From an optimization exercise on the open Yosys and OpenROAD flow, aimed at a short achievable clock period and few clock cycles; shortcuts taken in it are not production practice. The RTL was checked by simulation tests, not by an equivalence proof against the original design. Some runs may be left out. An edit can pass the tests and still lose a function that they never use.

## design/flow/run.sh

```bash
#!/bin/bash
# synth_recipe.tcl (not shown) runs the flow's synth.tcl, then flattens the netlist and writes it again
# the make line also repeats each setting of config.mk as NAME=value (left out here)
make -C /OpenROAD-flow-scripts/flow DESIGN_CONFIG=/design/flow/config.mk WORK_HOME=/design/flow/orfs CLKGATE_MAP_FILE= SYNTH_SCRIPT=/design/flow/synth_recipe.tcl finish
```

## design/flow/config.mk

```make
export PLATFORM = sky130hd
export DESIGN_NAME = mar810
export DESIGN_NICKNAME = mar810
export VERILOG_FILES = /design/flow/design.v
export SDC_FILE = /design/flow/constraint.sdc
export NUM_CORES = 4
export LEC_CHECK = 0
export ABC_CLOCK_PERIOD_IN_PS = 3000
export CAP_MARGIN = 20
export CORE_MARGIN = 2
export CORE_UTILIZATION = 40
export SETUP_SLACK_MARGIN = 5
export SLEW_MARGIN = 20
export TNS_END_PERCENT = 20
```

## design/flow/constraint.sdc

```tcl
create_clock -name core_clock -period 10.5 [get_ports {clk}]
set_input_delay 2.1000 -clock core_clock [delete_from_list [all_inputs] [get_ports {clk}]]
set_output_delay 2.1000 -clock core_clock [all_outputs]
set_load 0.01 [all_outputs]
```

## design/flow/design.v

```verilog
module mar810_pre
(
	input  logic [15:0]       i,
	output logic [61-1:0]  pd
);
	logic is_bal, is_mulgrp, is_40, special, lo0;
	logic bal_t, is_mul, is_bin, is_imm, is_bcc, is_adr, is_alu, is_01;
	logic is_mem, is_ld, is_st, is_inc, is_shi, xwr;
	logic use_a, use_b, wr_d, const_a, const_b;
	logic [3:0] src_a, src_b, dst;
	logic op_add, op_sub, op_and, op_orr, op_xor, op_shl, op_shr;
	logic [1:0] cb_sel;
	logic [12:0] off, off1, off2;
	always_comb begin
		is_bal    = i[7:4] == 4'b0000;
		is_mulgrp = i[7:0] == 8'h80;
		is_40     = i[6:0] == 7'h40;
		lo0       = i[3:0] == 4'b0000;
		special   = is_bal || is_mulgrp || is_40;
		bal_t  = is_bal && {i[15:8], i[3:0]} != 12'd0;
		is_mul = is_mulgrp && i[15:12] != 4'd0 && i[11:8] != 4'd0;
		is_bin = is_40 && i[15:12] == 4'd0 && !i[7];
		is_imm = is_40 && i[15:12] != 4'd0;
		is_bcc = !special && lo0;
		is_adr = !special && !lo0 && i[5:4] == 2'b11;
		is_alu = !special && !lo0 && !i[4];
		is_01  = !special && !lo0 && i[5:4] == 2'b01;
		is_mem = is_01 && i[15:11] == 5'd0;
		is_ld  = is_mem && i[6];
		is_st  = is_mem && !i[6];
		is_inc = is_01 && i[15:11] != 5'd0 && i[10:7] == 4'd0;
		is_shi = is_01 && i[15:11] != 5'd0 && i[10:7] != 4'd0;
		xwr    = is_alu || is_imm || is_adr || is_inc || is_shi;
		use_a   = 1'b0;
		use_b   = 1'b0;
		const_a = 1'b0;
		const_b = 1'b0;
		cb_sel  = 2'd0;
		src_a   = i[15:12];
		src_b   = i[11:8];
		wr_d    = 1'b0;
		dst     = i[3:0];
		if (is_alu) begin
			use_a = 1'b1; use_b = 1'b1; wr_d = 1'b1;
		end
		if (is_mul) begin
			use_a = 1'b1; use_b = 1'b1; wr_d = 1'b1; dst = i[11:8];
		end
		if (is_bin) begin
			use_a = 1'b1; src_a = i[11:8];
		end
		if (is_imm) begin
			wr_d = 1'b1; dst = i[15:12];
			const_a = 1'b1; const_b = 1'b1; cb_sel = 2'd0;
		end
		if (is_bcc) begin
			use_a = 1'b1; use_b = 1'b1;
			src_a = {i[15:13], 1'b0}; src_b = {i[15:13], 1'b1};
		end
		if (is_adr) begin
			wr_d = 1'b1;
			const_a = 1'b1; const_b = 1'b1; cb_sel = 2'd2;
		end
		if (is_ld) begin
			use_a = 1'b1; src_a = i[10:7]; wr_d = 1'b1;
		end
		if (is_st) begin
			use_a = 1'b1; use_b = 1'b1; src_a = i[10:7]; src_b = i[3:0];
		end
		if (is_inc) begin
			use_a = 1'b1; src_a = i[3:0]; wr_d = 1'b1;
			const_b = 1'b1; cb_sel = 2'd1;
		end
		if (is_shi) begin
			use_a = 1'b1; src_a = i[10:7]; wr_d = 1'b1;
			const_b = 1'b1; cb_sel = 2'd1;
		end
		op_sub = (is_alu && i[7:5] == 3'b111) || (is_inc && i[6]);
		op_and = is_alu && i[7:5] == 3'b001;
		op_orr = is_alu && i[7:5] == 3'b010;
		op_xor = is_alu && i[7:5] == 3'b011;
		op_shl = (is_alu && i[7:5] == 3'b100) || (is_shi && !i[6]);
		op_shr = (is_alu && i[7:5] == 3'b101) || (is_shi && i[6]);
		op_add = !op_sub && !op_and && !op_orr && !op_xor && !op_shl && !op_shr;
		if (is_bal)
			off = {i[15], i[15:8], i[3:0]};
		else if (is_adr)
			off = {{3{i[15]}}, i[15:6]};
		else
			off = {{6{i[12]}}, i[12:6]};
		off1 = off + 13'd1;
		off2 = off + 13'd2;
	end
	assign pd = {off2, off1, bal_t, is_mul, is_bin, is_bcc, is_adr, is_mem, is_ld, is_st, xwr,
	             use_a, use_b, wr_d, const_a, const_b, cb_sel, src_a, src_b, dst,
	             op_add, op_sub, op_and, op_orr, op_xor, op_shl, op_shr};
endmodule
module mar810_mul
(
	input  logic        clk,
	input  logic [31:0] a,
	                    b,
	output logic [31:0] p
);
	logic [31:0] pp0;
	assign pp0 = (a & {32{b[0]}}) << 0;
	logic [31:0] pp1;
	assign pp1 = (a & {32{b[1]}}) << 1;
	logic [31:0] pp2;
	assign pp2 = (a & {32{b[2]}}) << 2;
	logic [31:0] pp3;
	assign pp3 = (a & {32{b[3]}}) << 3;
	logic [31:0] pp4;
	assign pp4 = (a & {32{b[4]}}) << 4;
	logic [31:0] pp5;
	assign pp5 = (a & {32{b[5]}}) << 5;
	logic [31:0] pp6;
	assign pp6 = (a & {32{b[6]}}) << 6;
	logic [31:0] pp7;
	assign pp7 = (a & {32{b[7]}}) << 7;
	logic [31:0] pp8;
	assign pp8 = (a & {32{b[8]}}) << 8;
	logic [31:0] pp9;
	assign pp9 = (a & {32{b[9]}}) << 9;
	logic [31:0] pp10;
	assign pp10 = (a & {32{b[10]}}) << 10;
	logic [31:0] pp11;
	assign pp11 = (a & {32{b[11]}}) << 11;
	logic [31:0] pp12;
	assign pp12 = (a & {32{b[12]}}) << 12;
	logic [31:0] pp13;
	assign pp13 = (a & {32{b[13]}}) << 13;
	logic [31:0] pp14;
	assign pp14 = (a & {32{b[14]}}) << 14;
	logic [31:0] pp15;
	assign pp15 = (a & {32{b[15]}}) << 15;
	logic [31:0] pp16;
	assign pp16 = (a & {32{b[16]}}) << 16;
	logic [31:0] pp17;
	assign pp17 = (a & {32{b[17]}}) << 17;
	logic [31:0] pp18;
	assign pp18 = (a & {32{b[18]}}) << 18;
	logic [31:0] pp19;
	assign pp19 = (a & {32{b[19]}}) << 19;
	logic [31:0] pp20;
	assign pp20 = (a & {32{b[20]}}) << 20;
	logic [31:0] pp21;
	assign pp21 = (a & {32{b[21]}}) << 21;
	logic [31:0] pp22;
	assign pp22 = (a & {32{b[22]}}) << 22;
	logic [31:0] pp23;
	assign pp23 = (a & {32{b[23]}}) << 23;
	logic [31:0] pp24;
	assign pp24 = (a & {32{b[24]}}) << 24;
	logic [31:0] pp25;
	assign pp25 = (a & {32{b[25]}}) << 25;
	logic [31:0] pp26;
	assign pp26 = (a & {32{b[26]}}) << 26;
	logic [31:0] pp27;
	assign pp27 = (a & {32{b[27]}}) << 27;
	logic [31:0] pp28;
	assign pp28 = (a & {32{b[28]}}) << 28;
	logic [31:0] pp29;
	assign pp29 = (a & {32{b[29]}}) << 29;
	logic [31:0] pp30;
	assign pp30 = (a & {32{b[30]}}) << 30;
	logic [31:0] pp31;
	assign pp31 = (a & {32{b[31]}}) << 31;
	logic [31:0] l1_s1, l1_c2;
	assign l1_s1 = pp0 ^ pp1 ^ pp2;
	assign l1_c2 = ((pp0 & pp1) | (pp0 & pp2) | (pp1 & pp2)) << 1;
	logic [31:0] l1_s3, l1_c4;
	assign l1_s3 = pp3 ^ pp4 ^ pp5;
	assign l1_c4 = ((pp3 & pp4) | (pp3 & pp5) | (pp4 & pp5)) << 1;
	logic [31:0] l1_s5, l1_c6;
	assign l1_s5 = pp6 ^ pp7 ^ pp8;
	assign l1_c6 = ((pp6 & pp7) | (pp6 & pp8) | (pp7 & pp8)) << 1;
	logic [31:0] l1_s7, l1_c8;
	assign l1_s7 = pp9 ^ pp10 ^ pp11;
	assign l1_c8 = ((pp9 & pp10) | (pp9 & pp11) | (pp10 & pp11)) << 1;
	logic [31:0] l1_s9, l1_c10;
	assign l1_s9 = pp12 ^ pp13 ^ pp14;
	assign l1_c10 = ((pp12 & pp13) | (pp12 & pp14) | (pp13 & pp14)) << 1;
	logic [31:0] l1_s11, l1_c12;
	assign l1_s11 = pp15 ^ pp16 ^ pp17;
	assign l1_c12 = ((pp15 & pp16) | (pp15 & pp17) | (pp16 & pp17)) << 1;
	logic [31:0] l1_s13, l1_c14;
	assign l1_s13 = pp18 ^ pp19 ^ pp20;
	assign l1_c14 = ((pp18 & pp19) | (pp18 & pp20) | (pp19 & pp20)) << 1;
	logic [31:0] l1_s15, l1_c16;
	assign l1_s15 = pp21 ^ pp22 ^ pp23;
	assign l1_c16 = ((pp21 & pp22) | (pp21 & pp23) | (pp22 & pp23)) << 1;
	logic [31:0] l1_s17, l1_c18;
	assign l1_s17 = pp24 ^ pp25 ^ pp26;
	assign l1_c18 = ((pp24 & pp25) | (pp24 & pp26) | (pp25 & pp26)) << 1;
	logic [31:0] l1_s19, l1_c20;
	assign l1_s19 = pp27 ^ pp28 ^ pp29;
	assign l1_c20 = ((pp27 & pp28) | (pp27 & pp29) | (pp28 & pp29)) << 1;
	logic [31:0] l1_s21, l1_c22;
	assign l1_s21 = l1_s1 ^ l1_c2 ^ l1_s3;
	assign l1_c22 = ((l1_s1 & l1_c2) | (l1_s1 & l1_s3) | (l1_c2 & l1_s3)) << 1;
	logic [31:0] l1_s23, l1_c24;
	assign l1_s23 = l1_c4 ^ l1_s5 ^ l1_c6;
	assign l1_c24 = ((l1_c4 & l1_s5) | (l1_c4 & l1_c6) | (l1_s5 & l1_c6)) << 1;
	logic [31:0] l1_s25, l1_c26;
	assign l1_s25 = l1_s7 ^ l1_c8 ^ l1_s9;
	assign l1_c26 = ((l1_s7 & l1_c8) | (l1_s7 & l1_s9) | (l1_c8 & l1_s9)) << 1;
	logic [31:0] l1_s27, l1_c28;
	assign l1_s27 = l1_c10 ^ l1_s11 ^ l1_c12;
	assign l1_c28 = ((l1_c10 & l1_s11) | (l1_c10 & l1_c12) | (l1_s11 & l1_c12)) << 1;
	logic [31:0] l1_s29, l1_c30;
	assign l1_s29 = l1_s13 ^ l1_c14 ^ l1_s15;
	assign l1_c30 = ((l1_s13 & l1_c14) | (l1_s13 & l1_s15) | (l1_c14 & l1_s15)) << 1;
	logic [31:0] l1_s31, l1_c32;
	assign l1_s31 = l1_c16 ^ l1_s17 ^ l1_c18;
	assign l1_c32 = ((l1_c16 & l1_s17) | (l1_c16 & l1_c18) | (l1_s17 & l1_c18)) << 1;
	logic [31:0] l1_s33, l1_c34;
	assign l1_s33 = l1_s19 ^ l1_c20 ^ pp30;
	assign l1_c34 = ((l1_s19 & l1_c20) | (l1_s19 & pp30) | (l1_c20 & pp30)) << 1;
	logic [31:0] l1_s35, l1_c36;
	assign l1_s35 = l1_s21 ^ l1_c22 ^ l1_s23;
	assign l1_c36 = ((l1_s21 & l1_c22) | (l1_s21 & l1_s23) | (l1_c22 & l1_s23)) << 1;
	logic [31:0] l1_s37, l1_c38;
	assign l1_s37 = l1_c24 ^ l1_s25 ^ l1_c26;
	assign l1_c38 = ((l1_c24 & l1_s25) | (l1_c24 & l1_c26) | (l1_s25 & l1_c26)) << 1;
	logic [31:0] l1_s39, l1_c40;
	assign l1_s39 = l1_s27 ^ l1_c28 ^ l1_s29;
	assign l1_c40 = ((l1_s27 & l1_c28) | (l1_s27 & l1_s29) | (l1_c28 & l1_s29)) << 1;
	logic [31:0] l1_s41, l1_c42;
	assign l1_s41 = l1_c30 ^ l1_s31 ^ l1_c32;
	assign l1_c42 = ((l1_c30 & l1_s31) | (l1_c30 & l1_c32) | (l1_s31 & l1_c32)) << 1;
	logic [31:0] l1_s43, l1_c44;
	assign l1_s43 = l1_s33 ^ l1_c34 ^ pp31;
	assign l1_c44 = ((l1_s33 & l1_c34) | (l1_s33 & pp31) | (l1_c34 & pp31)) << 1;
	logic [31:0] l1_s45, l1_c46;
	assign l1_s45 = l1_s35 ^ l1_c36 ^ l1_s37;
	assign l1_c46 = ((l1_s35 & l1_c36) | (l1_s35 & l1_s37) | (l1_c36 & l1_s37)) << 1;
	logic [31:0] l1_s47, l1_c48;
	assign l1_s47 = l1_c38 ^ l1_s39 ^ l1_c40;
	assign l1_c48 = ((l1_c38 & l1_s39) | (l1_c38 & l1_c40) | (l1_s39 & l1_c40)) << 1;
	logic [31:0] l1_s49, l1_c50;
	assign l1_s49 = l1_s41 ^ l1_c42 ^ l1_s43;
	assign l1_c50 = ((l1_s41 & l1_c42) | (l1_s41 & l1_s43) | (l1_c42 & l1_s43)) << 1;
	logic [31:0] l1_s51, l1_c52;
	assign l1_s51 = l1_s45 ^ l1_c46 ^ l1_s47;
	assign l1_c52 = ((l1_s45 & l1_c46) | (l1_s45 & l1_s47) | (l1_c46 & l1_s47)) << 1;
	logic [31:0] l1_s53, l1_c54;
	assign l1_s53 = l1_c48 ^ l1_s49 ^ l1_c50;
	assign l1_c54 = ((l1_c48 & l1_s49) | (l1_c48 & l1_c50) | (l1_s49 & l1_c50)) << 1;
	logic [31:0] r1_0;
	logic [31:0] r1_1;
	logic [31:0] r1_2;
	logic [31:0] r1_3;
	logic [31:0] r1_4;
	always_ff @(posedge clk) begin
		r1_0 <= l1_s51;
		r1_1 <= l1_c52;
		r1_2 <= l1_s53;
		r1_3 <= l1_c54;
		r1_4 <= l1_c44;
	end
	logic [31:0] l2_s55, l2_c56;
	assign l2_s55 = r1_0 ^ r1_1 ^ r1_2;
	assign l2_c56 = ((r1_0 & r1_1) | (r1_0 & r1_2) | (r1_1 & r1_2)) << 1;
	logic [31:0] l2_s57, l2_c58;
	assign l2_s57 = l2_s55 ^ l2_c56 ^ r1_3;
	assign l2_c58 = ((l2_s55 & l2_c56) | (l2_s55 & r1_3) | (l2_c56 & r1_3)) << 1;
	logic [31:0] l2_s59, l2_c60;
	assign l2_s59 = l2_s57 ^ l2_c58 ^ r1_4;
	assign l2_c60 = ((l2_s57 & l2_c58) | (l2_s57 & r1_4) | (l2_c58 & r1_4)) << 1;
	assign p = l2_s59 + l2_c60;
endmodule
module mar810
(
	input  logic        clk,
	                    rst_n,
	input  logic        irq,
	                    halt,
	input  logic        fetch_ready,
	                    data_ready,
	input  logic [31:0] fetch_data_rd,
	                    data_data_rd,
	output logic [31:0] data_data_wr,
	output logic [29:0] fetch_addr,
	                    data_addr,
	output logic        fetch_start,
	                    data_start,
	                    data_write,
	output logic [3:0]  data_data_be,
	output logic        halted
);
	localparam int PD_BALT = 34, PD_MUL = 33, PD_BIN = 32, PD_BCC = 31, PD_ADR = 30,
	               PD_MEM = 29, PD_LD = 28, PD_ST = 27, PD_XWR = 26, PD_USEA = 25,
	               PD_USEB = 24, PD_WRD = 23, PD_CA = 22, PD_CB = 21;
	assign halted = 1'b0;
	assign data_data_be = 4'b1111;
	logic [29:0] fptr;
	logic        f_busy, f_disc, f_odd;
	logic [15:0] hq [6];
	logic [60:0] hp [6];
	logic [2:0]  hcnt;
	logic [30:0] dpc;
	logic        redir;
	logic [30:0] redir_tgt;
	logic        d_go, d_adv;
	logic f_acc, f_resp, push, two;
	logic        sel_x2, sel_x, sel_d, spec, pres_ok;
	logic        psel_f, psel_x2, psel_xt, psel_xa, psel_br;
	logic        br_ok, br_bcc, s1;
	logic [30:0] br_tgt, pres_tgt;
	logic [29:0] pres_next, pres_next2, s1_w1, s1_w2;
	logic        binadr;
	assign sel_x2   = psel_x2;
	assign sel_x    = psel_xt || psel_xa;
	assign sel_d    = psel_br;
	assign spec     = !psel_f;
	assign pres_tgt = psel_xa ? x_a[31:1] : psel_xt ? x_tgt : br_tgt;
	assign pres_next  = pres_tgt[30:1] + 30'd1;
	assign pres_next2 = pres_tgt[30:1] + 30'd2;
	assign fetch_addr  = ({30{psel_f}} & fptr) | ({30{psel_x2}} & s1_w1)
	                   | ({30{psel_xt}} & x_tgt[30:1]) | ({30{psel_xa}} & x_a[31:2])
	                   | ({30{psel_br}} & br_tgt[30:1]);
	logic room;
	assign fetch_start = !psel_f || room;
	assign f_acc  = fetch_start && (!f_busy || fetch_ready);
	assign f_resp = f_busy && fetch_ready;
	assign push   = f_resp && !f_disc;
	assign two    = !f_odd;
	logic s1_taken, s1push;
	assign s1_taken = sel_x2 && (x_bcc ? x_taken : d_redir);
	assign s1push   = s1_taken && f_resp;
	always_ff @(posedge clk or negedge rst_n)
		if (!rst_n) begin
			fptr   <= 30'd0;
			f_busy <= 1'b0;
			f_disc <= 1'b0;
			f_odd  <= 1'b0;
			hcnt   <= 3'd0;
			dpc    <= 31'd0;
		end else if (redir) begin
			if (s1_taken) begin
				if (!f_resp) begin
					fptr   <= s1_w1;
					f_busy <= 1'b1;
				end else if (f_acc) begin
					fptr   <= s1_w2;
					f_busy <= 1'b1;
				end else begin
					fptr   <= s1_w1;
					f_busy <= 1'b0;
				end
				f_disc <= 1'b0;
				f_odd  <= f_resp ? 1'b0 : x_tgt[0];
				hcnt   <= f_resp ? (x_tgt[0] ? 3'd1 : 3'd2) : 3'd0;
			end else begin
				if (pres_ok) begin
					fptr   <= pres_next;
					f_busy <= 1'b1;
					f_disc <= 1'b0;
				end else begin
					fptr   <= redir_tgt[30:1];
					f_busy <= f_acc || (f_busy && !fetch_ready);
					f_disc <= f_acc || (f_busy && !fetch_ready);
				end
				f_odd  <= redir_tgt[0];
				hcnt   <= 3'd0;
			end
			dpc    <= redir_tgt;
		end else begin
			if (f_acc) begin
				if (!spec)
					fptr <= fptr + 30'd1;
				f_busy <= 1'b1;
				f_disc <= spec;
			end else if (f_resp)
				f_busy <= 1'b0;
			if (push)
				f_odd <= 1'b0;
			hcnt <= d_adv ? hcnt_go : hcnt_st;
			if (d_adv)
				dpc <= dpc + 31'd1;
		end
	logic [2:0] hcnt_go, hcnt_st, pushamt;
	assign pushamt = push ? (two ? 3'd2 : 3'd1) : 3'd0;
	assign hcnt_st = hcnt + pushamt;
	assign hcnt_go = hcnt + pushamt - 3'd1;
	logic nx_f_busy, room_go, room_st;
	assign nx_f_busy = f_acc || (f_busy && !fetch_ready);
	assign room_st = ({1'b0, hcnt_st} + {2'b00, nx_f_busy, 1'b0}) <= 4'd4;
	assign room_go = ({1'b0, hcnt_go} + {2'b00, nx_f_busy, 1'b0}) <= 4'd4;
	always_ff @(posedge clk or negedge rst_n)
		if (!rst_n)
			room <= 1'b1;
		else
			room <= redir || (d_adv ? room_go : room_st);
	logic [15:0] n1;
	logic [12:0] n1_off;
	logic        n1_bal, n1_bcc, n1_adrbin;
	assign n1 = hq[1];
	assign n1_bal = hp[1][PD_BALT];
	assign n1_bcc = hp[1][PD_BCC];
	assign n1_adrbin = hp[1][PD_ADR] && hcnt >= 3'd3 && hp[2][PD_BIN] && hq[2][11:8] == n1[3:0];
	assign n1_off = hp[1][60:48];
	logic nx_br_ok, nx_s1, nx_x_bcc, nx_x_bin, nx_binadr;
	always_comb begin
		nx_br_ok = br_ok;
		if (redir)
			nx_br_ok = 1'b0;
		else if (d_adv)
			nx_br_ok = hcnt >= 3'd2 && (n1_bal || n1_bcc || n1_adrbin);
		else if (hcnt == 3'd0)
			nx_br_ok = 1'b0;
		else if (bal_wait)
			nx_br_ok = 1'b1;
		nx_s1     = !redir && sel_d && br_bcc && f_acc && d_adv;
		nx_x_bcc  = d_adv && is_bcc;
		nx_x_bin  = d_adv && is_bin && !bin_early;
		nx_binadr = d_adv && is_adr && hcnt >= 3'd2 && hp[1][PD_BIN]
		            && n1[11:8] == r_lo;
	end
	always_ff @(posedge clk or negedge rst_n)
		if (!rst_n) begin
			br_ok   <= 1'b0;
			br_bcc  <= 1'b0;
			s1      <= 1'b0;
			binadr  <= 1'b0;
			psel_f  <= 1'b1;
			psel_x2 <= 1'b0;
			psel_xt <= 1'b0;
			psel_xa <= 1'b0;
			psel_br <= 1'b0;
		end else begin
			br_ok <= nx_br_ok;
			if (!redir && d_adv)
				br_bcc <= n1_bcc || n1_adrbin;
			else if (bal_wait)
				br_bcc <= 1'b0;
			s1     <= nx_s1;
			binadr <= nx_binadr;
			psel_x2 <= (nx_x_bcc || nx_binadr) && nx_s1;
			psel_xt <= (nx_x_bcc || nx_binadr) && !nx_s1;
			psel_xa <= nx_x_bin;
			psel_br <= nx_br_ok && !nx_x_bcc && !nx_x_bin && !nx_binadr;
			psel_f  <= !nx_x_bcc && !nx_x_bin && !nx_binadr && !nx_br_ok;
		end
	always_ff @(posedge clk) begin
		if (d_go)
			br_tgt <= dpc + {{18{n1_off[12]}}, n1_off};
		else if (bal_wait)
			br_tgt <= d_tgt;
		s1_w1 <= pres_next;
		s1_w2 <= pres_next2;
	end
	logic [15:0] in_lo, in_hi, h_first, s1_first;
	logic [60:0] pd_lo, pd_hi, p_first, ps1_first;
	assign in_lo = fetch_data_rd[15:0];
	assign in_hi = fetch_data_rd[31:16];
	mar810_pre pre_lo (.i(in_lo), .pd(pd_lo));
	mar810_pre pre_hi (.i(in_hi), .pd(pd_hi));
	assign h_first   = f_odd ? in_hi : in_lo;
	assign p_first   = f_odd ? pd_hi : pd_lo;
	assign s1_first  = x_tgt[0] ? in_hi : in_lo;
	assign ps1_first = x_tgt[0] ? pd_hi : pd_lo;
	logic [76:0] qe [6], qe_up [6], qe_go [6], qe_st [6];
	always_comb
		for (int k = 0; k < 6; k++)
			qe[k] = {hp[k], hq[k]};
	always_comb begin
		for (int k = 0; k < 5; k++)
			qe_up[k] = qe[k + 1];
		qe_up[5] = qe[5];
	end
	always_comb
		for (int k = 0; k < 6; k++) begin
			if (push && hcnt == 3'(k + 1))
				qe_go[k] = {p_first, h_first};
			else if (push && two && hcnt == 3'(k))
				qe_go[k] = {pd_hi, in_hi};
			else
				qe_go[k] = qe_up[k];
			if (push && hcnt == 3'(k))
				qe_st[k] = {p_first, h_first};
			else if (push && two && hcnt + 3'd1 == 3'(k))
				qe_st[k] = {pd_hi, in_hi};
			else
				qe_st[k] = qe[k];
		end
	always_ff @(posedge clk)
		for (int k = 0; k < 6; k++)
			if (s1push && k == 0)
				{hp[k], hq[k]} <= {ps1_first, s1_first};
			else if (s1push && k == 1)
				{hp[k], hq[k]} <= {pd_hi, in_hi};
			else
				{hp[k], hq[k]} <= d_go ? qe_go[k] : qe_st[k];
	logic [15:0] i;
	logic        d_valid;
	assign i = hq[0];
	assign d_valid = hcnt != 3'd0;
	logic [60:0] pd0;
	logic bal_taken, is_mul, is_bin, is_bcc, is_adr, is_mem, is_ld, is_st, is_xwr;
	logic use_a, use_b, wr_d, const_a, const_b;
	logic [1:0] cb_sel;
	logic [3:0] src_a, src_b, dst;
	logic op_add, op_sub, op_and, op_orr, op_xor, op_shl, op_shr;
	assign pd0 = hp[0];
	logic [12:0] d_off1, d_off2;
	assign {d_off2, d_off1, bal_taken, is_mul, is_bin, is_bcc, is_adr, is_mem, is_ld, is_st, is_xwr,
	        use_a, use_b, wr_d, const_a, const_b, cb_sel, src_a, src_b, dst,
	        op_add, op_sub, op_and, op_orr, op_xor, op_shl, op_shr} = pd0;
	logic [30:0] d_tgt;
	logic [30:0] adr_off;
	always_comb begin
		adr_off = {{21{i[15]}}, i[15:6]};
		d_tgt = dpc + {{18{d_off1[12]}}, d_off1};
	end
	logic [31:0] rf [16];
	logic        x_wr, x_bcc, x_bin, x_mul, x_adr;
	logic        x_add, x_sub, x_and, x_orr, x_xor, x_shl, x_shr;
	logic [3:0]  x_rd;
	logic [1:0]  x_cond;
	logic [31:0] x_a, x_b, xres;
	logic [30:0] x_tgt;
	logic        m2_v;
	logic [3:0]  m2_rd;
	logic [31:0] mres;
	logic        ds, d_busy, ld_pend;
	logic [3:0]  ld_rd;
	logic        ld_ret;
	assign ld_ret = ld_pend && d_busy && data_ready;
	function automatic logic [31:0] rd_early(input logic [3:0] r);
		if (r == 4'd0)
			rd_early = 32'd0;
		else if (ld_pend && ld_rd == r)
			rd_early = data_data_rd;
		else if (m2_v && m2_rd == r)
			rd_early = mres;
		else
			rd_early = rf[r];
	endfunction
	logic [3:0] r_mid, r_lo;
	assign r_mid = i[11:8];
	assign r_lo  = i[3:0];
	logic [31:0] ca, cb;
	always_comb begin
		ca = is_adr ? {dpc, 1'b1} : 32'd0;
		case (cb_sel)
			2'd0: cb = {{27{i[11]}}, i[11:7]};
			2'd1: cb = {27'd0, i[15:11]};
			default: cb = {adr_off, 1'b1};
		endcase
	end
	logic [31:0] ea, eb, va, vb;
	logic        hit_xa, hit_xb;
	assign ea = const_a ? ca : rd_early(src_a);
	assign eb = const_b ? cb : rd_early(src_b);
	assign hit_xa = !const_a && x_wr && x_rd == src_a;
	assign hit_xb = !const_b && x_wr && x_rd == src_b;
	assign va = hit_xa ? xres : ea;
	assign vb = hit_xb ? xres : eb;
	logic m1_v;
	logic [3:0] m1_rd;
	logic ld_wait, hz_ld, hz_mul, mem_ok, stall;
	assign ld_wait = ld_pend && !(d_busy && data_ready);
	assign hz_ld = ld_wait && ((use_a && src_a == ld_rd) || (use_b && src_b == ld_rd)
	                           || (wr_d && dst == ld_rd));
	assign hz_mul = m1_v && ((use_a && src_a == m1_rd) || (use_b && src_b == m1_rd));
	assign mem_ok = !ds && (!d_busy || data_ready);
	logic bal_wait;
	assign bal_wait = d_valid && bal_taken && !br_ok;
	assign stall = hz_ld || hz_mul || (is_mem && !mem_ok) || bal_wait;
	assign d_go  = d_valid && !stall;
	assign d_adv = d_go && !x_redir;
	logic bin_early;
	assign bin_early = x_wr && x_adr && x_rd == r_mid;
	logic x_redir, x_taken;
	logic [32:0] x_sum;
	always_comb begin
		x_sum = {x_a, 1'b1} + {x_b ^ {32{x_sub}}, x_sub};
		xres = ({32{x_add | x_sub}} & x_sum[32:1])
		     | ({32{x_and}} & (x_a & x_b))
		     | ({32{x_orr}} & (x_a | x_b))
		     | ({32{x_xor}} & (x_a ^ x_b))
		     | ({32{x_shl && x_b[31:5] == 27'd0}} & (x_a << x_b[4:0]))
		     | ({32{x_shr && x_b[31:5] == 27'd0}} & (x_a >> x_b[4:0]));
		case (x_cond)
			2'b00: x_taken = 1'b1;
			2'b01: x_taken = {!x_a[31], x_a[30:0]} < {!x_b[31], x_b[30:0]};
			2'b10: x_taken = x_a == x_b;
			default: x_taken = x_a != x_b;
		endcase
	end
	assign x_redir = (x_bcc && x_taken) || x_bin;
	logic d_redir;
	assign d_redir = d_go && (bal_taken || (is_bin && bin_early));
	assign pres_ok = f_acc && (sel_x ? (x_redir || (binadr && d_redir)) : (sel_d && d_redir && !x_redir));
	always_comb begin
		redir = x_redir || d_redir;
		if (x_redir)
			redir_tgt = x_bin ? x_a[31:1] : x_tgt;
		else if (is_bin)
			redir_tgt = x_tgt;
		else
			redir_tgt = br_tgt;
	end
	always_ff @(posedge clk or negedge rst_n)
		if (!rst_n) begin
			x_wr  <= 1'b0;
			x_bcc <= 1'b0;
			x_bin <= 1'b0;
			x_mul <= 1'b0;
		end else begin
			x_wr  <= d_adv && is_xwr;
			x_bcc <= nx_x_bcc;
			x_bin <= nx_x_bin;
			x_mul <= d_adv && is_mul;
		end
	always_ff @(posedge clk) begin
		x_tgt  <= d_tgt;
		x_cond <= i[5:4];
		x_rd   <= dst;
		x_adr  <= is_adr;
		x_a    <= va;
		x_b    <= vb;
		x_add <= op_add;
		x_sub <= op_sub;
		x_and <= op_and;
		x_orr <= op_orr;
		x_xor <= op_xor;
		x_shl <= op_shl;
		x_shr <= op_shr;
	end
	assign m1_v  = x_mul;
	assign m1_rd = x_rd;
	mar810_mul mul
	(
		.clk(clk),
		.a(x_a),
		.b(x_b),
		.p(mres)
	);
	always_ff @(posedge clk or negedge rst_n)
		if (!rst_n)
			m2_v <= 1'b0;
		else
			m2_v <= x_mul;
	always_ff @(posedge clk)
		m2_rd <= x_rd;
	always_ff @(posedge clk) begin
		rf[0] <= 32'd0;
		for (int k = 1; k < 16; k++)
			if (x_wr && x_rd == 4'(k))
				rf[k] <= xres;
			else if (ld_ret && ld_rd == 4'(k))
				rf[k] <= data_data_rd;
			else if (m2_v && m2_rd == 4'(k))
				rf[k] <= mres;
	end
	logic mem_go;
	assign mem_go = d_adv && is_mem;
	always_ff @(posedge clk or negedge rst_n)
		if (!rst_n) begin
			ds      <= 1'b0;
			d_busy  <= 1'b0;
			ld_pend <= 1'b0;
		end else begin
			ds     <= mem_go;
			d_busy <= ds || (d_busy && !data_ready);
			if (mem_go && is_ld)
				ld_pend <= 1'b1;
			else if (ld_ret)
				ld_pend <= 1'b0;
		end
	assign data_start = ds;
	always_ff @(posedge clk) begin
		if (d_go && is_mem) begin
			data_write   <= is_st;
			data_addr    <= is_ld ? va[31:2] : vb[31:2];
			data_data_wr <= va;
		end
		if (mem_go)
			ld_rd <= r_lo;
	end
endmodule
```

**Run 1: the whole layout, all layers**

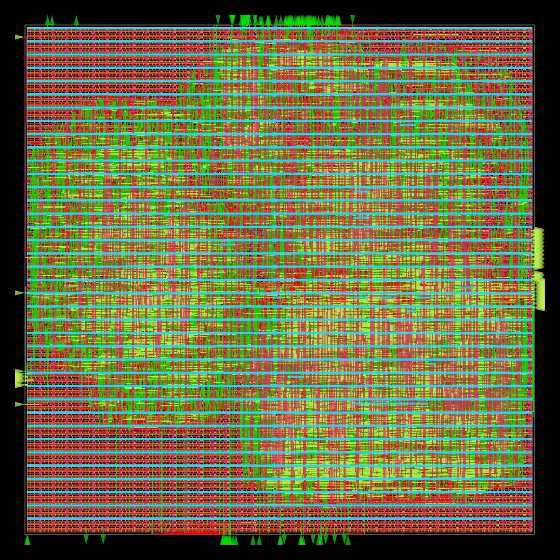
utilization of the core after routing: 44.4%
total routed wirelength: 523 mm

**Run 1: where the registers sit**

Other sequential cells in the stronger gray, the rest of the logic in the fainter gray.
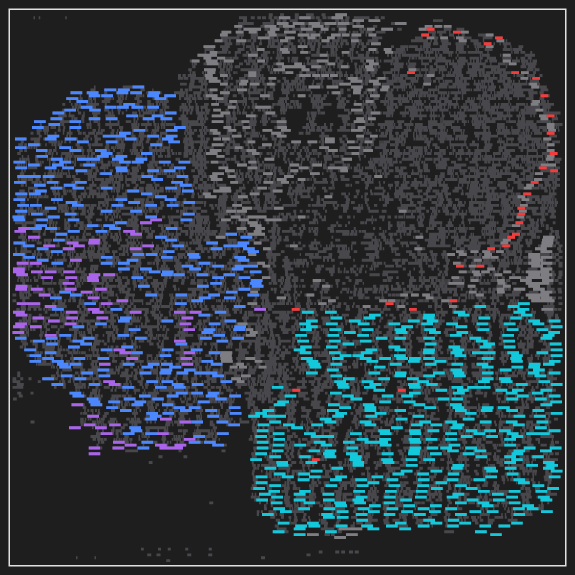
hp -> blue  # placed flops 353
rf -> cyan  # placed flops 480
hq -> purple  # placed flops 96, where left middle
mul.r1_0 -> red  # placed flops 32
not colored = 408
area taken by flip-flops and latches: 0.0381 mm2
sequential cell area share: 32.1%

==> flow_summary_export.csv, run 1 <==
group,metric,value,unit
floorplan,taps,3552,
route,remaining_drc_errors,0,
floorplan,dieArea,0.273,mm2
global_route,largest_net_degree_at_the_start_of_global_routing,131,
place,gp_routability_congestion,1.04,
layout,multi_input_area_share,53.7,%
clocking,post-cts-setup-buffer-count,20,
layout,drive_above_1_share,8.85,%
critical_path,r2r_cells,15,
timing,final_max_slew_viol_count,0,
timing,worst_hold_slack,0.332,ns
critical_path,cp_slowest_stage_delay,0.59,ns
clocking,cts.clk_slew.worst_paths,0.06,ns
floorplan,design.core.area,0.268,mm2
timing,period_needed,5.83,ns
global_route,first_global_vias,101000,
layout,number_of_flip_flops_under_the_largest_register_name,480,
layout,clock_cell_share_of_area,4.54,%
synthesis,ys_seq_elements,1369,
synthesis,yosysWarningCount,10,
synthesis,ys_top_cells_by_area,"sky130_fd_sc_hd__edfxtp_1 (29%), sky130_fd_sc_hd__fa_1 (7.8%), sky130_fd_sc_hd__nand2_1 (5.8%)",
hold_path,timing.hold.worst.class,"flop to flop",
synthesis,postSynthCellCount,12600,
timing,worst_slew_pin_slew,1.41,ns
clocking,cts_inserted_buffers,172,
layout,finalNetCount,13000,
clocking,clock_sinks,1369,
clocking,clockBufferDepth,4,
synthesis,synth-seq-area-share,35.4,%
critical_path,cp_top_family,"compound AO/OA/AOI/OAI gates",
global_route,gr-total-overflow,0,
place,hpwlAfterDp,325,mm
timing,hold_violation_count_in_the_final_report,0,
route,first_pass_iteration_count_of_the_detailed_router,17,
critical_path,cp.arrival,6.33,ns
outcome,run_status,"no timing/DRC/antenna violations",
layout,largest-register,"rf",
synthesis,ys_top_cells_by_count,"sky130_fd_sc_hd__nand2_1 (1654), sky130_fd_sc_hd__nor2_1 (1370), sky130_fd_sc_hd__a21oi_1 (1036), sky130_fd_sc_hd__edfxtp_1 (1027), sky130_fd_sc_hd__o21ai_0 (1007)",
layout,mostFrequentLayoutCell,"sky130_fd_sc_hd__nand2_1",
floorplan,die_x,523,um
hold_path,min_delay_path_depth,0,
Testbench counts for the RTL of run 1, summed over its fixed seeds: cycles 29,975.
**Run 1: layout detail**

Region (236, 132) to (286, 182) um. Cells in gray, sequential cells in the stronger gray; small squares are vias.
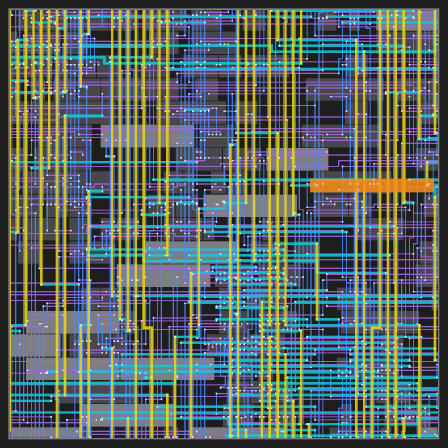
M4 -> yellow
M5 -> orange
M1 -> purple
M3 -> cyan
M2 -> blue
sequential cells in the window = 11
cells with their middle in the window = 143
most frequent = buf_4 (28), nand2_1 (24), edfxtp_1 (10)
netlist names of flops here include = rf (10), mul.r1_0 (1)

## run 1: cells by family after synthesis
kind of cell	share of synthesized area, %
simple gates	16.3
compound gates	23.9
buf+inv	6.54
flops	35.4
fa+ha+maj	11.5
xor+xnor	2.94
mux	3.53
other cells	0.00698
## run 1: worst max-delay path by stage
stage                 startpoint       endpoint  slack (ns)  depth (start not counted)
2_1_floorplan        fetch_ready       hp[2][0]        3.53                          6
3_3_place_gp          data_ready       hp[0][5]        3.07                         11
3_5_place_dp          data_ready      hp[1][56]        2.98                         12
4_1_cts              mul.r1_1[9]  data_addr[17]        4.77                         15
5_1_grt        fetch_data_rd[10]      hp[4][57]        4.81                         11
6_report                 x_a[25]      hp[1][59]        4.67                         15
## run 1: routing by layer
| layer | vias up | GRT usage (%) | part of all wire, % | wire length (um) |
|---|---|---|---|---|
| met3 | 2449 | 11.8 | 15 | 78100 |
| met4 | 26 | 27.1 | 9.0 | 47000 |
| li1 | 44700 | - | - | - |
| met5 | - | 0.316 | 0.043 | 226 |
| met2 | 9402 | 52.6 | 41 | 213000 |
| met1 | 51600 | 46.4 | 35 | 185000 |
**Run 1: met3 routing**

Scale bar: 200 um.
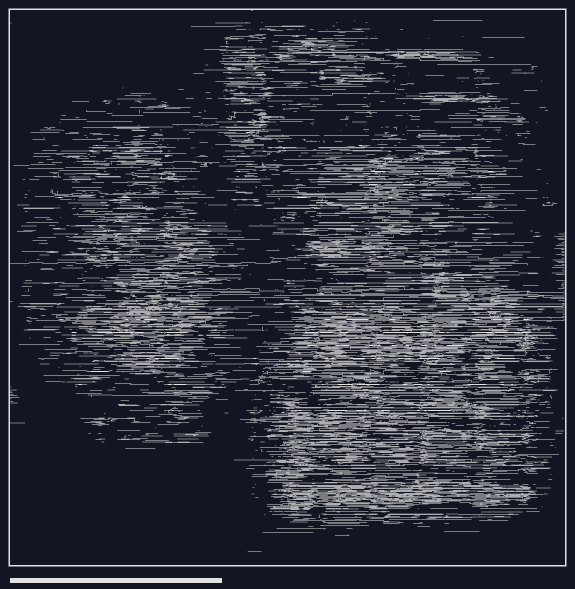

## Run 2: what changed since run 1
--- a/design/flow/design.v
+++ b/design/flow/design.v
@@ -247,27 +247,25 @@
 	logic [31:0] l1_s53, l1_c54;
 	assign l1_s53 = l1_c48 ^ l1_s49 ^ l1_c50;
 	assign l1_c54 = ((l1_c48 & l1_s49) | (l1_c48 & l1_c50) | (l1_s49 & l1_c50)) << 1;
+	logic [31:0] l1_s55, l1_c56;
+	assign l1_s55 = l1_s51 ^ l1_c52 ^ l1_s53;
+	assign l1_c56 = ((l1_s51 & l1_c52) | (l1_s51 & l1_s53) | (l1_c52 & l1_s53)) << 1;
 	logic [31:0] r1_0;
 	logic [31:0] r1_1;
 	logic [31:0] r1_2;
 	logic [31:0] r1_3;
-	logic [31:0] r1_4;
 	always_ff @(posedge clk) begin
-		r1_0 <= l1_s51;
-		r1_1 <= l1_c52;
-		r1_2 <= l1_s53;
-		r1_3 <= l1_c54;
-		r1_4 <= l1_c44;
+		r1_0 <= l1_s55;
+		r1_1 <= l1_c56;
+		r1_2 <= l1_c54;
+		r1_3 <= l1_c44;
 	end
-	logic [31:0] l2_s55, l2_c56;
-	assign l2_s55 = r1_0 ^ r1_1 ^ r1_2;
-	assign l2_c56 = ((r1_0 & r1_1) | (r1_0 & r1_2) | (r1_1 & r1_2)) << 1;
 	logic [31:0] l2_s57, l2_c58;
-	assign l2_s57 = l2_s55 ^ l2_c56 ^ r1_3;
-	assign l2_c58 = ((l2_s55 & l2_c56) | (l2_s55 & r1_3) | (l2_c56 & r1_3)) << 1;
+	assign l2_s57 = r1_0 ^ r1_1 ^ r1_2;
+	assign l2_c58 = ((r1_0 & r1_1) | (r1_0 & r1_2) | (r1_1 & r1_2)) << 1;
 	logic [31:0] l2_s59, l2_c60;
-	assign l2_s59 = l2_s57 ^ l2_c58 ^ r1_4;
-	assign l2_c60 = ((l2_s57 & l2_c58) | (l2_s57 & r1_4) | (l2_c58 & r1_4)) << 1;
+	assign l2_s59 = l2_s57 ^ l2_c58 ^ r1_3;
+	assign l2_c60 = ((l2_s57 & l2_c58) | (l2_s57 & r1_3) | (l2_c58 & r1_3)) << 1;
 	assign p = l2_s59 + l2_c60;
 endmodule
 module mar810
@@ -300,13 +298,17 @@
 	logic [60:0] hp [6];
 	logic [2:0]  hcnt;
 	logic [30:0] dpc;
+	logic [30:0] hpc [6];
+	logic [29:0] f_w;
 	logic        redir;
 	logic [30:0] redir_tgt;
 	logic        d_go, d_adv;
 	logic f_acc, f_resp, push, two;
 	logic        sel_x2, sel_x, sel_d, spec, pres_ok;
-	logic        psel_f, psel_x2, psel_xt, psel_xa, psel_br;
+	logic        psel_f, psel_x2, psel_xt, psel_xa, psel_br, psel_b1;
 	logic        br_ok, br_bcc, s1;
+	logic        br1_ok, skip1;
+	logic [30:0] br1_tgt;
 	logic [30:0] br_tgt, pres_tgt;
 	logic [29:0] pres_next, pres_next2, s1_w1, s1_w2;
 	logic        binadr;
@@ -314,18 +316,17 @@
 	assign sel_x    = psel_xt || psel_xa;
 	assign sel_d    = psel_br;
 	assign spec     = !psel_f;
-	assign pres_tgt = psel_xa ? x_a[31:1] : psel_xt ? x_tgt : br_tgt;
+	assign pres_tgt = psel_xa ? x_a[31:1] : psel_xt ? x_tgt : psel_br ? br_tgt : br1_tgt;
 	assign pres_next  = pres_tgt[30:1] + 30'd1;
 	assign pres_next2 = pres_tgt[30:1] + 30'd2;
 	assign fetch_addr  = ({30{psel_f}} & fptr) | ({30{psel_x2}} & s1_w1)
 	                   | ({30{psel_xt}} & x_tgt[30:1]) | ({30{psel_xa}} & x_a[31:2])
-	                   | ({30{psel_br}} & br_tgt[30:1]);
+	                   | ({30{psel_br}} & br_tgt[30:1]) | ({30{psel_b1}} & br1_tgt[30:1]);
 	logic room;
 	assign fetch_start = !psel_f || room;
 	assign f_acc  = fetch_start && (!f_busy || fetch_ready);
 	assign f_resp = f_busy && fetch_ready;
 	assign push   = f_resp && !f_disc;
-	assign two    = !f_odd;
 	logic s1_taken, s1push;
 	assign s1_taken = sel_x2 && (x_bcc ? x_taken : d_redir);
 	assign s1push   = s1_taken && f_resp;
@@ -336,7 +337,6 @@
 			f_disc <= 1'b0;
 			f_odd  <= 1'b0;
 			hcnt   <= 3'd0;
-			dpc    <= 31'd0;
 		end else if (redir) begin
 			if (s1_taken) begin
 				if (!f_resp) begin
@@ -365,7 +365,6 @@
 				f_odd  <= redir_tgt[0];
 				hcnt   <= 3'd0;
 			end
-			dpc    <= redir_tgt;
 		end else begin
 			if (f_acc) begin
 				if (!spec)
@@ -377,17 +376,42 @@
 			if (push)
 				f_odd <= 1'b0;
 			hcnt <= d_adv ? hcnt_go : hcnt_st;
-			if (d_adv)
-				dpc <= dpc + 31'd1;
 		end
+	always_ff @(posedge clk)
+		if (f_acc)
+			f_w <= fetch_addr;
 	logic [2:0] hcnt_go, hcnt_st, pushamt;
-	assign pushamt = push ? (two ? 3'd2 : 3'd1) : 3'd0;
-	assign hcnt_st = hcnt + pushamt;
-	assign hcnt_go = hcnt + pushamt - 3'd1;
+	logic [2:0] hc_p0, hc_p1, hc_p2, hc_m1, hc_p1m, hc_p2m;
+	assign pushamt = push ? ({2'b00, lo_ok} + {2'b00, hi_ok}) : 3'd0;
+	assign hc_p0  = hcnt;
+	assign hc_p1  = hcnt + 3'd1;
+	assign hc_p2  = hcnt + 3'd2;
+	assign hc_m1  = hcnt - 3'd1;
+	assign hc_p1m = hcnt;
+	assign hc_p2m = hcnt + 3'd1;
+	assign hcnt_st = pushamt == 3'd2 ? hc_p2 : pushamt == 3'd1 ? hc_p1 : hc_p0;
+	assign hcnt_go = pushamt == 3'd2 ? hc_p2m : pushamt == 3'd1 ? hc_p1m : hc_m1;
 	logic nx_f_busy, room_go, room_st;
+	logic [1:0] pmax;
+	logic r_st0, r_st1, r_st2, r_go0, r_go1, r_go2, r_st0b, r_st1b, r_st2b, r_go0b, r_go1b, r_go2b;
 	assign nx_f_busy = f_acc || (f_busy && !fetch_ready);
-	assign room_st = ({1'b0, hcnt_st} + {2'b00, nx_f_busy, 1'b0}) <= 4'd4;
-	assign room_go = ({1'b0, hcnt_go} + {2'b00, nx_f_busy, 1'b0}) <= 4'd4;
+	assign pmax = push ? (f_odd ? 2'd1 : 2'd2) : 2'd0;
+	assign r_st0  = {1'b0, hcnt} <= 4'd4;
+	assign r_st1  = {1'b0, hcnt} <= 4'd3;
+	assign r_st2  = {1'b0, hcnt} <= 4'd2;
+	assign r_st0b = {1'b0, hcnt} <= 4'd2;
+	assign r_st1b = {1'b0, hcnt} <= 4'd1;
+	assign r_st2b = {1'b0, hcnt} <= 4'd0;
+	assign r_go0  = {1'b0, hcnt} <= 4'd5;
+	assign r_go1  = {1'b0, hcnt} <= 4'd4;
+	assign r_go2  = {1'b0, hcnt} <= 4'd3;
+	assign r_go0b = {1'b0, hcnt} <= 4'd3;
+	assign r_go1b = {1'b0, hcnt} <= 4'd2;
+	assign r_go2b = {1'b0, hcnt} <= 4'd1;
+	assign room_st = nx_f_busy ? (pmax == 2'd2 ? r_st2b : pmax == 2'd1 ? r_st1b : r_st0b)
+	                           : (pmax == 2'd2 ? r_st2  : pmax == 2'd1 ? r_st1  : r_st0);
+	assign room_go = nx_f_busy ? (pmax == 2'd2 ? r_go2b : pmax == 2'd1 ? r_go1b : r_go0b)
+	                           : (pmax == 2'd2 ? r_go2  : pmax == 2'd1 ? r_go1  : r_go0);
 	always_ff @(posedge clk or negedge rst_n)
 		if (!rst_n)
 			room <= 1'b1;
@@ -400,8 +424,8 @@
 	assign n1_bal = hp[1][PD_BALT];
 	assign n1_bcc = hp[1][PD_BCC];
 	assign n1_adrbin = hp[1][PD_ADR] && hcnt >= 3'd3 && hp[2][PD_BIN] && hq[2][11:8] == n1[3:0];
-	assign n1_off = hp[1][60:48];
-	logic nx_br_ok, nx_s1, nx_x_bcc, nx_x_bin, nx_binadr;
+	assign n1_off = hp[1][47:35];
+	logic nx_br_ok, nx_s1, nx_x_bcc, nx_x_bin, nx_binadr, nx_br1_ok;
 	always_comb begin
 		nx_br_ok = br_ok;
 		if (redir)
@@ -413,6 +437,12 @@
 		else if (bal_wait)
 			nx_br_ok = 1'b1;
 		nx_s1     = !redir && sel_d && br_bcc && f_acc && d_adv;
+		if (redir)
+			nx_br1_ok = 1'b0;
+		else if (d_adv)
+			nx_br1_ok = hcnt >= 3'd3 && hp[2][PD_BALT];
+		else
+			nx_br1_ok = br1_ok && hcnt >= 3'd2;
 		nx_x_bcc  = d_adv && is_bcc;
 		nx_x_bin  = d_adv && is_bin && !bin_early;
 		nx_binadr = d_adv && is_adr && hcnt >= 3'd2 && hp[1][PD_BIN]
@@ -429,7 +459,11 @@
 			psel_xt <= 1'b0;
 			psel_xa <= 1'b0;
 			psel_br <= 1'b0;
+			psel_b1 <= 1'b0;
+			br1_ok  <= 1'b0;
 		end else begin
+			br1_ok  <= nx_br1_ok;
+			psel_b1 <= nx_br1_ok && !nx_br_ok && !nx_x_bcc && !nx_x_bin && !nx_binadr;
 			br_ok <= nx_br_ok;
 			if (!redir && d_adv)
 				br_bcc <= n1_bcc || n1_adrbin;
@@ -441,30 +475,40 @@
 			psel_xt <= (nx_x_bcc || nx_binadr) && !nx_s1;
 			psel_xa <= nx_x_bin;
 			psel_br <= nx_br_ok && !nx_x_bcc && !nx_x_bin && !nx_binadr;
-			psel_f  <= !nx_x_bcc && !nx_x_bin && !nx_binadr && !nx_br_ok;
+			psel_f  <= !nx_x_bcc && !nx_x_bin && !nx_binadr && !nx_br_ok && !nx_br1_ok;
 		end
 	always_ff @(posedge clk) begin
 		if (d_go)
-			br_tgt <= dpc + {{18{n1_off[12]}}, n1_off};
+			br_tgt <= hpc[1] + {{18{n1_off[12]}}, n1_off};
 		else if (bal_wait)
 			br_tgt <= d_tgt;
+		if (d_go)
+			br1_tgt <= hpc[2] + {{18{hp[2][47]}}, hp[2][47:35]};
 		s1_w1 <= pres_next;
 		s1_w2 <= pres_next2;
 	end
-	logic [15:0] in_lo, in_hi, h_first, s1_first;
-	logic [60:0] pd_lo, pd_hi, p_first, ps1_first;
+	logic [15:0] in_lo, in_hi, s1_first;
+	logic [60:0] pd_lo, pd_hi, ps1_first;
+	logic        lo_ok, hi_ok;
+	logic [107:0] e_lo, e_hi, e_first, e_s1a, e_s1b;
 	assign in_lo = fetch_data_rd[15:0];
 	assign in_hi = fetch_data_rd[31:16];
 	mar810_pre pre_lo (.i(in_lo), .pd(pd_lo));
 	mar810_pre pre_hi (.i(in_hi), .pd(pd_hi));
-	assign h_first   = f_odd ? in_hi : in_lo;
-	assign p_first   = f_odd ? pd_hi : pd_lo;
-	assign s1_first  = x_tgt[0] ? in_hi : in_lo;
-	assign ps1_first = x_tgt[0] ? pd_hi : pd_lo;
-	logic [76:0] qe [6], qe_up [6], qe_go [6], qe_st [6];
+	assign lo_ok = !f_odd && in_lo != 16'd0;
+	assign hi_ok = in_hi != 16'd0;
+	assign two   = lo_ok && hi_ok;
+	assign e_lo    = {{f_w, 1'b0}, pd_lo, in_lo};
+	assign e_hi    = {{f_w, 1'b1}, pd_hi, in_hi};
+	assign e_first = lo_ok ? e_lo : e_hi;
+	assign e_s1a   = x_tgt[0] ? {x_tgt, pd_hi, in_hi} : {x_tgt, pd_lo, in_lo};
+	assign e_s1b   = {{x_tgt[30:1], 1'b1}, pd_hi, in_hi};
+	logic [107:0] qe [6], qe_up [6], qe_go [6], qe_st [6];
+	logic         pf;
+	assign pf = push;
 	always_comb
 		for (int k = 0; k < 6; k++)
-			qe[k] = {hp[k], hq[k]};
+			qe[k] = {hpc[k], hp[k], hq[k]};
 	always_comb begin
 		for (int k = 0; k < 5; k++)
 			qe_up[k] = qe[k + 1];
@@ -472,27 +516,28 @@
 	end
 	always_comb
 		for (int k = 0; k < 6; k++) begin
-			if (push && hcnt == 3'(k + 1))
-				qe_go[k] = {p_first, h_first};
-			else if (push && two && hcnt == 3'(k))
-				qe_go[k] = {pd_hi, in_hi};
+			if (pf && hcnt == 3'(k + 1))
+				qe_go[k] = e_first;
+			else if (push && hcnt == 3'(k))
+				qe_go[k] = e_hi;
 			else
 				qe_go[k] = qe_up[k];
-			if (push && hcnt == 3'(k))
-				qe_st[k] = {p_first, h_first};
-			else if (push && two && hcnt + 3'd1 == 3'(k))
-				qe_st[k] = {pd_hi, in_hi};
+			if (pf && hcnt == 3'(k))
+				qe_st[k] = e_first;
+			else if (push && hcnt + 3'd1 == 3'(k))
+				qe_st[k] = e_hi;
 			else
 				qe_st[k] = qe[k];
 		end
 	always_ff @(posedge clk)
 		for (int k = 0; k < 6; k++)
 			if (s1push && k == 0)
-				{hp[k], hq[k]} <= {ps1_first, s1_first};
+				{hpc[k], hp[k], hq[k]} <= e_s1a;
 			else if (s1push && k == 1)
-				{hp[k], hq[k]} <= {pd_hi, in_hi};
+				{hpc[k], hp[k], hq[k]} <= e_s1b;
 			else
-				{hp[k], hq[k]} <= d_go ? qe_go[k] : qe_st[k];
+				{hpc[k], hp[k], hq[k]} <= d_go ? qe_go[k] : qe_st[k];
+	assign dpc = hpc[0];
 	logic [15:0] i;
 	logic        d_valid;
 	assign i = hq[0];
@@ -592,12 +637,16 @@
 	end
 	assign x_redir = (x_bcc && x_taken) || x_bin;
 	logic d_redir;
-	assign d_redir = d_go && (bal_taken || (is_bin && bin_early));
-	assign pres_ok = f_acc && (sel_x ? (x_redir || (binadr && d_redir)) : (sel_d && d_redir && !x_redir));
+	assign d_redir = d_valid && ((bal_taken && br_ok) || (is_bin && bin_early));
+	assign skip1 = psel_b1 && f_acc && d_adv && !d_redir;
+	assign pres_ok = f_acc && (sel_x ? (x_redir || (binadr && d_redir))
+	                                 : sel_d ? (d_redir && !x_redir) : skip1);
 	always_comb begin
-		redir = x_redir || d_redir;
+		redir = x_redir || d_redir || skip1;
 		if (x_redir)
 			redir_tgt = x_bin ? x_a[31:1] : x_tgt;
+		else if (!d_redir)
+			redir_tgt = br1_tgt;
 		else if (is_bin)
 			redir_tgt = x_tgt;
 		else
==> design/flow/flow/run.sh (new file) <==
#!/bin/bash
set -euo pipefail
export SETUP_SLACK_MARGIN=6.5
export BUFFER_PORTS_ARGS="-buffer_cell sky130_fd_sc_hd__buf_4"
bash standard.sh > standard_flow.log 2>&1
==> design/flow/standard.sh (new file) <==
#!/bin/bash
# synth_recipe.tcl (not shown) runs the flow's synth.tcl, then flattens the netlist and writes it again
# the make line also repeats each setting of config.mk as NAME=value (left out here)
make -C /OpenROAD-flow-scripts/flow DESIGN_CONFIG=/design/flow/config.mk WORK_HOME=/design/flow/orfs CLKGATE_MAP_FILE= SYNTH_SCRIPT=/design/flow/synth_recipe.tcl "${@:-finish}"
--- a/design/flow/config.mk
+++ b/design/flow/config.mk
@@ -9,6 +9,5 @@
 export CAP_MARGIN = 20
 export CORE_MARGIN = 2
 export CORE_UTILIZATION = 40
-export SETUP_SLACK_MARGIN = 5
 export SLEW_MARGIN = 20
 export TNS_END_PERCENT = 20
removed: design/flow/run.sh
**Run 2: met3 routing**

Scale bar: 200 um.
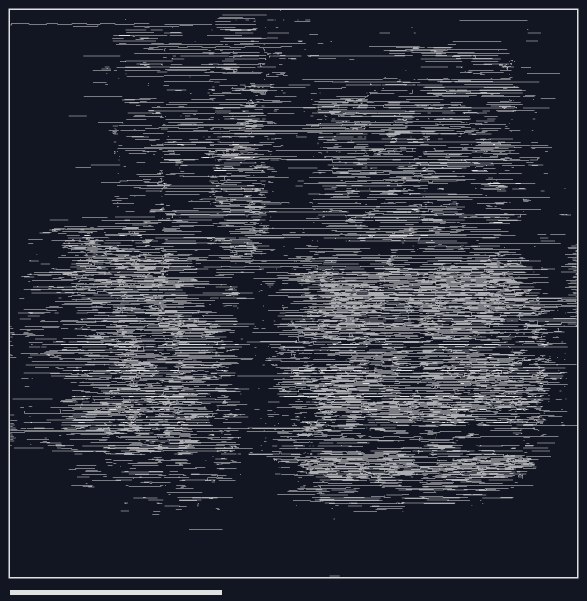
longest straight run = 260 um
main direction = horizontal
total number of vias: 114000
met3 usage: 13.4%

**Run 2: the whole layout, all layers**

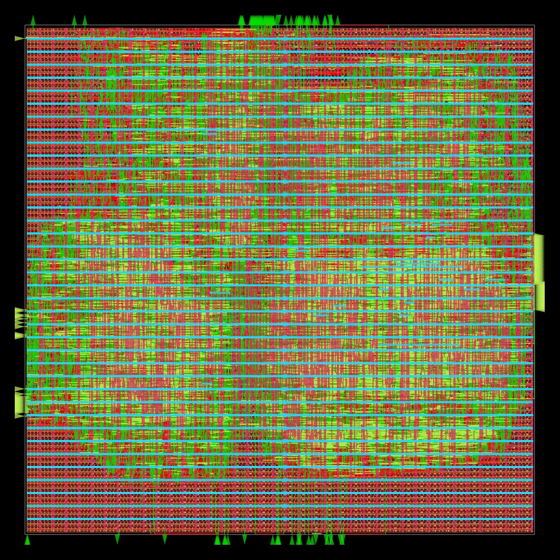
number of top-level pins: 170
die outline width: 534 um

**Run 2: where the registers sit**

Other sequential cells in the stronger gray, the rest of the logic in the fainter gray.
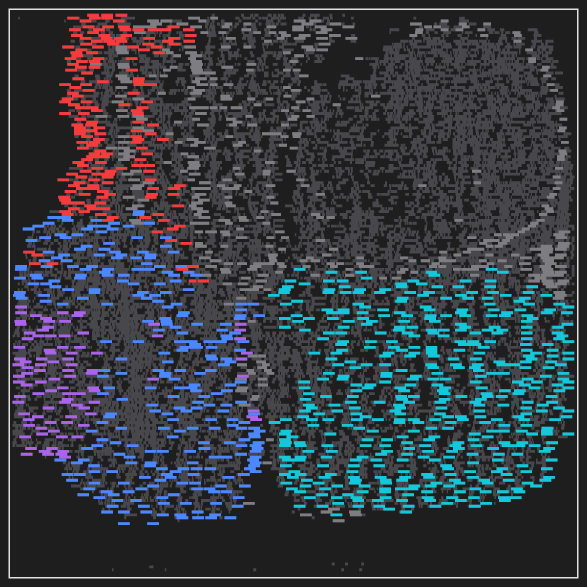
hq -> purple  # placed flops 96
hpc -> red  # placed flops 186, where top left
rf -> cyan  # placed flops 480
hp -> blue  # placed flops 288
not colored = 454
utilization of the core after routing: 49.3%
sequential cell area share: 30.9%

==> run 2 against run 1 <==
Effect of this change: design area rose by 16%; critical endpoint is now fetch_addr[8]; sequential share of layout area fell by 1.1 points; global-route usage rose by 0.66 points; worst hold slack better by 0.018 ns; critical path type is now flop to output port; non-clock buffer count increased by 685.
==> flow_summary_export.csv, run 2 <==
group,metric,value,unit
outcome,run_status,"no timing/DRC/antenna violations",
route,drt-wirelength-per-cell,33.8,um
critical_path,origin_of_the_worst_setup_path,"x_bin",
route,remaining_drc_errors,0,
clocking,clock_sinks,1504,
timing,period_needed,4.63,ns
place,gp_routability_congestion,1.01,
timing,worst_slew_pin_slew,1.34,ns
global_route,largest_net_degree_at_the_start_of_global_routing,96,
hold_path,min_delay_path_depth,0,
floorplan,taps,3724,
global_route,first_global_vias,105000,
global_route,gr-total-overflow,0,
synthesis,ys_top_cells_by_count,"sky130_fd_sc_hd__nand2_1 (1583), sky130_fd_sc_hd__nor2_1 (1431), sky130_fd_sc_hd__edfxtp_1 (1208), sky130_fd_sc_hd__a21oi_1 (1022), sky130_fd_sc_hd__clkbuf_1 (1009)",
synthesis,synthesized_area_fraction_occupied_by_ao_oa_aoi_and_oai_cells,22.6,%
layout,layout.area.seq,0.0426,mm2
synthesis,muxShareOfSynthArea,4.55,%
timing,final_max_slew_viol_count,0,
synthesis,xor_xnor_fraction_of_synth_area,2.77,%
critical_path,cp_slowest_stage_delay,0.58,ns
critical_path,r2r_cells,17,
route,first_pass_iteration_count_of_the_detailed_router,12,
layout,number_of_flip_flops_under_the_largest_register_name,480,
run,max_cap_violations,0,
clocking,post_cts_resize_count,764,
timing,worst_hold_slack,0.350,ns
layout,finalNetCount,13800,
synthesis,ys_seq_elements,1504,
synthesis,yosysWarningCount,11,
layout,area_delta_synth_final,22.6,%
layout,nFlopsAndLatches,1504,
layout,drive_above_1_share,19.9,%
synthesis,synth_simple_gate_area_share,15.0,%
clocking,cts_inserted_buffers,183,
place,hpwlAfterDp,334,mm
synthesis,synth_top_family_by_area,"compound AO/OA/AOI/OAI gates",
layout,clock_cell_share_of_area,4.20,%
critical_path,cp.arrival,2.53,ns
layout,mostFrequentLayoutCell,"sky130_fd_sc_hd__nand2_1",
clocking,post-cts-setup-buffer-count,313,
synthesis,synth-seq-area-share,37.8,%
layout,largest-register,"rf",
hold_path,timing.hold.worst.class,"flop to flop",
floorplan,dieArea,0.285,mm2
critical_path,worst_setup_path_endpoint,"fetch_addr[8]",
route,drtAntennaViolNets,0,
floorplan,design.core.area,0.279,mm2
synthesis,synth.most_common_cell,"sky130_fd_sc_hd__nand2_1",
clocking,cts.clk_slew.worst_paths,0.06,ns
synthesis,postSynthCellCount,12700,
synthesis,synth_adder_area_share,11.4,%
layout,multi_input_area_share,49.8,%
synthesis,ys_top_cells_by_area,"sky130_fd_sc_hd__edfxtp_1 (32%), sky130_fd_sc_hd__fa_1 (7.4%), sky130_fd_sc_hd__nand2_1 (5.3%)",
route,drt_wl_total,570,mm
Testbench counts for the RTL of run 2, summed over its fixed seeds: cycles 29,206.
-- run 2: cell count changes in the layout (fill, tap and decap cells not counted), sizes merged, moves of 40 or more --
cell	change
a31oi	+76
buf	+788
clkdlybuf4s50	-158
edfxtp	+181
ha	+40
inv	-53
mux2	+51
mux2i	+101
nand2	-70
nand3	-84
nor2	+53
o211ai	-56
o21ai	-130
-- run 2: routing by layer --
metal | wire (um) | global-route usage, % | up-vias
met5 | 452 | 0.0167 | -
met4 | 51900 | 26.5 | 41
met3 | 88400 | 13.4 | 2705
met2 | 229000 | 53.0 | 10100
met1 | 200000 | 47.3 | 54700
li1 | - | - | 46800
-- run 2: critical path: cells and delay by family, from the launching register on --
| kind | cells | cell delay [ns] |
|---|---|---|
| AOI/OAI and AO/OA | 1 | 0.43 |
| DFF | 1 | 0.58 |
| buffers and inverters | 2 | 0.40 |
| and+or+nand+nor | 1 | 0.23 |
**Run 2: layout detail**

Region (242, 135) to (292, 185) um. Cells in gray, sequential cells in the stronger gray; small squares are vias.
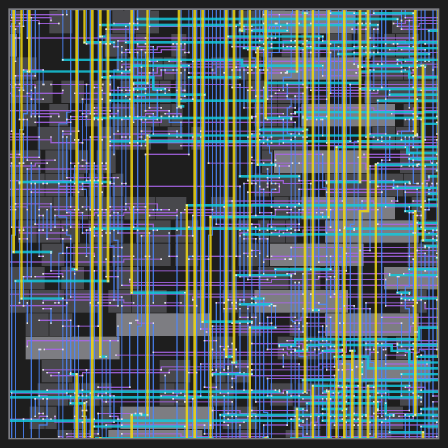

## Run 3: what changed since run 2
--- a/design/flow/design.v
+++ b/design/flow/design.v
@@ -241,32 +241,43 @@
 	logic [31:0] l1_s49, l1_c50;
 	assign l1_s49 = l1_s41 ^ l1_c42 ^ l1_s43;
 	assign l1_c50 = ((l1_s41 & l1_c42) | (l1_s41 & l1_s43) | (l1_c42 & l1_s43)) << 1;
-	logic [31:0] l1_s51, l1_c52;
-	assign l1_s51 = l1_s45 ^ l1_c46 ^ l1_s47;
-	assign l1_c52 = ((l1_s45 & l1_c46) | (l1_s45 & l1_s47) | (l1_c46 & l1_s47)) << 1;
-	logic [31:0] l1_s53, l1_c54;
-	assign l1_s53 = l1_c48 ^ l1_s49 ^ l1_c50;
-	assign l1_c54 = ((l1_c48 & l1_s49) | (l1_c48 & l1_c50) | (l1_s49 & l1_c50)) << 1;
-	logic [31:0] l1_s55, l1_c56;
-	assign l1_s55 = l1_s51 ^ l1_c52 ^ l1_s53;
-	assign l1_c56 = ((l1_s51 & l1_c52) | (l1_s51 & l1_s53) | (l1_c52 & l1_s53)) << 1;
 	logic [31:0] r1_0;
 	logic [31:0] r1_1;
 	logic [31:0] r1_2;
 	logic [31:0] r1_3;
+	logic [31:0] r1_4;
+	logic [31:0] r1_5;
+	logic [31:0] r1_6;
 	always_ff @(posedge clk) begin
-		r1_0 <= l1_s55;
-		r1_1 <= l1_c56;
-		r1_2 <= l1_c54;
-		r1_3 <= l1_c44;
+		r1_0 <= l1_s45;
+		r1_1 <= l1_c46;
+		r1_2 <= l1_s47;
+		r1_3 <= l1_c48;
+		r1_4 <= l1_s49;
+		r1_5 <= l1_c50;
+		r1_6 <= l1_c44;
 	end
+	logic [31:0] l2_s51, l2_c52;
+	assign l2_s51 = r1_0 ^ r1_1 ^ r1_2;
+	assign l2_c52 = ((r1_0 & r1_1) | (r1_0 & r1_2) | (r1_1 & r1_2)) << 1;
+	logic [31:0] l2_s53, l2_c54;
+	assign l2_s53 = r1_3 ^ r1_4 ^ r1_5;
+	assign l2_c54 = ((r1_3 & r1_4) | (r1_3 & r1_5) | (r1_4 & r1_5)) << 1;
+	logic [31:0] l2_s55, l2_c56;
+	assign l2_s55 = l2_s51 ^ l2_c52 ^ l2_s53;
+	assign l2_c56 = ((l2_s51 & l2_c52) | (l2_s51 & l2_s53) | (l2_c52 & l2_s53)) << 1;
 	logic [31:0] l2_s57, l2_c58;
-	assign l2_s57 = r1_0 ^ r1_1 ^ r1_2;
-	assign l2_c58 = ((r1_0 & r1_1) | (r1_0 & r1_2) | (r1_1 & r1_2)) << 1;
+	assign l2_s57 = l2_s55 ^ l2_c56 ^ l2_c54;
+	assign l2_c58 = ((l2_s55 & l2_c56) | (l2_s55 & l2_c54) | (l2_c56 & l2_c54)) << 1;
 	logic [31:0] l2_s59, l2_c60;
-	assign l2_s59 = l2_s57 ^ l2_c58 ^ r1_3;
-	assign l2_c60 = ((l2_s57 & l2_c58) | (l2_s57 & r1_3) | (l2_c58 & r1_3)) << 1;
-	assign p = l2_s59 + l2_c60;
+	assign l2_s59 = l2_s57 ^ l2_c58 ^ r1_6;
+	assign l2_c60 = ((l2_s57 & l2_c58) | (l2_s57 & r1_6) | (l2_c58 & r1_6)) << 1;
+	logic [31:0] r2_0, r2_1;
+	always_ff @(posedge clk) begin
+		r2_0 <= l2_s59;
+		r2_1 <= l2_c60;
+	end
+	assign p = r2_0 + r2_1;
 endmodule
 module mar810
 (
@@ -305,7 +316,9 @@
 	logic        d_go, d_adv;
 	logic f_acc, f_resp, push, two;
 	logic        sel_x2, sel_x, sel_d, spec, pres_ok;
-	logic        psel_f, psel_x2, psel_xt, psel_xa, psel_br, psel_b1;
+	logic        psel_s, psel_x2, psel_xt, psel_br, psel_b1;
+	logic        np_x2, np_xt, np_br, np_b1, np_s;
+	logic [29:0] alt;
 	logic        br_ok, br_bcc, s1;
 	logic        br1_ok, skip1;
 	logic [30:0] br1_tgt;
@@ -313,17 +326,15 @@
 	logic [29:0] pres_next, pres_next2, s1_w1, s1_w2;
 	logic        binadr;
 	assign sel_x2   = psel_x2;
-	assign sel_x    = psel_xt || psel_xa;
+	assign sel_x    = psel_xt;
 	assign sel_d    = psel_br;
-	assign spec     = !psel_f;
-	assign pres_tgt = psel_xa ? x_a[31:1] : psel_xt ? x_tgt : psel_br ? br_tgt : br1_tgt;
+	assign spec     = psel_s;
+	assign pres_tgt = psel_xt ? x_tgt : psel_br ? br_tgt : br1_tgt;
 	assign pres_next  = pres_tgt[30:1] + 30'd1;
 	assign pres_next2 = pres_tgt[30:1] + 30'd2;
-	assign fetch_addr  = ({30{psel_f}} & fptr) | ({30{psel_x2}} & s1_w1)
-	                   | ({30{psel_xt}} & x_tgt[30:1]) | ({30{psel_xa}} & x_a[31:2])
-	                   | ({30{psel_br}} & br_tgt[30:1]) | ({30{psel_b1}} & br1_tgt[30:1]);
-	logic room;
-	assign fetch_start = !psel_f || room;
+	assign fetch_addr  = psel_s ? alt : fptr;
+	logic nroom;
+	assign fetch_start = psel_s || !nroom;
 	assign f_acc  = fetch_start && (!f_busy || fetch_ready);
 	assign f_resp = f_busy && fetch_ready;
 	assign push   = f_resp && !f_disc;
@@ -414,9 +425,9 @@
 	                           : (pmax == 2'd2 ? r_go2  : pmax == 2'd1 ? r_go1  : r_go0);
 	always_ff @(posedge clk or negedge rst_n)
 		if (!rst_n)
-			room <= 1'b1;
+			nroom <= 1'b0;
 		else
-			room <= redir || (d_adv ? room_go : room_st);
+			nroom <= !(redir || (d_adv ? room_go : room_st));
 	logic [15:0] n1;
 	logic [12:0] n1_off;
 	logic        n1_bal, n1_bcc, n1_adrbin;
@@ -447,23 +458,30 @@
 		nx_x_bin  = d_adv && is_bin && !bin_early;
 		nx_binadr = d_adv && is_adr && hcnt >= 3'd2 && hp[1][PD_BIN]
 		            && n1[11:8] == r_lo;
+		np_x2 = (nx_x_bcc || nx_binadr) && nx_s1;
+		np_xt = (nx_x_bcc || nx_binadr) && !nx_s1;
+		np_br = nx_br_ok && !nx_x_bcc && !nx_x_bin && !nx_binadr;
+		np_b1 = nx_br1_ok && !nx_br_ok && !nx_x_bcc && !nx_x_bin && !nx_binadr;
+		np_s  = np_x2 || np_xt || np_br || np_b1;
 	end
+	logic [30:0] nb_tgt, nb1_tgt;
+	assign nb_tgt  = d_go ? hpc[1] + {{18{n1_off[12]}}, n1_off} : bal_wait ? d_tgt : br_tgt;
+	assign nb1_tgt = d_go ? hpc[2] + {{18{hp[2][47]}}, hp[2][47:35]} : br1_tgt;
 	always_ff @(posedge clk or negedge rst_n)
 		if (!rst_n) begin
 			br_ok   <= 1'b0;
 			br_bcc  <= 1'b0;
 			s1      <= 1'b0;
 			binadr  <= 1'b0;
-			psel_f  <= 1'b1;
+			psel_s  <= 1'b0;
 			psel_x2 <= 1'b0;
 			psel_xt <= 1'b0;
-			psel_xa <= 1'b0;
 			psel_br <= 1'b0;
 			psel_b1 <= 1'b0;
 			br1_ok  <= 1'b0;
 		end else begin
 			br1_ok  <= nx_br1_ok;
-			psel_b1 <= nx_br1_ok && !nx_br_ok && !nx_x_bcc && !nx_x_bin && !nx_binadr;
+			psel_b1 <= np_b1;
 			br_ok <= nx_br_ok;
 			if (!redir && d_adv)
 				br_bcc <= n1_bcc || n1_adrbin;
@@ -471,19 +489,16 @@
 				br_bcc <= 1'b0;
 			s1     <= nx_s1;
 			binadr <= nx_binadr;
-			psel_x2 <= (nx_x_bcc || nx_binadr) && nx_s1;
-			psel_xt <= (nx_x_bcc || nx_binadr) && !nx_s1;
-			psel_xa <= nx_x_bin;
-			psel_br <= nx_br_ok && !nx_x_bcc && !nx_x_bin && !nx_binadr;
-			psel_f  <= !nx_x_bcc && !nx_x_bin && !nx_binadr && !nx_br_ok && !nx_br1_ok;
+			psel_x2 <= np_x2;
+			psel_xt <= np_xt;
+			psel_br <= np_br;
+			psel_s  <= np_s;
 		end
 	always_ff @(posedge clk) begin
-		if (d_go)
-			br_tgt <= hpc[1] + {{18{n1_off[12]}}, n1_off};
-		else if (bal_wait)
-			br_tgt <= d_tgt;
-		if (d_go)
-			br1_tgt <= hpc[2] + {{18{hp[2][47]}}, hp[2][47:35]};
+		br_tgt  <= nb_tgt;
+		br1_tgt <= nb1_tgt;
+		alt <= ({30{np_x2}} & pres_next) | ({30{np_xt}} & d_tgt[30:1])
+		     | ({30{np_br}} & nb_tgt[30:1]) | ({30{np_b1}} & nb1_tgt[30:1]);
 		s1_w1 <= pres_next;
 		s1_w2 <= pres_next2;
 	end
@@ -504,8 +519,6 @@
 	assign e_s1a   = x_tgt[0] ? {x_tgt, pd_hi, in_hi} : {x_tgt, pd_lo, in_lo};
 	assign e_s1b   = {{x_tgt[30:1], 1'b1}, pd_hi, in_hi};
 	logic [107:0] qe [6], qe_up [6], qe_go [6], qe_st [6];
-	logic         pf;
-	assign pf = push;
 	always_comb
 		for (int k = 0; k < 6; k++)
 			qe[k] = {hpc[k], hp[k], hq[k]};
@@ -516,24 +529,24 @@
 	end
 	always_comb
 		for (int k = 0; k < 6; k++) begin
-			if (pf && hcnt == 3'(k + 1))
+			if (hcnt == 3'(k + 1))
 				qe_go[k] = e_first;
-			else if (push && hcnt == 3'(k))
+			else if (hcnt == 3'(k))
 				qe_go[k] = e_hi;
 			else
 				qe_go[k] = qe_up[k];
-			if (pf && hcnt == 3'(k))
+			if (hcnt == 3'(k))
 				qe_st[k] = e_first;
-			else if (push && hcnt + 3'd1 == 3'(k))
+			else if (hcnt + 3'd1 == 3'(k))
 				qe_st[k] = e_hi;
 			else
 				qe_st[k] = qe[k];
 		end
 	always_ff @(posedge clk)
 		for (int k = 0; k < 6; k++)
-			if (s1push && k == 0)
+			if (s1_taken && k == 0)
 				{hpc[k], hp[k], hq[k]} <= e_s1a;
-			else if (s1push && k == 1)
+			else if (s1_taken && k == 1)
 				{hpc[k], hp[k], hq[k]} <= e_s1b;
 			else
 				{hpc[k], hp[k], hq[k]} <= d_go ? qe_go[k] : qe_st[k];
@@ -566,8 +579,8 @@
 	logic [1:0]  x_cond;
 	logic [31:0] x_a, x_b, xres;
 	logic [30:0] x_tgt;
-	logic        m2_v;
-	logic [3:0]  m2_rd;
+	logic        m2_v, m3_v;
+	logic [3:0]  m2_rd, m3_rd;
 	logic [31:0] mres;
 	logic        ds, d_busy, ld_pend;
 	logic [3:0]  ld_rd;
@@ -578,7 +591,7 @@
 			rd_early = 32'd0;
 		else if (ld_pend && ld_rd == r)
 			rd_early = data_data_rd;
-		else if (m2_v && m2_rd == r)
+		else if (m3_v && m3_rd == r)
 			rd_early = mres;
 		else
 			rd_early = rf[r];
@@ -609,7 +622,9 @@
 	assign ld_wait = ld_pend && !(d_busy && data_ready);
 	assign hz_ld = ld_wait && ((use_a && src_a == ld_rd) || (use_b && src_b == ld_rd)
 	                           || (wr_d && dst == ld_rd));
-	assign hz_mul = m1_v && ((use_a && src_a == m1_rd) || (use_b && src_b == m1_rd));
+	assign hz_mul = (m1_v && ((use_a && src_a == m1_rd) || (use_b && src_b == m1_rd)
+	                          || (wr_d && dst == m1_rd)))
+	             || (m2_v && ((use_a && src_a == m2_rd) || (use_b && src_b == m2_rd)));
 	assign mem_ok = !ds && (!d_busy || data_ready);
 	logic bal_wait;
 	assign bal_wait = d_valid && bal_taken && !br_ok;
@@ -689,12 +704,17 @@
 		.p(mres)
 	);
 	always_ff @(posedge clk or negedge rst_n)
-		if (!rst_n)
+		if (!rst_n) begin
 			m2_v <= 1'b0;
-		else
+			m3_v <= 1'b0;
+		end else begin
 			m2_v <= x_mul;
-	always_ff @(posedge clk)
+			m3_v <= m2_v;
+		end
+	always_ff @(posedge clk) begin
 		m2_rd <= x_rd;
+		m3_rd <= m2_rd;
+	end
 	always_ff @(posedge clk) begin
 		rf[0] <= 32'd0;
 		for (int k = 1; k < 16; k++)
@@ -702,7 +722,7 @@
 				rf[k] <= xres;
 			else if (ld_ret && ld_rd == 4'(k))
 				rf[k] <= data_data_rd;
-			else if (m2_v && m2_rd == 4'(k))
+			else if (m3_v && m3_rd == 4'(k))
 				rf[k] <= mres;
 	end
 	logic mem_go;
**Run 3: layout detail**

Region (245, 137) to (295, 187) um. Cells in gray, sequential cells in the stronger gray; small squares are vias.
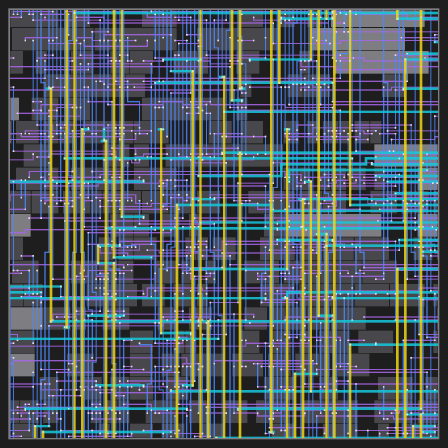
M2 -> blue
M4 -> yellow
M3 -> cyan
M1 -> purple
cells with their middle in the window = 180
sequential cells in the window = 5
most frequent = buf_4 (39), nand2_1 (27), o21ai_0 (12)
netlist names of flops here include = rf (5)

**Run 3: the whole layout, all layers**

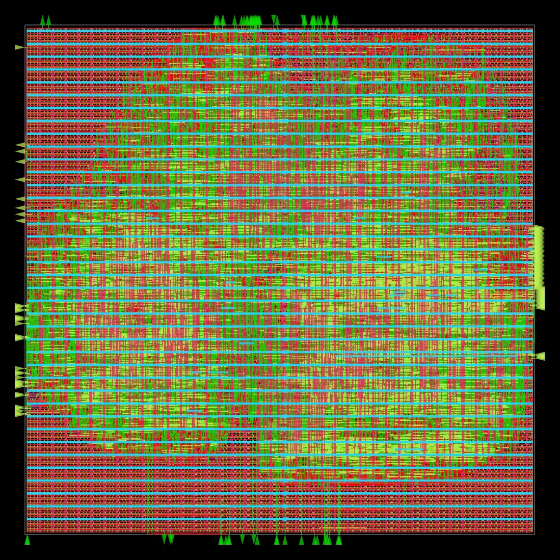
cell area after layout: 0.137 mm2
row cnt: 196
die outline width: 539 um
total routed wirelength: 544 mm
Die Y: 539 um

==> run 3 against run 2 <==
Effect of this change: still clean on timing, DRC and antenna; cell count up 0.56%; via count down 2.1%; setup slack better by 0.20 ns; core utilization down 1.3 points; clock skew up 0.019 ns; flip-flop and latch count up 139; worst hold slack worse by 0.018 ns; design area down 0.57%; sequential share of layout area up 1.7 points; critical path type is now flop to flop; highest routed layer unchanged.
==> flow_summary_export.csv, run 3 <==
group,metric,value,unit
layout,finalNetCount,13900,
route,dr.max_layer_used,"met5",
synthesis,ys_seq_elements,1643,
route,detailroute.wirelength.met2,220,mm
synthesis,ys_top_cells_by_count,"sky130_fd_sc_hd__nand2_1 (1559), sky130_fd_sc_hd__nor2_1 (1487), sky130_fd_sc_hd__edfxtp_1 (1148), sky130_fd_sc_hd__a21oi_1 (1086), sky130_fd_sc_hd__clkbuf_1 (977)",
outcome,run_status,"no timing/DRC/antenna violations",
synthesis,ys_top_cells_by_area,"sky130_fd_sc_hd__edfxtp_1 (30%), sky130_fd_sc_hd__dfxtp_1 (7.7%), sky130_fd_sc_hd__fa_1 (7.3%)",
layout,drive_above_1_share,17.5,%
route,first_pass_iteration_count_of_the_detailed_router,13,
place,hpwlAfterDp,325,mm
layout,clock_cell_share_of_area,4.59,%
route,drtAntennaViolNets,0,
global_route,first_global_vias,102000,
timing,worst_hold_slack,0.332,ns
layout,mostFrequentLayoutCell,"sky130_fd_sc_hd__nand2_1",
floorplan,ios,170,
route,route.met3.wl,82.9,mm
timing,period_needed,4.43,ns
critical_path,cp.arrival,5.18,ns
global_route,largest_net_degree_at_the_start_of_global_routing,116,
floorplan,taps,3762,
global_route,busiest_layer,"met2",
synthesis,synth.most_common_cell,"sky130_fd_sc_hd__nand2_1",
layout,seqAreaFraction,32.7,%
timing,hold_violation_count_in_the_final_report,0,
hold_path,timing.hold.worst.class,"flop to flop",
route,remaining_drc_errors,0,
critical_path,cp_slowest_stage_delay,0.39,ns
clocking,cts.clk_slew.worst_paths,0.07,ns
floorplan,dieArea,0.291,mm2
synthesis,synth-seq-area-share,38.9,%
place,gp_routability_congestion,1.03,
clocking,cts_inserted_buffers,195,
layout,area_delta_synth_final,19.5,%
critical_path,worst-path-buf-inv,7,
Testbench counts for the RTL of run 3, summed over its fixed seeds: cycles 29,642.
**Run 3: met3 routing**

Scale bar: 200 um.
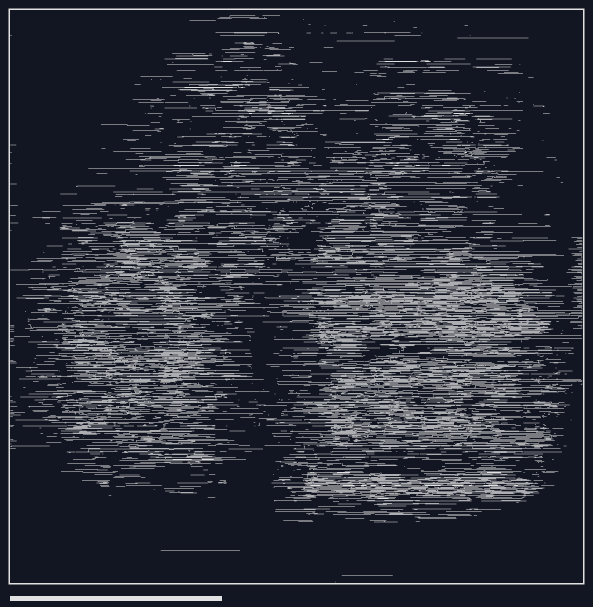
main direction = horizontal
wire length on this layer = 82.9 mm
share of all routed wire = 15%
total number of vias: 112000
met3 usage: 12.0%

==> run 3: cell count changes after synthesis, sizes merged, moves of 58 or more <==
cell and change:
inv +60, o22ai +89, o21ai +95, a31oi -58, edfxtp -60, o211ai -91
dfxtp +198, a21oi +67
==> run 3: repair_timing <==
action / in CTS / in global routing
gates resized for setup: 781 / 519
gates cloned: 48 / 23
setup endpoints to repair: 1653 / 1374
buffers inserted: 261 / 217
pin swaps: 154 / 156
==> run 3: worst paths after layout <==
path                             start     endpoint  slack (ns)  cells past startpoint
hold reg to reg            mul.r1_0[2]  mul.r2_0[2]        0.33                      0
max in group asynchronous        rst_n      hcnt[2]        8.37                      1
setup / recovery               x_a[19]      alt[11]        6.07                     19
setup reg to reg               x_a[19]      alt[11]        6.07                     19
hold / removal             mul.r1_0[2]  mul.r2_0[2]        0.33                      0
min in group asynchronous        rst_n      fptr[7]        1.34                      1
==> run 3: cell families after synthesis <==
logic type / share of synthesized area, %
buf+inv: 5.94
flops: 38.9
mux: 4.49
compound gates: 22.2
xor+xnor: 2.79
fa+ha+maj: 11.2
other cells: 0.00655
simple gates: 14.5
**Run 3: where the registers sit**

Other sequential cells in the stronger gray, the rest of the logic in the fainter gray.
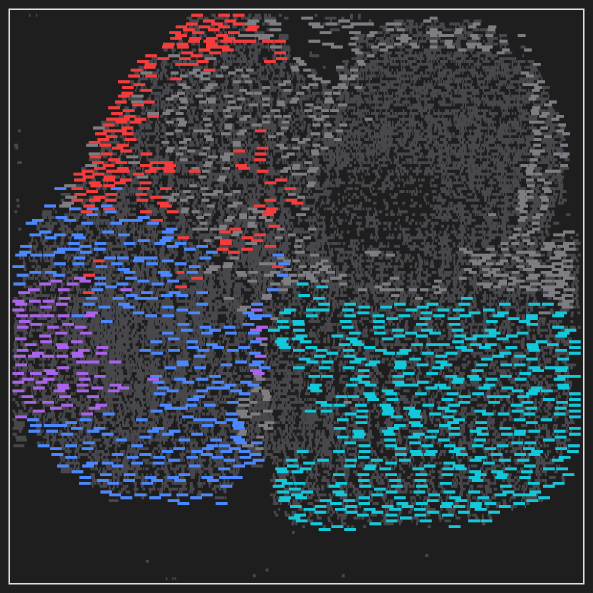

## Run 4: what changed since run 3
--- a/design/flow/config.mk
+++ b/design/flow/config.mk
@@ -8,6 +8,6 @@
 export ABC_CLOCK_PERIOD_IN_PS = 3000
 export CAP_MARGIN = 20
 export CORE_MARGIN = 2
-export CORE_UTILIZATION = 40
+export CORE_UTILIZATION = 50
 export SLEW_MARGIN = 20
 export TNS_END_PERCENT = 20
**Run 4: where the registers sit**

Other sequential cells in the stronger gray, the rest of the logic in the fainter gray.
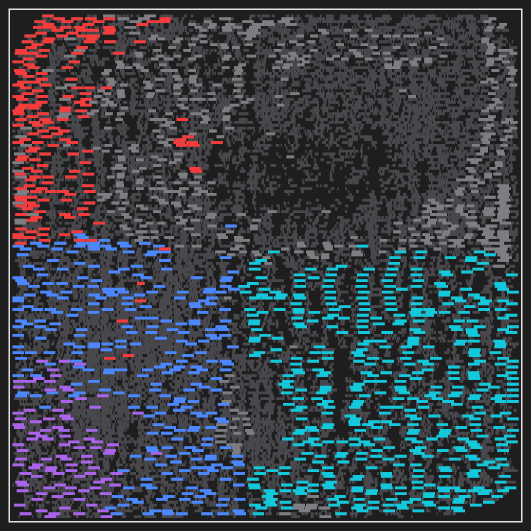
hq -> purple  # placed flops 96, where bottom left
hpc -> red  # placed flops 186
rf -> cyan  # placed flops 480
hp -> blue  # placed flops 288
not colored = 593
sequential cell area share: 32.2%
utilization of the core after routing: 61.1%
area taken by flip-flops and latches: 0.0448 mm2

**Run 4: layout detail**

Region (216, 120) to (266, 170) um. Cells in gray, sequential cells in the stronger gray; small squares are vias.
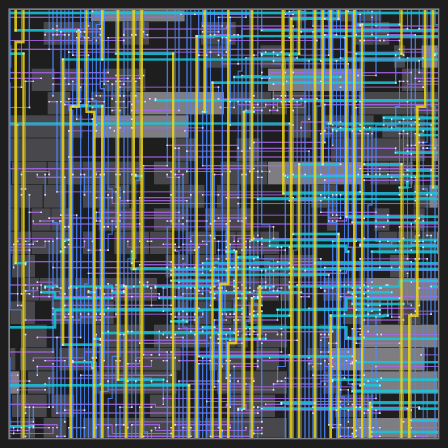
M2 -> blue
M4 -> yellow
M3 -> cyan
M1 -> purple
sequential cells in the window = 9
cells with their middle in the window = 149
most frequent = buf_4 (27), nor2_4 (16), nand2_1 (15)
netlist names of flops here include = rf (9)

==> run 4 against run 3 <==
Effect of this change: cell count decreased by 3.7%; worst hold slack improved by 0.0028 ns; sequential share of layout area decreased by 0.46 points.
==> flow_summary_export.csv, run 4 <==
group,metric,value,unit
outcome,run_status,"no timing/DRC/antenna violations",
timing,period_needed,4.37,ns
synthesis,yosysWarningCount,11,
route,wl_met1,202,mm
layout,layout.cell_area.non_filler,0.139,mm2
route,dr.max_layer_used,"met5",
global_route,gr-total-overflow,0,
floorplan,dieArea,0.233,mm2
clocking,post_cts_resize_count,809,
floorplan,design.core.area,0.228,mm2
route,drt-wirelength-per-cell,35.4,um
synthesis,ys_seq_elements,1643,
critical_path,r2r_cells,11,
critical_path,worst-path-buf-inv,1,
run,max_cap_violations,0,
floorplan,ios,170,
layout,finalNetCount,14000,
floorplan,floorplan.rows,175,
synthesis,postSynthCellCount,13000,
route,first_pass_iteration_count_of_the_detailed_router,17,
timing,hold_violation_count_in_the_final_report,0,
route,route.met3.wl,89.9,mm
layout,mostFrequentLayoutCell,"sky130_fd_sc_hd__nand2_1",
place,gp_routability_congestion,1.02,
floorplan,taps,3009,
critical_path,cp.arrival,5.11,ns
clocking,post-cts-setup-buffer-count,268,
**Run 4: met3 routing**

Scale bar: 100 um.
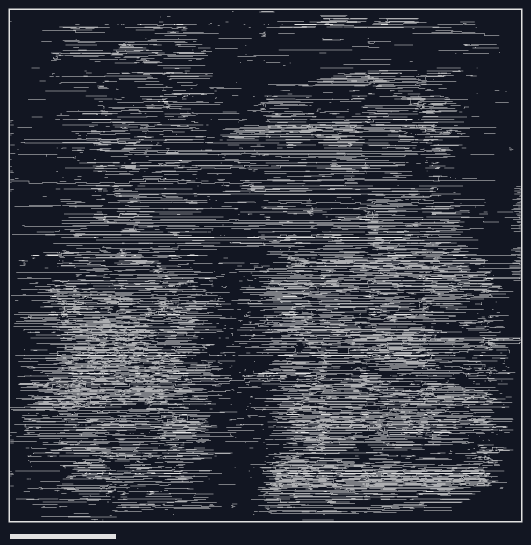
wire length on this layer = 89.9 mm
main direction = horizontal
share of all routed wire = 16%
nets with wire on the layer = 1975
longest straight run = 271 um
total number of vias: 115000
total routed wirelength: 578 mm
met3 usage: 17.5%

## run 4: cell counts after synthesis
Identical to the previous run, type by type.
## run 4: routing by layer
metal	vias up	GRT usage, %
met2	10100	65.5
met1	55100	59.8
li1	47100	-
met3	2819	17.5
met5	-	0.531
met4	58	34.4
## run 4: how the worst max path moves through the flow
stage                           start     endpoint  slack, ns  cells after the start
finish               fetch_data_rd[4]    hp[0][45]       6.13                     12
detailed placement  fetch_data_rd[18]    hp[3][23]       3.66                     11
global route         fetch_data_rd[1]    hp[1][45]       6.12                     13
CTS                            psel_s  fetch_start       6.19                      4
floorplan           fetch_data_rd[15]      hcnt[2]       5.29                     16
global placement    fetch_data_rd[18]    hp[3][23]       3.83                     11
## run 4: logic make-up (layout without fill, tap and decap cells)
kind of cell,Yosys count,count (layout),share of synthesized area (%)
flip-flops,1643,1643,38.9
other,2,26,0.00655
AO/OA/AOI/OAI,4008,4013,22.2
AND/OR/NAND/NOR,3934,3947,14.5
buffers and inverters,1786,2100,5.94
XOR/XNOR,364,364,2.79
adder cells (fa/ha/maj),772,772,11.2
multiplexers,465,466,4.49

-- separate check: timing with driven ports --
The results above use ideal ports. As a check the final layouts listed here were re-extracted and re-timed, cells and wires unchanged.
Step 1 sets driving cells, clkbuf_16 on the clock port and buf_2 on the other inputs (assumed; they add their load-dependent delay and slew).
Step 2 moves the port delays by t, midway between the first and last clock arrival at a register: inputs arrive t later, outputs are due t later. That takes back most of the time a late clock gives input paths.
a / b / c = ideal ports / drivers / drivers and shift; a / b = the first two.
run | shift t [ns] | setup WS [ns] | worst setup path at the end
run 1 | 0.958 | 4.668 / 4.668 / 3.862 | input to register
run 2 | 0.972 | 5.869 / 5.762 / 4.914 | input to register
run 3 | 0.982 | 6.069 / 6.034 / 5.126 | input to register
run 4 | 0.965 | 6.135 / 5.948 / 4.983 | input to register
After both steps every run listed still meets setup and hold. The setup slack of run 4, which loses most, moves by -0.187 ns with the drivers and by -1.152 ns with both steps.
